Background: an optimization exercise with open tools, aiming at small area, a short achievable clock period and few clock cycles per item. Do not read the settings as production practice. Function was checked by simulation only, so behaviour that the tests miss may differ from the original. The series may have gaps, and a smaller design here may also do less where the tests do not look.

==> design.v <==
`timescale 1ns/1ps
module accel_dot (
  input  logic [31:0] a,           
  input  logic [10:0] x1, x2, ng,   
  input  logic [9:0] h0, h1,       
  input  logic [31:0] sf,          
  input  logic [14:0] cf,           
  input  logic clr,                
  output logic [31:0] so,          
  output logic [14:0] co            
);
  logic [10:0] ne;    
  assign ne = ng | ~(x1 | x2);
  logic [31:0] pp0;
  accel_pp #(.WD(32)) r0 (.a(a[31:0]), .x1(x1[0]), .x2(x2[0]), .ng(ng[0]), .p(pp0));
  logic [29:0] pp1;
  accel_pp #(.WD(30)) r1 (.a(a[29:0]), .x1(x1[1]), .x2(x2[1]), .ng(ng[1]), .p(pp1));
  logic [27:0] pp2;
  accel_pp #(.WD(28)) r2 (.a(a[27:0]), .x1(x1[2]), .x2(x2[2]), .ng(ng[2]), .p(pp2));
  logic [25:0] pp3;
  accel_pp #(.WD(26)) r3 (.a(a[25:0]), .x1(x1[3]), .x2(x2[3]), .ng(ng[3]), .p(pp3));
  logic [23:0] pp4;
  accel_pp #(.WD(24)) r4 (.a(a[23:0]), .x1(x1[4]), .x2(x2[4]), .ng(ng[4]), .p(pp4));
  logic [21:0] pp5;
  accel_pp #(.WD(22)) r5 (.a(a[21:0]), .x1(x1[5]), .x2(x2[5]), .ng(ng[5]), .p(pp5));
  logic [19:0] pp6;
  accel_pp #(.WD(20)) r6 (.a(a[19:0]), .x1(x1[6]), .x2(x2[6]), .ng(ng[6]), .p(pp6));
  logic [17:0] pp7;
  accel_pp #(.WD(18)) r7 (.a(a[17:0]), .x1(x1[7]), .x2(x2[7]), .ng(ng[7]), .p(pp7));
  logic [15:0] pp8;
  accel_pp #(.WD(16)) r8 (.a(a[15:0]), .x1(x1[8]), .x2(x2[8]), .ng(ng[8]), .p(pp8));
  logic [13:0] pp9;
  accel_pp #(.WD(14)) r9 (.a(a[13:0]), .x1(x1[9]), .x2(x2[9]), .ng(ng[9]), .p(pp9));
  logic [11:0] pp10;
  accel_pp #(.WD(12)) r10 (.a(a[11:0]), .x1(x1[10]), .x2(x2[10]), .ng(ng[10]), .p(pp10));
  logic [271:0] fs, fc;
  accel_ha fu0 (sf[22], cf[10], fs[0], fc[0]);
  accel_ha fu1 (sf[23], h0[1], fs[1], fc[1]);
  accel_fa fu2 (sf[24], cf[11], h0[2], fs[2], fc[2]);
  accel_ha fu3 (sf[25], h0[3], fs[3], fc[3]);
  accel_fa fu4 (sf[26], cf[12], h0[4], fs[4], fc[4]);
  accel_ha fu5 (sf[27], h0[5], fs[5], fc[5]);
  accel_fa fu6 (sf[28], cf[13], h0[6], fs[6], fc[6]);
  accel_ha fu7 (sf[29], h0[7], fs[7], fc[7]);
  accel_fa fu8 (sf[30], cf[14], h0[8], fs[8], fc[8]);
  assign fs[9] = sf[31] ^ h0[9];
  accel_ha fu10 (sf[2], cf[0], fs[10], fc[10]);
  accel_ha fu11 (sf[4], cf[1], fs[11], fc[11]);
  accel_ha fu12 (sf[6], cf[2], fs[12], fc[12]);
  accel_ha fu13 (sf[8], cf[3], fs[13], fc[13]);
  accel_ha fu14 (sf[10], cf[4], fs[14], fc[14]);
  accel_ha fu15 (sf[12], cf[5], fs[15], fc[15]);
  accel_ha fu16 (sf[14], cf[6], fs[16], fc[16]);
  accel_ha fu17 (sf[16], cf[7], fs[17], fc[17]);
  accel_ha fu18 (sf[18], cf[8], fs[18], fc[18]);
  accel_ha fu19 (sf[20], cf[9], fs[19], fc[19]);
  accel_ha fu20 (h0[0], h1[0], fs[20], fc[20]);
  accel_fa fu21 (h1[1], fc[0], fs[1], fs[21], fc[21]);
  accel_fa fu22 (h1[2], fc[1], fs[2], fs[22], fc[22]);
  accel_fa fu23 (h1[3], fs[3], fc[2], fs[23], fc[23]);
  accel_fa fu24 (h1[4], fc[3], fs[4], fs[24], fc[24]);
  accel_fa fu25 (h1[5], fs[5], fc[4], fs[25], fc[25]);
  accel_fa fu26 (h1[6], fc[5], fs[6], fs[26], fc[26]);
  accel_fa fu27 (h1[7], fs[7], fc[6], fs[27], fc[27]);
  accel_fa fu28 (h1[8], fc[7], fs[8], fs[28], fc[28]);
  accel_fa fu29 (h1[9], fs[9], fc[8], fs[29], fc[29]);
  accel_ha fu30 (ne[7], fs[16], fs[30], fc[30]);
  accel_fa fu31 (sf[15], fc[16], pp0[15], fs[31], fc[31]);
  accel_fa fu32 (ne[8], fs[17], pp0[16], fs[32], fc[32]);
  accel_ha fu33 (pp1[14], pp2[12], fs[33], fc[33]);
  accel_fa fu34 (sf[17], fc[17], pp0[17], fs[34], fc[34]);
  accel_fa fu35 (pp1[15], pp2[13], pp3[11], fs[35], fc[35]);
  accel_fa fu36 (ne[9], fs[18], pp0[18], fs[36], fc[36]);
  accel_fa fu37 (pp1[16], pp2[14], pp3[12], fs[37], fc[37]);
  accel_ha fu38 (pp4[10], pp5[8], fs[38], fc[38]);
  accel_fa fu39 (sf[19], fc[18], pp0[19], fs[39], fc[39]);
  accel_fa fu40 (pp1[17], pp2[15], pp3[13], fs[40], fc[40]);
  accel_fa fu41 (pp4[11], pp5[9], pp6[7], fs[41], fc[41]);
  accel_fa fu42 (ne[10], fs[19], pp0[20], fs[42], fc[42]);
  accel_fa fu43 (pp1[18], pp2[16], pp3[14], fs[43], fc[43]);
  accel_fa fu44 (pp4[12], pp5[10], pp6[8], fs[44], fc[44]);
  accel_ha fu45 (pp7[6], pp8[4], fs[45], fc[45]);
  accel_fa fu46 (sf[21], fc[19], pp0[21], fs[46], fc[46]);
  accel_fa fu47 (pp1[19], pp2[17], pp3[15], fs[47], fc[47]);
  accel_fa fu48 (pp4[13], pp5[11], pp6[9], fs[48], fc[48]);
  accel_fa fu49 (pp7[7], pp8[5], pp9[3], fs[49], fc[49]);
  accel_fa fu50 (fs[20], fs[0], pp0[22], fs[50], fc[50]);
  accel_fa fu51 (pp1[20], pp2[18], pp3[16], fs[51], fc[51]);
  accel_fa fu52 (pp4[14], pp5[12], pp6[10], fs[52], fc[52]);
  accel_fa fu53 (pp7[8], pp8[6], pp9[4], fs[53], fc[53]);
  accel_fa fu54 (fc[20], pp0[23], pp1[21], fs[54], fc[54]);
  accel_fa fu55 (pp2[19], pp3[17], pp4[15], fs[55], fc[55]);
  accel_fa fu56 (pp5[13], pp6[11], pp7[9], fs[56], fc[56]);
  accel_fa fu57 (pp8[7], pp9[5], pp10[3], fs[57], fc[57]);
  accel_fa fu58 (pp0[24], pp1[22], pp2[20], fs[58], fc[58]);
  accel_fa fu59 (pp3[18], pp4[16], pp5[14], fs[59], fc[59]);
  accel_fa fu60 (pp6[12], pp7[10], pp8[8], fs[60], fc[60]);
  accel_fa fu61 (pp9[6], pp10[4], fc[21], fs[61], fc[61]);
  accel_fa fu62 (pp0[25], pp1[23], pp2[21], fs[62], fc[62]);
  accel_fa fu63 (pp3[19], pp4[17], pp5[15], fs[63], fc[63]);
  accel_fa fu64 (pp6[13], pp7[11], pp8[9], fs[64], fc[64]);
  accel_fa fu65 (pp9[7], pp10[5], fc[22], fs[65], fc[65]);
  accel_fa fu66 (pp0[26], pp1[24], pp2[22], fs[66], fc[66]);
  accel_fa fu67 (pp3[20], pp4[18], pp5[16], fs[67], fc[67]);
  accel_fa fu68 (pp6[14], pp7[12], pp8[10], fs[68], fc[68]);
  accel_fa fu69 (pp9[8], pp10[6], fc[23], fs[69], fc[69]);
  accel_fa fu70 (pp0[27], pp1[25], pp2[23], fs[70], fc[70]);
  accel_fa fu71 (pp3[21], pp4[19], pp5[17], fs[71], fc[71]);
  accel_fa fu72 (pp6[15], pp7[13], pp8[11], fs[72], fc[72]);
  accel_fa fu73 (pp9[9], pp10[7], fc[24], fs[73], fc[73]);
  accel_fa fu74 (pp0[28], pp1[26], pp2[24], fs[74], fc[74]);
  accel_fa fu75 (pp3[22], pp4[20], pp5[18], fs[75], fc[75]);
  accel_fa fu76 (pp6[16], pp7[14], pp8[12], fs[76], fc[76]);
  accel_fa fu77 (pp9[10], pp10[8], fc[25], fs[77], fc[77]);
  accel_fa fu78 (pp0[29], pp1[27], pp2[25], fs[78], fc[78]);
  accel_fa fu79 (pp3[23], pp4[21], pp5[19], fs[79], fc[79]);
  accel_fa fu80 (pp6[17], pp7[15], pp8[13], fs[80], fc[80]);
  accel_fa fu81 (pp9[11], pp10[9], fc[26], fs[81], fc[81]);
  accel_fa fu82 (pp0[30], pp1[28], pp2[26], fs[82], fc[82]);
  accel_fa fu83 (pp3[24], pp4[22], pp5[20], fs[83], fc[83]);
  accel_fa fu84 (pp6[18], pp7[16], pp8[14], fs[84], fc[84]);
  accel_fa fu85 (pp9[12], pp10[10], fc[27], fs[85], fc[85]);
  accel_fa fu86 (pp0[31], pp1[29], pp2[27], fs[86], fc[86]);
  accel_fa fu87 (pp3[25], pp4[23], pp5[21], fs[87], fc[87]);
  accel_fa fu88 (pp6[19], pp7[17], pp8[15], fs[88], fc[88]);
  accel_fa fu89 (pp9[13], pp10[11], fc[28], fs[89], fc[89]);
  accel_ha fu90 (ne[4], fs[13], fs[90], fc[90]);
  accel_fa fu91 (sf[9], fc[13], pp0[9], fs[91], fc[91]);
  accel_fa fu92 (ne[5], fs[14], pp0[10], fs[92], fc[92]);
  accel_ha fu93 (pp1[8], pp2[6], fs[93], fc[93]);
  accel_fa fu94 (sf[11], fc[14], pp0[11], fs[94], fc[94]);
  accel_fa fu95 (pp1[9], pp2[7], pp3[5], fs[95], fc[95]);
  accel_fa fu96 (ne[6], fs[15], pp0[12], fs[96], fc[96]);
  accel_fa fu97 (pp1[10], pp2[8], pp3[6], fs[97], fc[97]);
  accel_ha fu98 (pp4[4], pp5[2], fs[98], fc[98]);
  accel_fa fu99 (sf[13], fc[15], pp0[13], fs[99], fc[99]);
  accel_fa fu100 (pp1[11], pp2[9], pp3[7], fs[100], fc[100]);
  accel_fa fu101 (pp4[5], pp5[3], pp6[1], fs[101], fc[101]);
  accel_fa fu102 (pp0[14], pp1[12], pp2[10], fs[102], fc[102]);
  accel_fa fu103 (pp3[8], pp4[6], pp5[4], fs[103], fc[103]);
  accel_fa fu104 (pp6[2], pp7[0], fs[30], fs[104], fc[104]);
  accel_fa fu105 (pp1[13], pp2[11], pp3[9], fs[105], fc[105]);
  accel_fa fu106 (pp4[7], pp5[5], pp6[3], fs[106], fc[106]);
  accel_fa fu107 (pp7[1], fc[30], fs[31], fs[107], fc[107]);
  accel_fa fu108 (pp3[10], pp4[8], pp5[6], fs[108], fc[108]);
  accel_fa fu109 (pp6[4], pp7[2], pp8[0], fs[109], fc[109]);
  accel_fa fu110 (fs[33], fc[31], fs[32], fs[110], fc[110]);
  accel_fa fu111 (pp4[9], pp5[7], pp6[5], fs[111], fc[111]);
  accel_fa fu112 (pp7[3], pp8[1], fc[33], fs[112], fc[112]);
  accel_fa fu113 (fc[32], fs[34], fs[35], fs[113], fc[113]);
  accel_fa fu114 (pp6[6], pp7[4], pp8[2], fs[114], fc[114]);
  accel_fa fu115 (pp9[0], fs[38], fc[34], fs[115], fc[115]);
  accel_fa fu116 (fc[35], fs[36], fs[37], fs[116], fc[116]);
  accel_fa fu117 (pp7[5], pp8[3], pp9[1], fs[117], fc[117]);
  accel_fa fu118 (fc[38], fc[36], fc[37], fs[118], fc[118]);
  accel_fa fu119 (fs[39], fs[40], fs[41], fs[119], fc[119]);
  accel_fa fu120 (pp9[2], pp10[0], fs[45], fs[120], fc[120]);
  accel_fa fu121 (fc[39], fc[40], fc[41], fs[121], fc[121]);
  accel_fa fu122 (fs[42], fs[43], fs[44], fs[122], fc[122]);
  accel_fa fu123 (pp10[1], fc[45], fc[42], fs[123], fc[123]);
  accel_fa fu124 (fc[43], fc[44], fs[46], fs[124], fc[124]);
  accel_fa fu125 (fs[47], fs[48], fs[49], fs[125], fc[125]);
  accel_fa fu126 (pp10[2], fc[46], fc[47], fs[126], fc[126]);
  accel_fa fu127 (fc[48], fc[49], fs[50], fs[127], fc[127]);
  accel_fa fu128 (fs[51], fs[52], fs[53], fs[128], fc[128]);
  accel_fa fu129 (fc[50], fc[51], fc[52], fs[129], fc[129]);
  accel_fa fu130 (fc[53], fs[21], fs[54], fs[130], fc[130]);
  accel_fa fu131 (fs[55], fs[56], fs[57], fs[131], fc[131]);
  accel_fa fu132 (fc[54], fc[55], fc[56], fs[132], fc[132]);
  accel_fa fu133 (fc[57], fs[58], fs[59], fs[133], fc[133]);
  accel_fa fu134 (fs[60], fs[22], fs[61], fs[134], fc[134]);
  accel_fa fu135 (fc[58], fc[59], fc[60], fs[135], fc[135]);
  accel_fa fu136 (fs[62], fs[63], fs[64], fs[136], fc[136]);
  accel_fa fu137 (fs[23], fc[61], fs[65], fs[137], fc[137]);
  accel_fa fu138 (fc[62], fc[63], fc[64], fs[138], fc[138]);
  accel_fa fu139 (fs[66], fs[67], fs[68], fs[139], fc[139]);
  accel_fa fu140 (fs[24], fc[65], fs[69], fs[140], fc[140]);
  accel_fa fu141 (fc[66], fc[67], fc[68], fs[141], fc[141]);
  accel_fa fu142 (fs[70], fs[71], fs[72], fs[142], fc[142]);
  accel_fa fu143 (fs[25], fc[69], fs[73], fs[143], fc[143]);
  accel_fa fu144 (fc[70], fc[71], fc[72], fs[144], fc[144]);
  accel_fa fu145 (fs[74], fs[75], fs[76], fs[145], fc[145]);
  accel_fa fu146 (fs[26], fc[73], fs[77], fs[146], fc[146]);
  accel_fa fu147 (fc[74], fc[75], fc[76], fs[147], fc[147]);
  accel_fa fu148 (fs[78], fs[79], fs[80], fs[148], fc[148]);
  accel_fa fu149 (fs[27], fc[77], fs[81], fs[149], fc[149]);
  accel_fa fu150 (fc[78], fc[79], fc[80], fs[150], fc[150]);
  accel_fa fu151 (fs[82], fs[83], fs[84], fs[151], fc[151]);
  accel_fa fu152 (fs[28], fc[81], fs[85], fs[152], fc[152]);
  accel_fa fu153 (fc[82], fc[83], fc[84], fs[153], fc[153]);
  accel_fa fu154 (fs[86], fs[87], fs[88], fs[154], fc[154]);
  accel_fa fu155 (fs[29], fc[85], fs[89], fs[155], fc[155]);
  accel_ha fu156 (ne[2], fs[11], fs[156], fc[156]);
  accel_fa fu157 (sf[5], fc[11], pp0[5], fs[157], fc[157]);
  accel_fa fu158 (ne[3], fs[12], pp0[6], fs[158], fc[158]);
  accel_ha fu159 (pp1[4], pp2[2], fs[159], fc[159]);
  accel_fa fu160 (sf[7], fc[12], pp0[7], fs[160], fc[160]);
  accel_fa fu161 (pp1[5], pp2[3], pp3[1], fs[161], fc[161]);
  accel_fa fu162 (pp0[8], pp1[6], pp2[4], fs[162], fc[162]);
  accel_fa fu163 (pp3[2], pp4[0], fs[90], fs[163], fc[163]);
  accel_fa fu164 (pp1[7], pp2[5], pp3[3], fs[164], fc[164]);
  accel_fa fu165 (pp4[1], fc[90], fs[91], fs[165], fc[165]);
  accel_fa fu166 (pp3[4], pp4[2], pp5[0], fs[166], fc[166]);
  accel_fa fu167 (fs[93], fc[91], fs[92], fs[167], fc[167]);
  accel_fa fu168 (pp4[3], pp5[1], fc[93], fs[168], fc[168]);
  accel_fa fu169 (fc[92], fs[94], fs[95], fs[169], fc[169]);
  accel_fa fu170 (pp6[0], fs[98], fc[94], fs[170], fc[170]);
  accel_fa fu171 (fc[95], fs[96], fs[97], fs[171], fc[171]);
  accel_fa fu172 (fc[98], fc[96], fc[97], fs[172], fc[172]);
  accel_fa fu173 (fs[99], fs[100], fs[101], fs[173], fc[173]);
  accel_fa fu174 (fc[99], fc[100], fc[101], fs[174], fc[174]);
  accel_fa fu175 (fs[102], fs[103], fs[104], fs[175], fc[175]);
  accel_fa fu176 (fc[102], fc[103], fs[105], fs[176], fc[176]);
  accel_fa fu177 (fs[106], fc[104], fs[107], fs[177], fc[177]);
  accel_fa fu178 (fc[105], fc[106], fs[108], fs[178], fc[178]);
  accel_fa fu179 (fs[109], fc[107], fs[110], fs[179], fc[179]);
  accel_fa fu180 (fc[108], fc[109], fs[111], fs[180], fc[180]);
  accel_fa fu181 (fs[112], fc[110], fs[113], fs[181], fc[181]);
  accel_fa fu182 (fc[111], fs[114], fc[112], fs[182], fc[182]);
  accel_fa fu183 (fc[113], fs[115], fs[116], fs[183], fc[183]);
  accel_fa fu184 (fc[114], fs[117], fc[115], fs[184], fc[184]);
  accel_fa fu185 (fc[116], fs[118], fs[119], fs[185], fc[185]);
  accel_fa fu186 (fc[117], fs[120], fc[118], fs[186], fc[186]);
  accel_fa fu187 (fc[119], fs[121], fs[122], fs[187], fc[187]);
  accel_fa fu188 (fc[120], fc[121], fc[122], fs[188], fc[188]);
  accel_fa fu189 (fs[123], fs[124], fs[125], fs[189], fc[189]);
  accel_fa fu190 (fc[123], fc[124], fc[125], fs[190], fc[190]);
  accel_fa fu191 (fs[126], fs[127], fs[128], fs[191], fc[191]);
  accel_fa fu192 (fc[126], fc[127], fc[128], fs[192], fc[192]);
  accel_fa fu193 (fs[129], fs[130], fs[131], fs[193], fc[193]);
  accel_fa fu194 (fc[129], fc[130], fc[131], fs[194], fc[194]);
  accel_fa fu195 (fs[132], fs[133], fs[134], fs[195], fc[195]);
  accel_fa fu196 (fc[132], fc[133], fs[135], fs[196], fc[196]);
  accel_fa fu197 (fs[136], fc[134], fs[137], fs[197], fc[197]);
  accel_fa fu198 (fc[135], fc[136], fs[138], fs[198], fc[198]);
  accel_fa fu199 (fs[139], fs[140], fc[137], fs[199], fc[199]);
  accel_fa fu200 (fc[138], fc[139], fs[141], fs[200], fc[200]);
  accel_fa fu201 (fs[142], fc[140], fs[143], fs[201], fc[201]);
  accel_fa fu202 (fc[141], fc[142], fs[144], fs[202], fc[202]);
  accel_fa fu203 (fs[145], fs[146], fc[143], fs[203], fc[203]);
  accel_fa fu204 (fc[144], fc[145], fs[147], fs[204], fc[204]);
  accel_fa fu205 (fs[148], fc[146], fs[149], fs[205], fc[205]);
  accel_fa fu206 (fc[147], fc[148], fs[150], fs[206], fc[206]);
  accel_fa fu207 (fs[151], fs[152], fc[149], fs[207], fc[207]);
  accel_fa fu208 (fc[150], fc[151], fs[153], fs[208], fc[208]);
  accel_fa fu209 (fs[154], fc[152], fs[155], fs[209], fc[209]);
  accel_ha fu210 (ne[1], fs[10], fs[210], fc[210]);
  accel_fa fu211 (sf[3], fc[10], pp0[3], fs[211], fc[211]);
  accel_fa fu212 (pp0[4], pp1[2], pp2[0], fs[212], fc[212]);
  accel_fa fu213 (pp1[3], pp2[1], fc[156], fs[213], fc[213]);
  accel_fa fu214 (pp3[0], fs[159], fc[157], fs[214], fc[214]);
  accel_fa fu215 (fc[159], fc[158], fs[160], fs[215], fc[215]);
  accel_fa fu216 (fc[160], fc[161], fs[162], fs[216], fc[216]);
  accel_fa fu217 (fc[162], fs[164], fc[163], fs[217], fc[217]);
  accel_fa fu218 (fc[164], fs[166], fc[165], fs[218], fc[218]);
  accel_fa fu219 (fc[166], fs[168], fc[167], fs[219], fc[219]);
  accel_fa fu220 (fc[168], fc[169], fs[170], fs[220], fc[220]);
  accel_fa fu221 (fc[170], fc[171], fs[172], fs[221], fc[221]);
  accel_fa fu222 (fc[172], fc[173], fs[174], fs[222], fc[222]);
  accel_fa fu223 (fc[174], fs[176], fc[175], fs[223], fc[223]);
  accel_fa fu224 (fc[176], fs[178], fc[177], fs[224], fc[224]);
  accel_fa fu225 (fc[178], fs[180], fc[179], fs[225], fc[225]);
  accel_fa fu226 (fc[180], fs[182], fc[181], fs[226], fc[226]);
  accel_fa fu227 (fc[182], fs[184], fc[183], fs[227], fc[227]);
  accel_fa fu228 (fc[184], fs[186], fc[185], fs[228], fc[228]);
  accel_fa fu229 (fc[186], fc[187], fs[188], fs[229], fc[229]);
  accel_fa fu230 (fc[188], fc[189], fs[190], fs[230], fc[230]);
  accel_fa fu231 (fc[190], fc[191], fs[192], fs[231], fc[231]);
  accel_fa fu232 (fc[192], fc[193], fs[194], fs[232], fc[232]);
  accel_fa fu233 (fc[194], fs[196], fc[195], fs[233], fc[233]);
  accel_fa fu234 (fc[196], fs[198], fc[197], fs[234], fc[234]);
  accel_fa fu235 (fc[198], fs[200], fc[199], fs[235], fc[235]);
  accel_fa fu236 (fc[200], fs[202], fc[201], fs[236], fc[236]);
  accel_fa fu237 (fc[202], fs[204], fc[203], fs[237], fc[237]);
  accel_fa fu238 (fc[204], fs[206], fc[205], fs[238], fc[238]);
  accel_fa fu239 (fc[206], fs[208], fc[207], fs[239], fc[239]);
  accel_ha fu240 (sf[0], ne[0], fs[240], fc[240]);
  accel_ha fu241 (sf[1], pp0[1], fs[241], fc[241]);
  accel_fa fu242 (pp0[2], pp1[0], fs[210], fs[242], fc[242]);
  accel_fa fu243 (pp1[1], fc[210], fs[211], fs[243], fc[243]);
  accel_fa fu244 (fs[156], fc[211], fs[212], fs[244], fc[244]);
  accel_fa fu245 (fc[212], fs[157], fs[213], fs[245], fc[245]);
  accel_fa fu246 (fs[158], fc[213], fs[214], fs[246], fc[246]);
  accel_fa fu247 (fs[161], fc[214], fs[215], fs[247], fc[247]);
  accel_fa fu248 (fs[163], fc[215], fs[216], fs[248], fc[248]);
  accel_fa fu249 (fc[216], fs[165], fs[217], fs[249], fc[249]);
  accel_fa fu250 (fs[167], fc[217], fs[218], fs[250], fc[250]);
  accel_fa fu251 (fs[169], fc[218], fs[219], fs[251], fc[251]);
  accel_fa fu252 (fs[171], fc[219], fs[220], fs[252], fc[252]);
  accel_fa fu253 (fs[173], fc[220], fs[221], fs[253], fc[253]);
  accel_fa fu254 (fs[175], fc[221], fs[222], fs[254], fc[254]);
  accel_fa fu255 (fc[222], fs[177], fs[223], fs[255], fc[255]);
  accel_fa fu256 (fs[179], fc[223], fs[224], fs[256], fc[256]);
  accel_fa fu257 (fs[181], fc[224], fs[225], fs[257], fc[257]);
  accel_fa fu258 (fs[183], fc[225], fs[226], fs[258], fc[258]);
  accel_fa fu259 (fs[185], fc[226], fs[227], fs[259], fc[259]);
  accel_fa fu260 (fs[187], fc[227], fs[228], fs[260], fc[260]);
  accel_fa fu261 (fs[189], fc[228], fs[229], fs[261], fc[261]);
  accel_fa fu262 (fs[191], fc[229], fs[230], fs[262], fc[262]);
  accel_fa fu263 (fs[193], fc[230], fs[231], fs[263], fc[263]);
  accel_fa fu264 (fc[231], fs[195], fs[232], fs[264], fc[264]);
  accel_fa fu265 (fc[232], fs[197], fs[233], fs[265], fc[265]);
  accel_fa fu266 (fs[199], fc[233], fs[234], fs[266], fc[266]);
  accel_fa fu267 (fs[201], fc[234], fs[235], fs[267], fc[267]);
  accel_fa fu268 (fs[203], fc[235], fs[236], fs[268], fc[268]);
  accel_fa fu269 (fs[205], fc[236], fs[237], fs[269], fc[269]);
  accel_fa fu270 (fs[207], fc[237], fs[238], fs[270], fc[270]);
  accel_fa fu271 (fs[209], fc[238], fs[239], fs[271], fc[271]);
  logic [31:0] bp, bg;    
  logic [15:0] bc;
  accel_ha eh0 (fs[240], pp0[0], bp[0], bg[0]);
  accel_ha eh1 (fc[240], fs[241], bp[1], bg[1]);
  accel_ha eh2 (fc[241], fs[242], bp[2], bg[2]);
  accel_ha eh3 (fc[242], fs[243], bp[3], bg[3]);
  accel_ha eh4 (fc[243], fs[244], bp[4], bg[4]);
  accel_ha eh5 (fc[244], fs[245], bp[5], bg[5]);
  accel_ha eh6 (fc[245], fs[246], bp[6], bg[6]);
  accel_ha eh7 (fc[246], fs[247], bp[7], bg[7]);
  accel_ha eh8 (fc[247], fs[248], bp[8], bg[8]);
  accel_ha eh9 (fc[248], fs[249], bp[9], bg[9]);
  accel_ha eh10 (fc[249], fs[250], bp[10], bg[10]);
  accel_ha eh11 (fc[250], fs[251], bp[11], bg[11]);
  accel_ha eh12 (fc[251], fs[252], bp[12], bg[12]);
  accel_ha eh13 (fc[252], fs[253], bp[13], bg[13]);
  accel_ha eh14 (fc[253], fs[254], bp[14], bg[14]);
  accel_ha eh15 (fc[254], fs[255], bp[15], bg[15]);
  accel_ha eh16 (fc[255], fs[256], bp[16], bg[16]);
  accel_ha eh17 (fc[256], fs[257], bp[17], bg[17]);
  accel_ha eh18 (fc[257], fs[258], bp[18], bg[18]);
  accel_ha eh19 (fc[258], fs[259], bp[19], bg[19]);
  accel_ha eh20 (fc[259], fs[260], bp[20], bg[20]);
  accel_ha eh21 (fc[260], fs[261], bp[21], bg[21]);
  accel_ha eh22 (fc[261], fs[262], bp[22], bg[22]);
  accel_ha eh23 (fc[262], fs[263], bp[23], bg[23]);
  accel_ha eh24 (fc[263], fs[264], bp[24], bg[24]);
  accel_ha eh25 (fc[264], fs[265], bp[25], bg[25]);
  accel_ha eh26 (fc[265], fs[266], bp[26], bg[26]);
  accel_ha eh27 (fc[266], fs[267], bp[27], bg[27]);
  accel_ha eh28 (fc[267], fs[268], bp[28], bg[28]);
  accel_ha eh29 (fc[268], fs[269], bp[29], bg[29]);
  accel_ha eh30 (fc[269], fs[270], bp[30], bg[30]);
  accel_ha eh31 (fc[270], fs[271], bp[31], bg[31]);
  accel_blk2 eb0 (.p(bp[1:0]), .g(bg[1:0]), .clr(clr), .s(so[1:0]), .co(bc[0]));
  accel_blk2 eb1 (.p(bp[3:2]), .g(bg[3:2]), .clr(clr), .s(so[3:2]), .co(bc[1]));
  accel_blk2 eb2 (.p(bp[5:4]), .g(bg[5:4]), .clr(clr), .s(so[5:4]), .co(bc[2]));
  accel_blk2 eb3 (.p(bp[7:6]), .g(bg[7:6]), .clr(clr), .s(so[7:6]), .co(bc[3]));
  accel_blk2 eb4 (.p(bp[9:8]), .g(bg[9:8]), .clr(clr), .s(so[9:8]), .co(bc[4]));
  accel_blk2 eb5 (.p(bp[11:10]), .g(bg[11:10]), .clr(clr), .s(so[11:10]), .co(bc[5]));
  accel_blk2 eb6 (.p(bp[13:12]), .g(bg[13:12]), .clr(clr), .s(so[13:12]), .co(bc[6]));
  accel_blk2 eb7 (.p(bp[15:14]), .g(bg[15:14]), .clr(clr), .s(so[15:14]), .co(bc[7]));
  accel_blk2 eb8 (.p(bp[17:16]), .g(bg[17:16]), .clr(clr), .s(so[17:16]), .co(bc[8]));
  accel_blk2 eb9 (.p(bp[19:18]), .g(bg[19:18]), .clr(clr), .s(so[19:18]), .co(bc[9]));
  accel_blk2 eb10 (.p(bp[21:20]), .g(bg[21:20]), .clr(clr), .s(so[21:20]), .co(bc[10]));
  accel_blk2 eb11 (.p(bp[23:22]), .g(bg[23:22]), .clr(clr), .s(so[23:22]), .co(bc[11]));
  accel_blk2 eb12 (.p(bp[25:24]), .g(bg[25:24]), .clr(clr), .s(so[25:24]), .co(bc[12]));
  accel_blk2 eb13 (.p(bp[27:26]), .g(bg[27:26]), .clr(clr), .s(so[27:26]), .co(bc[13]));
  accel_blk2 eb14 (.p(bp[29:28]), .g(bg[29:28]), .clr(clr), .s(so[29:28]), .co(bc[14]));
  accel_blk2 eb15 (.p(bp[31:30]), .g(bg[31:30]), .clr(clr), .s(so[31:30]), .co(bc[15]));
  assign co = bc[14:0];
endmodule
module accel_hi (
  input  logic [9:0] a,            
  input  logic [15:11] x1, x2, ng,    
  output logic [9:0] h0, h1
);
  logic [15:11] ne;
  assign ne = ng | ~(x1 | x2);
  logic [9:0] pp11;
  accel_pp #(.WD(10)) r11 (.a(a[9:0]), .x1(x1[11]), .x2(x2[11]), .ng(ng[11]), .p(pp11));
  logic [7:0] pp12;
  accel_pp #(.WD(8)) r12 (.a(a[7:0]), .x1(x1[12]), .x2(x2[12]), .ng(ng[12]), .p(pp12));
  logic [5:0] pp13;
  accel_pp #(.WD(6)) r13 (.a(a[5:0]), .x1(x1[13]), .x2(x2[13]), .ng(ng[13]), .p(pp13));
  logic [3:0] pp14;
  accel_pp #(.WD(4)) r14 (.a(a[3:0]), .x1(x1[14]), .x2(x2[14]), .ng(ng[14]), .p(pp14));
  logic [1:0] pp15;
  accel_pp #(.WD(2)) r15 (.a(a[1:0]), .x1(x1[15]), .x2(x2[15]), .ng(ng[15]), .p(pp15));
  logic [19:0] hs, hc;
  accel_ha hu0 (ne[14], pp11[6], hs[0], hc[0]);
  accel_ha hu1 (pp11[7], pp12[5], hs[1], hc[1]);
  accel_fa hu2 (ne[15], pp11[8], pp12[6], hs[2], hc[2]);
  accel_ha hu3 (pp13[4], pp14[2], hs[3], hc[3]);
  accel_fa hu4 (pp11[9], pp12[7], pp13[5], hs[4], hc[4]);
  assign hs[5] = pp14[3] ^ pp15[1];
  accel_ha hu6 (ne[13], pp11[4], hs[6], hc[6]);
  accel_ha hu7 (pp11[5], pp12[3], hs[7], hc[7]);
  accel_fa hu8 (pp12[4], pp13[2], pp14[0], hs[8], hc[8]);
  accel_fa hu9 (pp13[3], pp14[1], hc[0], hs[9], hc[9]);
  accel_fa hu10 (pp15[0], hc[1], hs[3], hs[10], hc[10]);
  accel_fa hu11 (hc[3], hs[5], hc[2], hs[11], hc[11]);
  accel_ha hu12 (ne[12], pp11[2], hs[12], hc[12]);
  accel_ha hu13 (pp11[3], pp12[1], hs[13], hc[13]);
  accel_fa hu14 (pp12[2], pp13[0], hs[6], hs[14], hc[14]);
  accel_fa hu15 (pp13[1], hc[6], hs[7], hs[15], hc[15]);
  accel_fa hu16 (hc[7], hs[0], hs[8], hs[16], hc[16]);
  accel_fa hu17 (hs[1], hc[8], hs[9], hs[17], hc[17]);
  accel_fa hu18 (hs[2], hc[9], hs[10], hs[18], hc[18]);
  accel_fa hu19 (hs[4], hc[10], hs[11], hs[19], hc[19]);
  assign h0 = {hc[18], hc[17], hc[16], hc[15], hc[14], hc[13], hc[12], hs[12], pp11[1], ne[11]};
  assign h1 = {hs[19], hs[18], hs[17], hs[16], hs[15], hs[14], hs[13], pp12[0], 1'b0, pp11[0]};
endmodule
module accel_pp #(parameter int WD = 32) (
  input  logic [WD-1:0] a,
  input  logic x1, x2, ng,
  output logic [WD-1:0] p
);
  logic [WD:0] t;    
  assign t = ~({a, 1'b0} ^ {(WD+1){ng}});
  assign p = ~(({WD{x1}} & t[WD:1]) | ({WD{x2}} & t[WD-1:0]));
endmodule
module accel_enc (
  input  logic [31:0] b,
  output logic [15:0] x1,    
  output logic [15:0] x2,    
  output logic [15:0] ng     
);
  logic [32:0] bb;
  assign bb = {b, 1'b0};
  genvar d;
  generate
    for (d = 0; d < 16; d++) begin : dig
      accel_ex1 e1 (.b1(bb[2*d+1]), .b0(bb[2*d]), .y(x1[d]));
      accel_ex2 e2 (.b2(bb[2*d+2]), .b1(bb[2*d+1]), .b0(bb[2*d]), .y(x2[d]));
      assign ng[d] = bb[2*d+2];
    end
  endgenerate
endmodule
module accel_ex1 (input logic b1, b0, output logic y);
  assign y = b1 ^ b0;
endmodule
module accel_ex2 (input logic b2, b1, b0, output logic y);
  assign y = b2 ? ~(b1 | b0) : (b1 & b0);
endmodule
module accel_fa (input logic a, b, c, output logic s, co);
  assign s  = a ^ b ^ c;
  assign co = (a & b) | (c & (a ^ b));
endmodule
module accel_ha (input logic a, b, output logic s, co);
  assign s  = a ^ b;
  assign co = a & b;
endmodule
module accel_blk2 (input logic [1:0] p, g, input logic clr, output logic [1:0] s, output logic co);
  assign s[0] = p[0] & ~clr;
  assign s[1] = (p[1] ^ g[0]) & ~clr;
  assign co = (g[1] | (p[1] & g[0])) & ~clr;
endmodule
module accel_blk4 (input logic [3:0] p, g, input logic clr, output logic [3:0] s, output logic co);
  logic c1, c2, c3, c4;
  assign c1 = g[0];
  assign c2 = g[1] | (p[1] & g[0]);
  assign c3 = g[2] | (p[2] & g[1]) | (p[2] & p[1] & g[0]);
  assign c4 = g[3] | (p[3] & g[2]) | (p[3] & p[2] & g[1]) | (p[3] & p[2] & p[1] & g[0]);
  assign s = ({p[3] ^ c3, p[2] ^ c2, p[1] ^ c1, p[0]}) & ~{4{clr}};
  assign co = c4 & ~clr;
endmodule
module accel_hp (input logic a, b, clr, output logic y);
  assign y = (a ^ b) & ~clr;
endmodule
module accel_hg (input logic a, b, clr, output logic y);
  assign y = a & b & ~clr;
endmodule
module accel_cpa (
  input  logic [31:0] s,
  input  logic [14:0] c,
  output logic [31:0] y
);
  logic [14:0] g0, p0;
  assign g0 = c;
  genvar k;
  generate
    for (k = 0; k < 15; k++) begin : pr
      assign p0[k] = &s[k*2 +: 2];
    end
  endgenerate
  logic [14:0] g1, p1;
  assign g1[0] = ~g0[0];
  assign p1[0] = 1'b0;
  accel_aoi21 ug1_1 (p0[1], g0[0], g0[1], g1[1]);
  assign p1[1] = 1'b0;
  accel_aoi21 ug1_2 (p0[2], g0[1], g0[2], g1[2]);
  accel_nand2 up1_2 (p0[2], p0[1], p1[2]);
  accel_aoi21 ug1_3 (p0[3], g0[2], g0[3], g1[3]);
  accel_nand2 up1_3 (p0[3], p0[2], p1[3]);
  accel_aoi21 ug1_4 (p0[4], g0[3], g0[4], g1[4]);
  accel_nand2 up1_4 (p0[4], p0[3], p1[4]);
  accel_aoi21 ug1_5 (p0[5], g0[4], g0[5], g1[5]);
  accel_nand2 up1_5 (p0[5], p0[4], p1[5]);
  accel_aoi21 ug1_6 (p0[6], g0[5], g0[6], g1[6]);
  accel_nand2 up1_6 (p0[6], p0[5], p1[6]);
  accel_aoi21 ug1_7 (p0[7], g0[6], g0[7], g1[7]);
  accel_nand2 up1_7 (p0[7], p0[6], p1[7]);
  accel_aoi21 ug1_8 (p0[8], g0[7], g0[8], g1[8]);
  accel_nand2 up1_8 (p0[8], p0[7], p1[8]);
  accel_aoi21 ug1_9 (p0[9], g0[8], g0[9], g1[9]);
  accel_nand2 up1_9 (p0[9], p0[8], p1[9]);
  accel_aoi21 ug1_10 (p0[10], g0[9], g0[10], g1[10]);
  accel_nand2 up1_10 (p0[10], p0[9], p1[10]);
  accel_aoi21 ug1_11 (p0[11], g0[10], g0[11], g1[11]);
  accel_nand2 up1_11 (p0[11], p0[10], p1[11]);
  accel_aoi21 ug1_12 (p0[12], g0[11], g0[12], g1[12]);
  accel_nand2 up1_12 (p0[12], p0[11], p1[12]);
  accel_aoi21 ug1_13 (p0[13], g0[12], g0[13], g1[13]);
  accel_nand2 up1_13 (p0[13], p0[12], p1[13]);
  accel_aoi21 ug1_14 (p0[14], g0[13], g0[14], g1[14]);
  accel_nand2 up1_14 (p0[14], p0[13], p1[14]);
  logic [14:0] g2, p2;
  assign g2[0] = ~g1[0];
  assign p2[0] = 1'b0;
  assign g2[1] = ~g1[1];
  assign p2[1] = 1'b0;
  accel_oai21 ug2_2 (p1[2], g1[0], g1[2], g2[2]);
  assign p2[2] = 1'b0;
  accel_oai21 ug2_3 (p1[3], g1[1], g1[3], g2[3]);
  assign p2[3] = 1'b0;
  accel_oai21 ug2_4 (p1[4], g1[2], g1[4], g2[4]);
  accel_nor2 up2_4 (p1[4], p1[2], p2[4]);
  accel_oai21 ug2_5 (p1[5], g1[3], g1[5], g2[5]);
  accel_nor2 up2_5 (p1[5], p1[3], p2[5]);
  accel_oai21 ug2_6 (p1[6], g1[4], g1[6], g2[6]);
  accel_nor2 up2_6 (p1[6], p1[4], p2[6]);
  accel_oai21 ug2_7 (p1[7], g1[5], g1[7], g2[7]);
  accel_nor2 up2_7 (p1[7], p1[5], p2[7]);
  accel_oai21 ug2_8 (p1[8], g1[6], g1[8], g2[8]);
  accel_nor2 up2_8 (p1[8], p1[6], p2[8]);
  accel_oai21 ug2_9 (p1[9], g1[7], g1[9], g2[9]);
  accel_nor2 up2_9 (p1[9], p1[7], p2[9]);
  accel_oai21 ug2_10 (p1[10], g1[8], g1[10], g2[10]);
  accel_nor2 up2_10 (p1[10], p1[8], p2[10]);
  accel_oai21 ug2_11 (p1[11], g1[9], g1[11], g2[11]);
  accel_nor2 up2_11 (p1[11], p1[9], p2[11]);
  accel_oai21 ug2_12 (p1[12], g1[10], g1[12], g2[12]);
  accel_nor2 up2_12 (p1[12], p1[10], p2[12]);
  accel_oai21 ug2_13 (p1[13], g1[11], g1[13], g2[13]);
  accel_nor2 up2_13 (p1[13], p1[11], p2[13]);
  accel_oai21 ug2_14 (p1[14], g1[12], g1[14], g2[14]);
  accel_nor2 up2_14 (p1[14], p1[12], p2[14]);
  logic [14:0] g3, p3;
  assign g3[0] = ~g2[0];
  assign p3[0] = 1'b0;
  assign g3[1] = ~g2[1];
  assign p3[1] = 1'b0;
  assign g3[2] = ~g2[2];
  assign p3[2] = 1'b0;
  assign g3[3] = ~g2[3];
  assign p3[3] = 1'b0;
  accel_aoi21 ug3_4 (p2[4], g2[0], g2[4], g3[4]);
  assign p3[4] = 1'b0;
  accel_aoi21 ug3_5 (p2[5], g2[1], g2[5], g3[5]);
  assign p3[5] = 1'b0;
  accel_aoi21 ug3_6 (p2[6], g2[2], g2[6], g3[6]);
  assign p3[6] = 1'b0;
  accel_aoi21 ug3_7 (p2[7], g2[3], g2[7], g3[7]);
  assign p3[7] = 1'b0;
  accel_aoi21 ug3_8 (p2[8], g2[4], g2[8], g3[8]);
  accel_nand2 up3_8 (p2[8], p2[4], p3[8]);
  accel_aoi21 ug3_9 (p2[9], g2[5], g2[9], g3[9]);
  accel_nand2 up3_9 (p2[9], p2[5], p3[9]);
  accel_aoi21 ug3_10 (p2[10], g2[6], g2[10], g3[10]);
  accel_nand2 up3_10 (p2[10], p2[6], p3[10]);
  accel_aoi21 ug3_11 (p2[11], g2[7], g2[11], g3[11]);
  accel_nand2 up3_11 (p2[11], p2[7], p3[11]);
  accel_aoi21 ug3_12 (p2[12], g2[8], g2[12], g3[12]);
  accel_nand2 up3_12 (p2[12], p2[8], p3[12]);
  accel_aoi21 ug3_13 (p2[13], g2[9], g2[13], g3[13]);
  accel_nand2 up3_13 (p2[13], p2[9], p3[13]);
  accel_aoi21 ug3_14 (p2[14], g2[10], g2[14], g3[14]);
  accel_nand2 up3_14 (p2[14], p2[10], p3[14]);
  logic [14:0] g4, p4;
  assign g4[0] = ~g3[0];
  assign p4[0] = 1'b0;
  assign g4[1] = ~g3[1];
  assign p4[1] = 1'b0;
  assign g4[2] = ~g3[2];
  assign p4[2] = 1'b0;
  assign g4[3] = ~g3[3];
  assign p4[3] = 1'b0;
  assign g4[4] = ~g3[4];
  assign p4[4] = 1'b0;
  assign g4[5] = ~g3[5];
  assign p4[5] = 1'b0;
  assign g4[6] = ~g3[6];
  assign p4[6] = 1'b0;
  assign g4[7] = ~g3[7];
  assign p4[7] = 1'b0;
  accel_oai21 ug4_8 (p3[8], g3[0], g3[8], g4[8]);
  assign p4[8] = 1'b0;
  accel_oai21 ug4_9 (p3[9], g3[1], g3[9], g4[9]);
  assign p4[9] = 1'b0;
  accel_oai21 ug4_10 (p3[10], g3[2], g3[10], g4[10]);
  assign p4[10] = 1'b0;
  accel_oai21 ug4_11 (p3[11], g3[3], g3[11], g4[11]);
  assign p4[11] = 1'b0;
  accel_oai21 ug4_12 (p3[12], g3[4], g3[12], g4[12]);
  assign p4[12] = 1'b0;
  accel_oai21 ug4_13 (p3[13], g3[5], g3[13], g4[13]);
  assign p4[13] = 1'b0;
  accel_oai21 ug4_14 (p3[14], g3[6], g3[14], g4[14]);
  assign p4[14] = 1'b0;
  logic [14:0] ci;
  assign ci = g4;
  assign y[1:0] = s[1:0];
  generate
    for (k = 1; k < 16; k++) begin : inc
      accel_inc2 u (.s(s[k*2 +: 2]), .ci(ci[k-1]), .y(y[k*2 +: 2]));
    end
  endgenerate
endmodule
module accel_inc2 (input logic [1:0] s, input logic ci, output logic [1:0] y);
  assign y[0] = s[0] ^ ci;
  assign y[1] = s[1] ^ (ci & s[0]);
endmodule
module accel_inc4 (input logic [3:0] s, input logic ci, output logic [3:0] y);
  assign y[0] = s[0] ^ ci;
  assign y[1] = s[1] ^ (ci & s[0]);
  assign y[2] = s[2] ^ (ci & s[0] & s[1]);
  assign y[3] = s[3] ^ (ci & s[0] & s[1] & s[2]);
endmodule
module accel_aoi21 (input logic a1, a2, b, output logic y);
  assign y = ~((a1 & a2) | b);
endmodule
module accel_oai21 (input logic a1, a2, b, output logic y);
  assign y = ~((a1 | a2) & b);
endmodule
module accel_nand2 (input logic a, b, output logic y);
  assign y = ~(a & b);
endmodule
module accel_nor2 (input logic a, b, output logic y);
  assign y = ~(a | b);
endmodule
`timescale 1ns/1ps
module accel_pcpi_wrapper #(
  parameter int N = 4,
  parameter int W = 32
)(
  input  logic clk,
  input  logic rst_n,
  input  logic start_req,
  input  logic [N*N*W-1:0] memA,
  input  logic [N*N*W-1:0] memB,
  output logic done,
  output logic [N*N*W-1:0] result_flat
);
  localparam int K  = 4;           
  localparam int LD = 11;          
  localparam int BLK = 2;         
  logic [2:0] cnt, cnt_d;
  logic [K-1:0] sel_q, bsel;
  logic       idle, clr;
  assign idle = (cnt == '0);
  assign clr  = idle & start_req;    
  assign bsel = {sel_q[K-1:1], sel_q[0] & start_req};
  always_comb begin
    if (idle)
      cnt_d = start_req ? 3'(1) : '0;
    else if (cnt == 3'(K))
      cnt_d = '0;
    else
      cnt_d = cnt + 3'(1);
  end
  always_ff @(posedge clk or negedge rst_n) begin
    if (!rst_n) begin
      cnt   <= '0;
      sel_q <= K'(1);
      done  <= 1'b0;
    end else begin
      cnt  <= cnt_d;
      done <= (cnt == 3'(K));
      for (int p = 0; p < K; p++)
        sel_q[p] <= (cnt_d == 3'(p));
    end
  end
  genvar gi, gj;
  generate
    for (gi = 0; gi < N; gi++) begin : ar
      logic [W-1:0] av, a_q;
      always_comb begin
        av = '0;
        for (int p = 0; p < K; p++)
          av = av | ({W{sel_q[p]}} & memA[(gi*N+p)*W +: W]);
      end
      always_ff @(posedge clk) a_q <= av;
    end
    for (gj = 0; gj < N; gj++) begin : br
      logic [W-1:0] bv;
      always_comb begin
        bv = '0;
        for (int p = 0; p < K; p++)
          bv = bv | ({W{bsel[p]}} & memB[(p*N+gj)*W +: W]);
      end
      logic [15:0] x1, x2, ng;
      accel_enc enc (.b(bv), .x1(x1), .x2(x2), .ng(ng));
      logic [LD-1:0] x1_q, x2_q, ng_q;
      always_ff @(posedge clk) begin
        x1_q <= x1[LD-1:0];
        x2_q <= x2[LD-1:0];
        ng_q <= ng[LD-1:0];
      end
    end
    for (gi = 0; gi < N; gi++) begin : row
      for (gj = 0; gj < N; gj++) begin : col
        logic [W-2*LD-1:0] h0, h1, h0_q, h1_q;
        accel_hi hi (
          .a(ar[gi].av[W-2*LD-1:0]),
          .x1(br[gj].x1[15:LD]), .x2(br[gj].x2[15:LD]), .ng(br[gj].ng[15:LD]),
          .h0(h0), .h1(h1));
        always_ff @(posedge clk) begin
          h0_q <= h0;
          h1_q <= h1;
        end
        logic [W-1:0] s_q, s_d;
        logic [W/BLK-2:0] c_q, c_d;
        accel_dot dot (
          .a(ar[gi].a_q),
          .x1(br[gj].x1_q), .x2(br[gj].x2_q), .ng(br[gj].ng_q),
          .h0(h0_q), .h1(h1_q),
          .sf(s_q), .cf(c_q), .clr(clr),
          .so(s_d), .co(c_d));
        always_ff @(posedge clk) begin
          s_q <= s_d;
          c_q <= c_d;
        end
        accel_cpa cpa (.s(s_q), .c(c_q), .y(result_flat[(gi*N+gj)*W +: W]));
      end
    end
  endgenerate
endmodule
==> flow/run.sh <==
#!/bin/bash
set -euo pipefail
bash standard.sh synth > synth.log 2>&1
bash standard.sh "BUFFER_PORTS_ARGS=-buffer_cell sky130_fd_sc_hd__buf_2" finish > layout.log 2>&1
mkdir -p step_logs
cp orfs/logs/*/*/*/*.log step_logs/ 2>/dev/null || true
==> standard.sh <==
#!/bin/bash
# synth_recipe.tcl (not shown) runs the flow's synth.tcl, then flattens the netlist and writes it again
# the make line also repeats each setting of config.mk as NAME=value (left out here)
make -C /OpenROAD-flow-scripts/flow DESIGN_CONFIG=/design/flow/config.mk WORK_HOME=/design/flow/orfs CLKGATE_MAP_FILE= SYNTH_SCRIPT=/design/flow/synth_recipe.tcl "${@:-finish}"
==> config.mk <==
export PLATFORM = sky130hd
export DESIGN_NAME = accel_pcpi_wrapper
export DESIGN_NICKNAME = accel_pcpi_wrapper
export VERILOG_FILES = /design/flow/design.v
export SDC_FILE = /design/flow/constraint.sdc
export NUM_CORES = 8
export LEC_CHECK = 0
export CAP_MARGIN = 20
export CORE_MARGIN = 2
export CORE_UTILIZATION = 55
export SETUP_SLACK_MARGIN = 5
export SLEW_MARGIN = 20
export SYNTH_HIERARCHICAL = 1
==> constraint.sdc <==
create_clock -name core_clock -period 10.0 [get_ports {clk}]
set_input_delay 2.0000 -clock core_clock [delete_from_list [all_inputs] [get_ports {clk}]]
set_output_delay 2.0000 -clock core_clock [all_outputs]
set_load 0.01 [all_outputs]
Fig. 1: run 1, metal 1
The bar under the picture is 200 um long. Supply wires on this layer in gray.
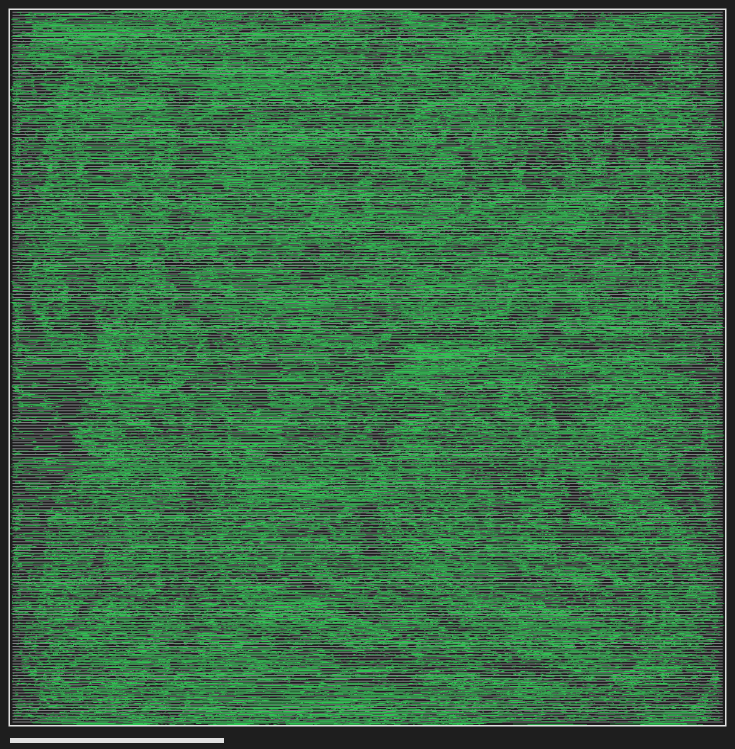
The wires run mostly horizontal. The longest straight run is 181 um. The layer holds 36% of the routed length. 26543 nets have wire on it. The layer carries 395 mm of wire.
vias: 196000
Total Routed Length: 1090000 um
M1 GR Usage: 0.586

Fig. 2: run 1, signal wires on met2
The bar under the picture is 200 um long.
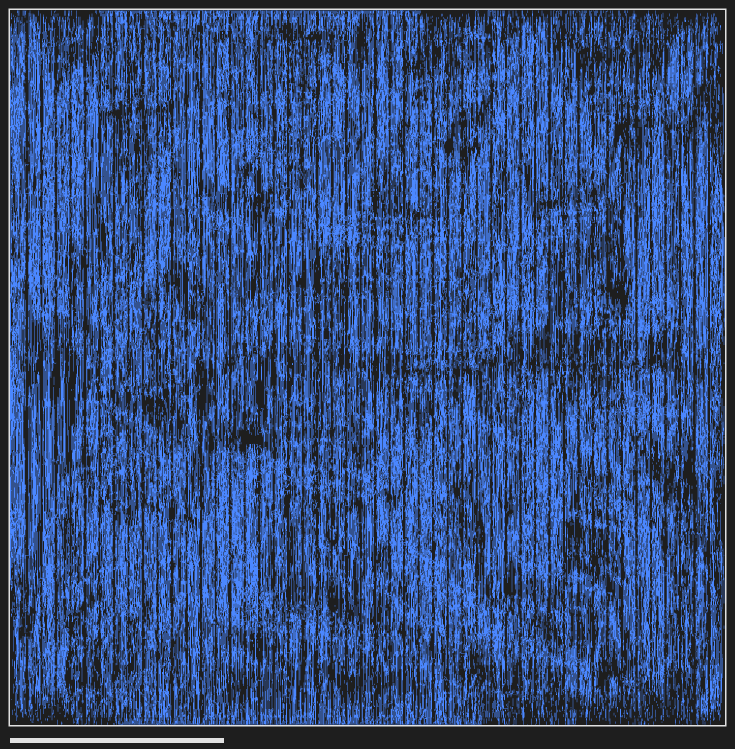
The layer holds 41% of the routed length. The wires run mostly vertical.

==> flow_metrics.tcl, run 1 <==
set metrics [dict create \
    outcome "no timing/DRC/antenna violations" \
    setup_viol_count_final 0 \
    post-route-drc-count 0 \
    maxSlewViolCount 0 \
    finalClockSkew_ns 0.0703 \
    postRouteAntennaNets 0 \
    routedWlPerCell_um 38.2 \
    num-nets-final 28900 \
    setup_tns_ns 0 \
    hold_viol_final 0 \
    ctsRootBufferMaster "clkbuf_16" \
    rsz0062_at_grt "true" \
    cts_buffers 188 \
    period_share 0.504 \
    die_w_um 669 \
    post-place-ws_ns 3.41 \
    worstPathArrival_ns 3.04 \
    grt_pass1_vias 199000 \
    rows 244 \
    synthCells 22000 \
    area_growth_pct 7.35 \
    cap_viol_max_count 0 \
    clk_pin_slew_ns 0.06 \
    max_slew_margin 0.124 \
    coreArea_sq_um 441000 \
]
Testbench counts for the RTL of run 1, summed over its fixed seeds: cycles 1,928, items 384.
Fig. 3: run 1, signal wires on met3
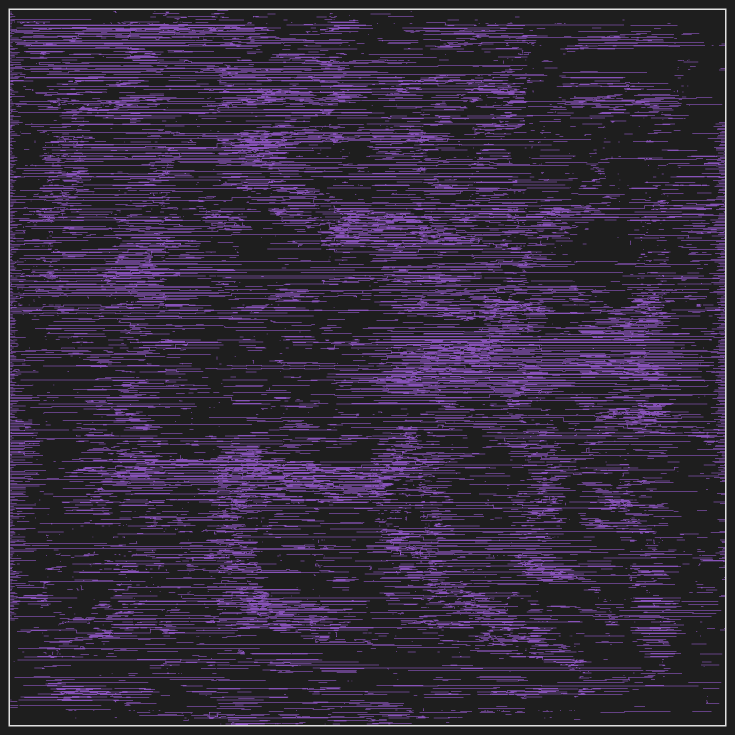
The longest straight run is 472 um. The layer holds 14% of the routed length. The layer carries 150 mm of wire. The wires run mostly horizontal.
M3 GR Usage: 0.180

Fig. 4: run 1, metal 4
Supply wires on this layer in gray.
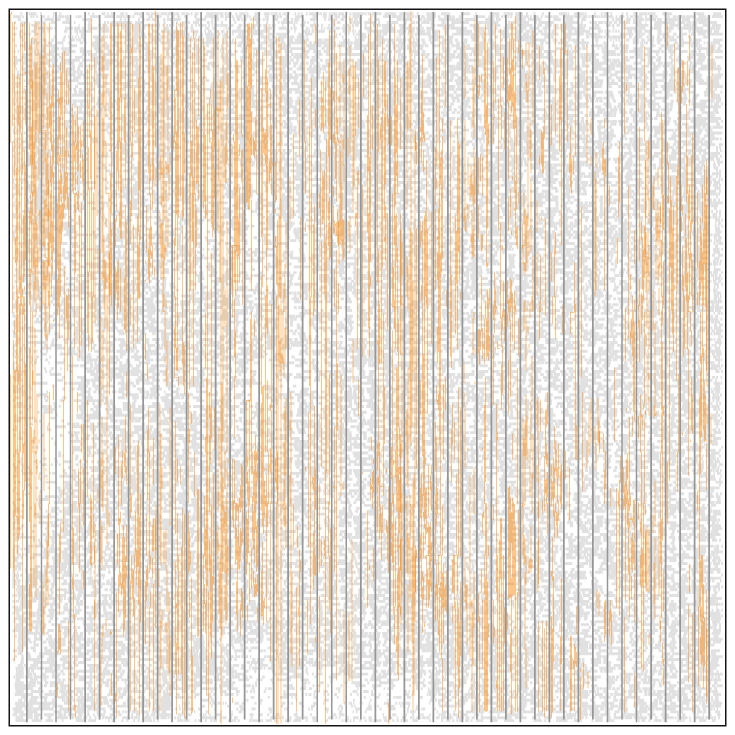
The layer carries 97.0 mm of wire. The layer holds 8.9% of the routed length. The longest straight run is 636 um. The wires run mostly vertical.

run 1: area by class of cell:
| class | count | area (sq um) |
|---|---|---|
| repair buffers | 2186 | 16000 |
| flip-flops and latches | 1340 | 28100 |
| clock inverters | 98 | 1260 |
| clock buffers | 248 | 5320 |
| multi-input cells | 18400 | 202000 |
| well taps | 5904 | 7390 |
| fillers | 38200 | 180000 |
| inverters | 130 | 488 |
| diodes | 202 | 505 |
run 1: worst max-delay path, stage by stage, from the launching register on:
cell and delay, ns:
dfxtp_2 0.44, and2_1 0.23, nand2_1 0.13, nor2_2 0.17, nand2_1 0.11, o21ai_4 0.21, ha_2 0.26, xor2_4 0.29
buf_2 0.20
run 1: through the flow:
stage                     instances  utilization
after floorplan               22000            -
after global placement        27700        0.557
after detailed placement      27700        0.557
after CTS                     28200        0.584
after global routing          28500        0.591
final                         28500        0.591
run 1: worst paths after layout:
kind                                              end  cells past startpoint  slack (ns)                   from
worst min-delay path                             done                      1        0.64                 cnt[2]
worst min register to register                   done                      1        0.64                 cnt[2]
worst max-delay path                 result_flat[253]                      8        4.96  row[1].col[3].s_q[21]
worst max register to register  row[0].col[3].s_q[23]                     11        4.97          ar[0].a_q[10]
max in group asynchronous                    sel_q[0]                      1        8.91                  rst_n
min in group asynchronous                      cnt[0]                      1        0.85                  rst_n
run 1: sequential cells by signal, summed over array words and instances (netlist names):
name / cells
row.col.h1_q: 160
row.col.h0_q: 160
done: 1
cnt: 3
sel_q: 4
row.col.c_q: 240
ar.a_q: 128
row.col.s_q: 512
br.ng_q: 44
br.x1_q: 44
br.x2_q: 44
run 1: cell usage in the layout (no fill, tap or decap), types with 257 or more instances in the layout:
cell type,count
xnor2_1,4353
a22oi_1,4352
fa_1,4080
ha_1,1546
buf_2,1532
dfxtp_1,852
nand2_1,703
nor2b_1,624
a21oi_2,386
buf_4,313
a21oi_1,257
run 1: metal layers:
metal / vias up / GRT usage / part of all wire
met3: 3505 / 0.180 / 0.14
li1: 77600 / - / -
met4: 90 / 0.342 / 0.089
met2: 14600 / 0.665 / 0.41
met1: 100000 / 0.586 / 0.36
met5: - / 0.0133 / 0.0015
Fig. 5: run 1, the whole layout, all layers
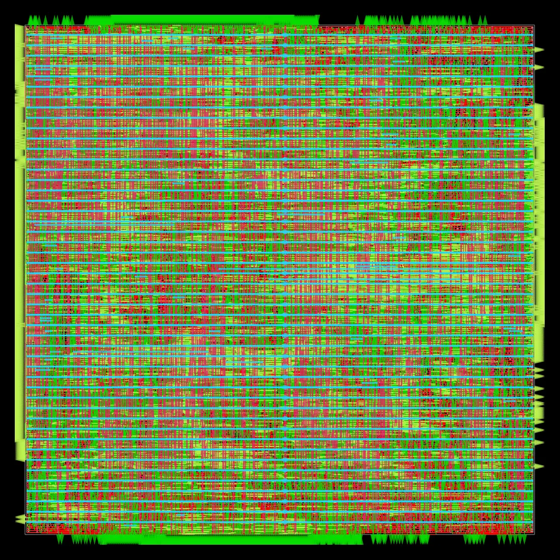

==> run 2: changes to the inputs <==
--- a/design.v
+++ b/design.v
@@ -410,6 +410,7 @@
 endmodule
 module accel_enc (
   input  logic [31:0] b,
+  input  logic go,           
   output logic [15:0] x1,    
   output logic [15:0] x2,    
   output logic [15:0] ng     
@@ -419,17 +420,17 @@
   genvar d;
   generate
     for (d = 0; d < 16; d++) begin : dig
-      accel_ex1 e1 (.b1(bb[2*d+1]), .b0(bb[2*d]), .y(x1[d]));
-      accel_ex2 e2 (.b2(bb[2*d+2]), .b1(bb[2*d+1]), .b0(bb[2*d]), .y(x2[d]));
+      accel_ex1 e1 (.go(go), .b1(bb[2*d+1]), .b0(bb[2*d]), .y(x1[d]));
+      accel_ex2 e2 (.go(go), .b2(bb[2*d+2]), .b1(bb[2*d+1]), .b0(bb[2*d]), .y(x2[d]));
       assign ng[d] = bb[2*d+2];
     end
   endgenerate
 endmodule
-module accel_ex1 (input logic b1, b0, output logic y);
-  assign y = b1 ^ b0;
+module accel_ex1 (input logic go, b1, b0, output logic y);
+  assign y = go & (b1 ^ b0);
 endmodule
-module accel_ex2 (input logic b2, b1, b0, output logic y);
-  assign y = b2 ? ~(b1 | b0) : (b1 & b0);
+module accel_ex2 (input logic go, b2, b1, b0, output logic y);
+  assign y = go & (b2 ? ~(b1 | b0) : (b1 & b0));
 endmodule
 module accel_fa (input logic a, b, c, output logic s, co);
   assign s  = a ^ b ^ c;
@@ -648,7 +649,9 @@
   logic       idle, clr;
   assign idle = (cnt == '0);
   assign clr  = idle & start_req;    
-  assign bsel = {sel_q[K-1:1], sel_q[0] & start_req};
+  assign bsel = sel_q;
+  logic go;
+  assign go = start_req | ~sel_q[0];
   always_comb begin
     if (idle)
       cnt_d = start_req ? 3'(1) : '0;
@@ -688,7 +691,7 @@
           bv = bv | ({W{bsel[p]}} & memB[(p*N+gj)*W +: W]);
       end
       logic [15:0] x1, x2, ng;
-      accel_enc enc (.b(bv), .x1(x1), .x2(x2), .ng(ng));
+      accel_enc enc (.b(bv), .go(go), .x1(x1), .x2(x2), .ng(ng));
       logic [LD-1:0] x1_q, x2_q, ng_q;
       always_ff @(posedge clk) begin
         x1_q <= x1[LD-1:0];
Fig. 6: run 2, the whole layout, all layers
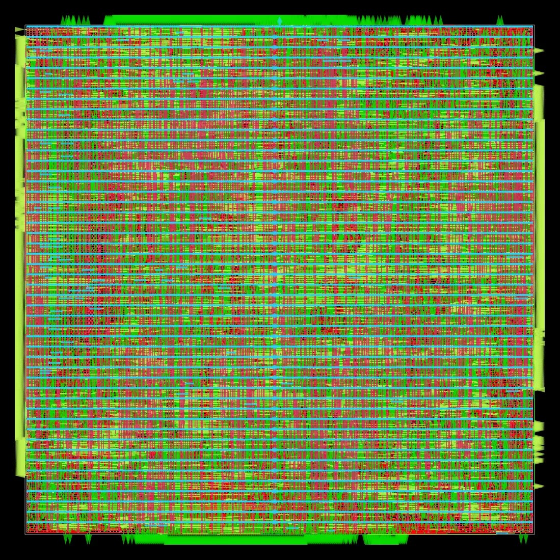
die width: 671 um
area of the die: 451000 sq um

Fig. 7: run 2, metal 4
Supply wires on this layer in gray.
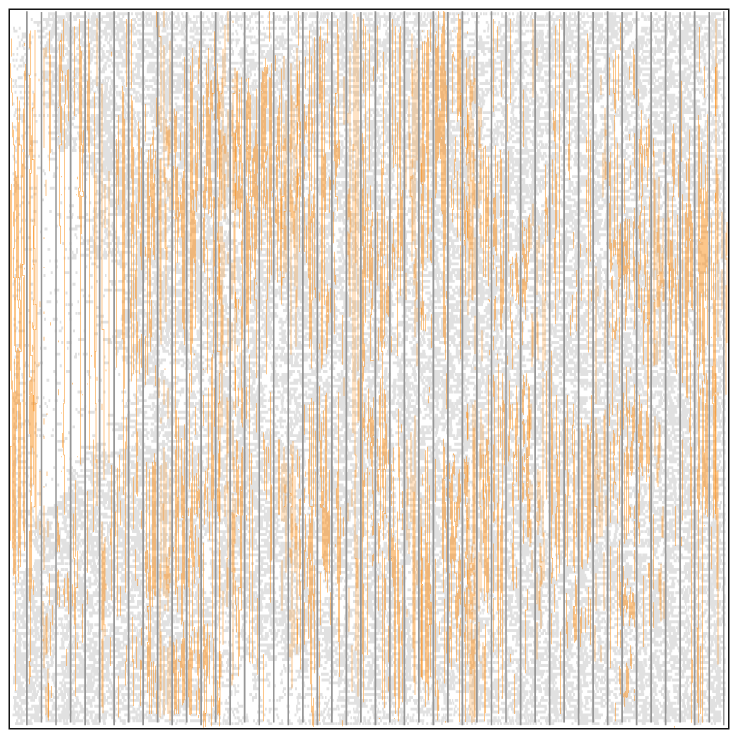
The longest straight run is 380 um. The layer holds 9.4% of the routed length. 955 nets have wire on it.

==> flow_metrics.tcl, run 2 <==
set metrics [dict create \
    outcome "no timing/DRC/antenna violations" \
    placed_cells 27800 \
    routedWlPerCell_um 36.3 \
    r2r_cells 11 \
    mostFrequentLayoutCells "xnor2_1 (4353), a22oi_1 (4319), fa_1 (4008)" \
    crit_family "simple AND/OR/NAND/NOR gates" \
    final_common_cell "xnor2_1" \
    rsz0062_at_grt "true" \
    post-route-drc-count 0 \
    maxSlewViolCount 0 \
    whs_path_depth 1 \
    cp_cell_sequence "and2_4, nand2_1, nor2_2, nand2_1, o21ai_4, ha_4, xor2_4, buf_6" \
    clk_pin_slew_ns 0.07 \
    holdCritStartpoint "cnt[2]" \
    finalClockSkew_ns 0.108 \
    period_share 0.509 \
    largest-register "row.col.s_q" \
    postRouteAntennaNets 0 \
    vias 191000 \
    worst-path-buf-inv 1 \
    min_to "done" \
    coreArea_sq_um 444000 \
    area_growth_pct 6.36 \
    setup_viol_count_final 0 \
    cts_buffers 190 \
    synthCells 22000 \
    cp_common_cell "nand2_1" \
    reg.largest.list "row.col.s_q: 512 flops, row.col.c_q: 240 flops" \
    r2r-end "row[3].col[1].h1_q[9]" \
    setup_tns_ns 0 \
    post-place-ws_ns 4.05 \
    ctsRootBufferMaster "clkbuf_16" \
    timing.rr.start "sel_q[1]" \
    rows 245 \
    max_slew_margin 0.178 \
]
Testbench counts for the RTL of run 2, summed over its fixed seeds: cycles 1,928, items 384.
Fig. 8: run 2, signal wires on met3
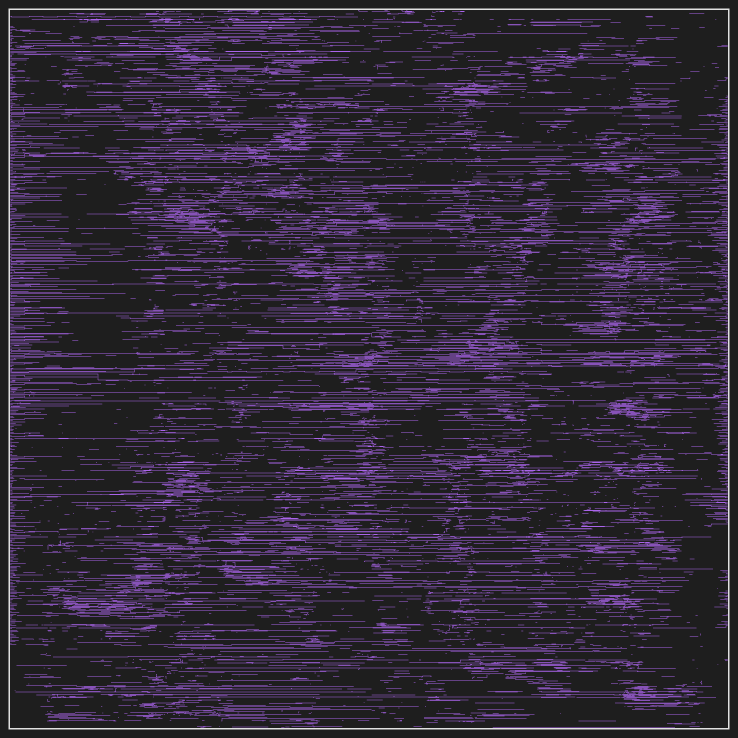
The layer holds 12% of the routed length. The layer carries 121 mm of wire. 3583 nets have wire on it.
M3 GR Usage: 0.154
Total Routed Length: 1030000 um

==> run 2: worst max-delay path by stage <==
| stage | start | to | slack, ns | cells past startpoint |
|---|---|---|---|---|
| finish | row[2].col[2].s_q[27] | result_flat[349] | 4.91 | 8 |
| CTS | row[2].col[2].s_q[26] | result_flat[349] | 4.78 | 8 |
| floorplan | start_req | row[0].col[0].c_q[0] | 4.07 | 4 |
| detailed placement | memB[471] | row[0].col[2].h1_q[9] | 4.05 | 10 |
| global placement | start_req | row[0].col[2].h1_q[9] | 4.14 | 8 |
| global route | row[2].col[2].s_q[27] | result_flat[349] | 4.91 | 8 |
==> run 2: final cells by class <==
| type | instances | area (sq um) |
|---|---|---|
| Tap cell | 5928 | 7420 |
| Inverter | 130 | 488 |
| Clock buffer | 244 | 5360 |
| Timing Repair Buffer | 2059 | 14400 |
| Antenna cell | 127 | 318 |
| Clock inverter | 105 | 1020 |
| Fill cell | 38100 | 184000 |
| Sequential cell | 1340 | 28000 |
| Multi-Input combinational cell | 18500 | 203000 |
==> run 2: metrics by stage <==
step	hold slack [ns]	cell area (sq um)
after floorplan	0.555	246000
after global placement	0.582	248000
after detailed placement	0.590	248000
after CTS	0.603	258000
after global routing	0.630	260000
final	0.604	260000
==> run 2: worst reg2reg max path: cells and delay by family (launching register included) <==
family / cells / cell delay [ns]
buffers and inverters: 4 / 2.00
DFF: 1 / 0.79
and+or+nand+nor: 1 / 0.10
adders and majority gates: 3 / 1.36
AOI/OAI and AO/OA: 2 / 0.25
xor gates and xnor gates: 1 / 0.33
==> run 2: timing repair <==
action	in CTS	in global routing
resized for setup	708	387
pin swaps	53	26
gates cloned	3	2
buffers inserted	69	73
endpoints found under the setup margin	560	301
==> run 2: routing by layer <==
layer	track usage	routed length, um
met5	0.000425	848
met2	0.685	455000
met4	0.337	96200
met1	0.506	356000
met3	0.154	121000
Fig. 9: run 2, signal wires on met2
The bar under the picture is 200 um long.
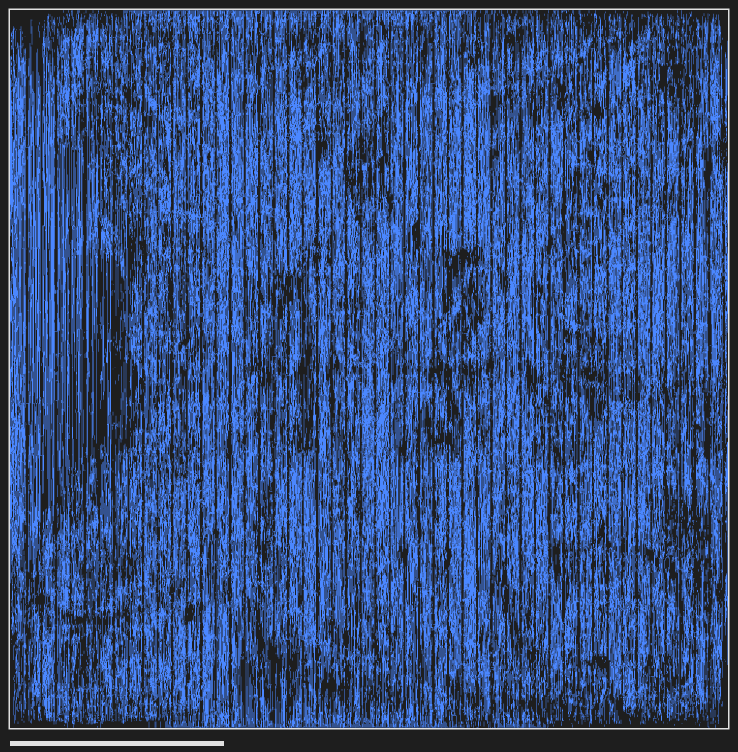

## Run 3: large edit since run 2, in outline
design.v: 729 -> 635 lines; modules unchanged: 17
  accel_dot: edited, 359 -> 344 lines
  accel_cpa: edited, 146 -> 67 lines
  accel_pcpi_wrapper: edited, 98 -> 98 lines
==> module accel_cpa as of run 3 <==
module accel_cpa (
  input  logic [31:0] s,
  input  logic [6:0] c,
  output logic [31:0] y
);
  logic [6:0] g0, p0;
  assign g0 = c;
  genvar k;
  generate
    for (k = 0; k < 7; k++) begin : pr
      assign p0[k] = &s[k*4 +: 4];
    end
  endgenerate
  logic [6:0] g1, p1;
  assign g1[0] = ~g0[0];
  assign p1[0] = 1'b0;
  accel_aoi21 ug1_1 (p0[1], g0[0], g0[1], g1[1]);
  assign p1[1] = 1'b0;
  accel_aoi21 ug1_2 (p0[2], g0[1], g0[2], g1[2]);
  accel_nand2 up1_2 (p0[2], p0[1], p1[2]);
  accel_aoi21 ug1_3 (p0[3], g0[2], g0[3], g1[3]);
  accel_nand2 up1_3 (p0[3], p0[2], p1[3]);
  accel_aoi21 ug1_4 (p0[4], g0[3], g0[4], g1[4]);
  accel_nand2 up1_4 (p0[4], p0[3], p1[4]);
  accel_aoi21 ug1_5 (p0[5], g0[4], g0[5], g1[5]);
  accel_nand2 up1_5 (p0[5], p0[4], p1[5]);
  accel_aoi21 ug1_6 (p0[6], g0[5], g0[6], g1[6]);
  accel_nand2 up1_6 (p0[6], p0[5], p1[6]);
  logic [6:0] g2, p2;
  assign g2[0] = ~g1[0];
  assign p2[0] = 1'b0;
  assign g2[1] = ~g1[1];
  assign p2[1] = 1'b0;
  accel_oai21 ug2_2 (p1[2], g1[0], g1[2], g2[2]);
  assign p2[2] = 1'b0;
  accel_oai21 ug2_3 (p1[3], g1[1], g1[3], g2[3]);
  assign p2[3] = 1'b0;
  accel_oai21 ug2_4 (p1[4], g1[2], g1[4], g2[4]);
  accel_nor2 up2_4 (p1[4], p1[2], p2[4]);
  accel_oai21 ug2_5 (p1[5], g1[3], g1[5], g2[5]);
  accel_nor2 up2_5 (p1[5], p1[3], p2[5]);
  accel_oai21 ug2_6 (p1[6], g1[4], g1[6], g2[6]);
  accel_nor2 up2_6 (p1[6], p1[4], p2[6]);
  logic [6:0] g3, p3;
  assign g3[0] = ~g2[0];
  assign p3[0] = 1'b0;
  assign g3[1] = ~g2[1];
  assign p3[1] = 1'b0;
  assign g3[2] = ~g2[2];
  assign p3[2] = 1'b0;
  assign g3[3] = ~g2[3];
  assign p3[3] = 1'b0;
  accel_aoi21 ug3_4 (p2[4], g2[0], g2[4], g3[4]);
  assign p3[4] = 1'b0;
  accel_aoi21 ug3_5 (p2[5], g2[1], g2[5], g3[5]);
  assign p3[5] = 1'b0;
  accel_aoi21 ug3_6 (p2[6], g2[2], g2[6], g3[6]);
  assign p3[6] = 1'b0;
  logic [6:0] ci;
  assign ci = ~g3;
  assign y[3:0] = s[3:0];
  generate
    for (k = 1; k < 8; k++) begin : inc
      accel_inc4 u (.s(s[k*4 +: 4]), .ci(ci[k-1]), .y(y[k*4 +: 4]));
    end
  endgenerate
endmodule
==> module accel_pcpi_wrapper as of run 3 <==
module accel_pcpi_wrapper #(
  parameter int N = 4,
  parameter int W = 32
)(
  input  logic clk,
  input  logic rst_n,
  input  logic start_req,
  input  logic [N*N*W-1:0] memA,
  input  logic [N*N*W-1:0] memB,
  output logic done,
  output logic [N*N*W-1:0] result_flat
);
  localparam int K  = 4;           
  localparam int LD = 11;          
  localparam int BLK = 4;         
  logic [2:0] cnt, cnt_d;
  logic [K-1:0] sel_q, bsel;
  logic       idle, clr;
  assign idle = (cnt == '0);
  assign clr  = idle & start_req;    
  assign bsel = sel_q;
  logic go;
  assign go = start_req | ~sel_q[0];
  always_comb begin
    if (idle)
      cnt_d = start_req ? 3'(1) : '0;
    else if (cnt == 3'(K))
      cnt_d = '0;
    else
      cnt_d = cnt + 3'(1);
  end
  always_ff @(posedge clk or negedge rst_n) begin
    if (!rst_n) begin
      cnt   <= '0;
      sel_q <= K'(1);
      done  <= 1'b0;
    end else begin
      cnt  <= cnt_d;
      done <= (cnt == 3'(K));
      for (int p = 0; p < K; p++)
        sel_q[p] <= (cnt_d == 3'(p));
    end
  end
  genvar gi, gj;
  generate
    for (gi = 0; gi < N; gi++) begin : ar
      logic [W-1:0] av, a_q;
      always_comb begin
        av = '0;
        for (int p = 0; p < K; p++)
          av = av | ({W{sel_q[p]}} & memA[(gi*N+p)*W +: W]);
      end
      always_ff @(posedge clk) a_q <= av;
    end
    for (gj = 0; gj < N; gj++) begin : br
      logic [W-1:0] bv;
      always_comb begin
        bv = '0;
        for (int p = 0; p < K; p++)
          bv = bv | ({W{bsel[p]}} & memB[(p*N+gj)*W +: W]);
      end
      logic [15:0] x1, x2, ng;
      accel_enc enc (.b(bv), .go(go), .x1(x1), .x2(x2), .ng(ng));
      logic [LD-1:0] x1_q, x2_q, ng_q;
      always_ff @(posedge clk) begin
        x1_q <= x1[LD-1:0];
        x2_q <= x2[LD-1:0];
        ng_q <= ng[LD-1:0];
      end
    end
    for (gi = 0; gi < N; gi++) begin : row
      for (gj = 0; gj < N; gj++) begin : col
        logic [W-2*LD-1:0] h0, h1, h0_q, h1_q;
        accel_hi hi (
          .a(ar[gi].av[W-2*LD-1:0]),
          .x1(br[gj].x1[15:LD]), .x2(br[gj].x2[15:LD]), .ng(br[gj].ng[15:LD]),
          .h0(h0), .h1(h1));
        always_ff @(posedge clk) begin
          h0_q <= h0;
          h1_q <= h1;
        end
        logic [W-1:0] s_q, s_d;
        logic [W/BLK-2:0] c_q, c_d;
        accel_dot dot (
          .a(ar[gi].a_q),
          .x1(br[gj].x1_q), .x2(br[gj].x2_q), .ng(br[gj].ng_q),
          .h0(h0_q), .h1(h1_q),
          .sf(s_q), .cf(c_q), .clr(clr),
          .so(s_d), .co(c_d));
        always_ff @(posedge clk) begin
          s_q <= s_d;
          c_q <= c_d;
        end
        accel_cpa cpa (.s(s_q), .c(c_q), .y(result_flat[(gi*N+gj)*W +: W]));
      end
    end
  endgenerate
endmodule
Fig. 10: run 3, signal wires on met2
The bar under the picture is 200 um long.
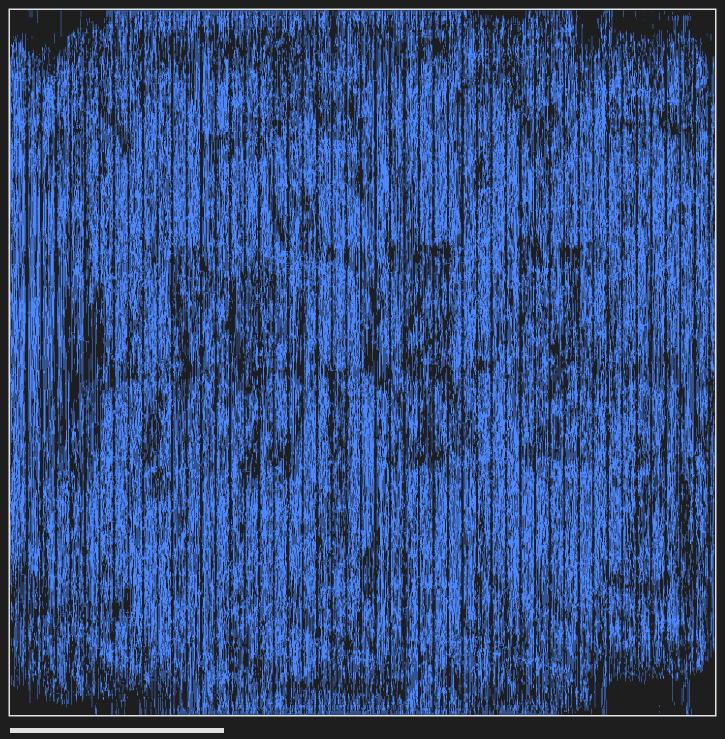
The layer carries 442 mm of wire. The wires run mostly vertical. The longest straight run is 254 um. 24870 nets have wire on it.

Fig. 11: run 3, the whole layout, all layers
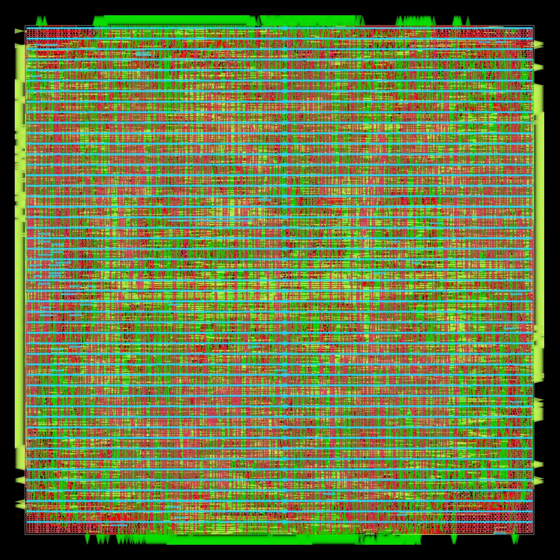
Rows: 240
area of the die: 434000 sq um

==> flow_metrics.tcl, run 3 <==
set metrics [dict create \
    outcome "no timing/DRC/antenna violations" \
    wirelength_um 1010000 \
    rsz0062_at_grt "true" \
    finalClockSkew_ns 0.0648 \
    vias 189000 \
    cp_cell_sequence "and4_4, a21oi_2, o21ai_2, a21oi_4, inv_2, ha_4, ha_4, ha_4, xor2_4, buf_6" \
    seqCellArea_sq_um 25800 \
    setup_tns_ns 0 \
    cp_common_cell "ha_4" \
    crit_end "result_flat[127]" \
    period_share 0.518 \
    worst-path-buf-inv 2 \
    max_slew_margin 0.147 \
    crit_family "compound AO/OA/AOI/OAI gates" \
    r2r_cells 9 \
    dpl_cell_area_sq_um 239000 \
    path_depth 10 \
    finish.instance_area_sq_um 255000 \
    cts_buffers 170 \
    mostFrequentLayoutCells "xnor2_1 (4353), a22oi_1 (4317), fa_1 (3880)" \
    synthCells 21100 \
    routedWlPerCell_um 36.7 \
    nFillCells 36500 \
    coreArea_sq_um 427000 \
    setup_viol_count_final 0 \
    final_common_cell "xnor2_1" \
    reg.largest.list "row.col.s_q: 512 flops, row.col.h0_q: 160 flops, row.col.h1_q: 160 flops" \
    post-route-drc-count 0 \
    startpoint "row[0].col[3].s_q[24]" \
    timing.rr.start "sel_q[1]" \
    ctsRootBufferMaster "clkbuf_16" \
    r2r-end "row[3].col[0].h1_q[9]" \
    multi_input_area_sq_um 198000 \
]
Testbench counts for the RTL of run 3, summed over its fixed seeds: cycles 1,928, items 384.
Fig. 12: run 3, signal wires on met3
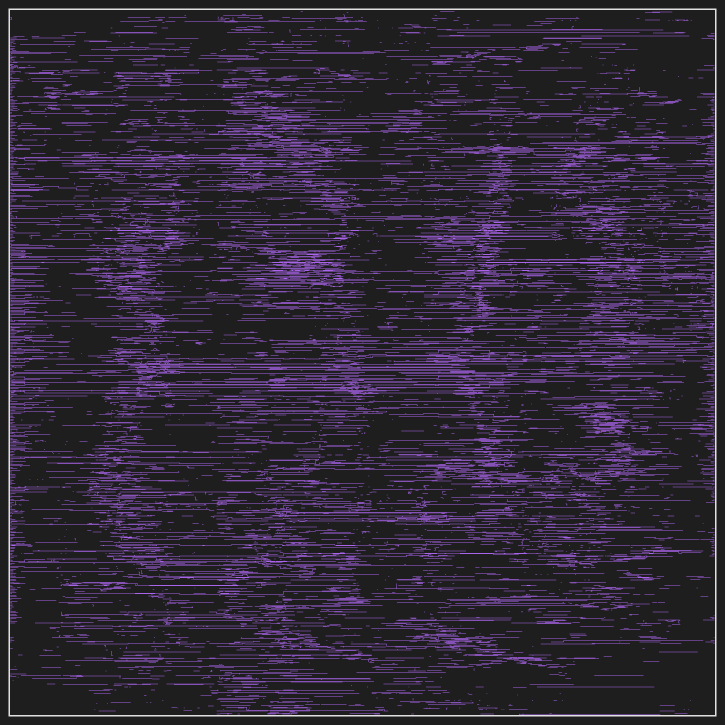
The wires run mostly horizontal. The layer carries 113 mm of wire.

run 3: metal layers:
layer,part of all wire,GRT usage,vias up
met4,0.11,0.382,94
met2,0.44,0.691,12400
met3,0.11,0.146,4077
met5,0.00071,0.00277,-
met1,0.34,0.511,96300
li1,-,-,75900
run 3: worst reg2reg max path: cells and delay by family, from the launching register on:
kind	cells	cell delay, ns
flops	1	0.72
fa+ha+maj	3	1.41
buf+inv	1	0.36
compound gates	3	1.44
simple gates	2	0.93
run 3: how the worst min path moves through the flow:
stage                     depth (start not counted)  slack (ns)   start    to
after floorplan                                   1        0.56  cnt[2]  done
after global placement                            1        0.66  cnt[2]  done
after detailed placement                          1        0.66  cnt[2]  done
after CTS                                         1        0.68  cnt[2]  done
after global routing                              1        0.71  cnt[2]  done
final                                             1        0.70  cnt[2]  done
run 3: through the flow:
stage	setup WS (ns)	util	cells	hold slack, ns
after global routing	4.87	0.598	27500	0.706
after CTS	4.81	0.587	27200	0.676
after global placement	3.64	0.559	26700	0.663
final	4.82	0.598	27600	0.702
after detailed placement	3.64	0.559	26700	0.664
after floorplan	3.87	-	21100	0.555
run 3: layout make-up:
class                      count  share of cell area
inverter                      82             0.00120
multi-input combinational  17800               0.775
clock buffer                 224              0.0187
tap                         5687              0.0279
timing repair buffer        2314              0.0701
antenna                      137             0.00134
sequential                  1212               0.101
clock inverter                89             0.00516
run 3: what timing repair did:
action,CTS,global route
setup buffers,191,211
cloned,8,9
gates resized for setup,927,504
setup endpoints to repair,566,302
pin swaps,86,73

[what the ideal ports hide]
No port has a modelled driver above. Below, the same layouts with a new extraction and two added sets of constraints.
Step 1: set_driving_cell puts a clkbuf_16 on clk and a buf_2 on each other input, an assumption about the parent block.
Step 2 adds t to the input delays and takes it off the output delays; t is the mean of the earliest and latest rising clock arrival at the registers after step 1. Input paths then give back, and output paths get back, about the clock's delay inside the block.
Three values: ideal, step 1, step 2; two values: the first two.
run | t (ns) | setup WS [ns] | latest minus earliest clock arrival (ns)
run 1 | 1.107 | 4.963 / 4.823 / 3.964 | 0.073 / 0.073
run 2 | 1.091 | 4.915 / 4.780 / 4.153 | 0.113 / 0.113
run 3 | 1.091 | 4.824 / 4.686 / 4.010 | 0.079 / 0.079
After both steps every run listed still meets setup and hold. For run 1, which loses most, drivers alone change the setup slack by -0.140 ns; drivers and shift together by -0.999 ns.
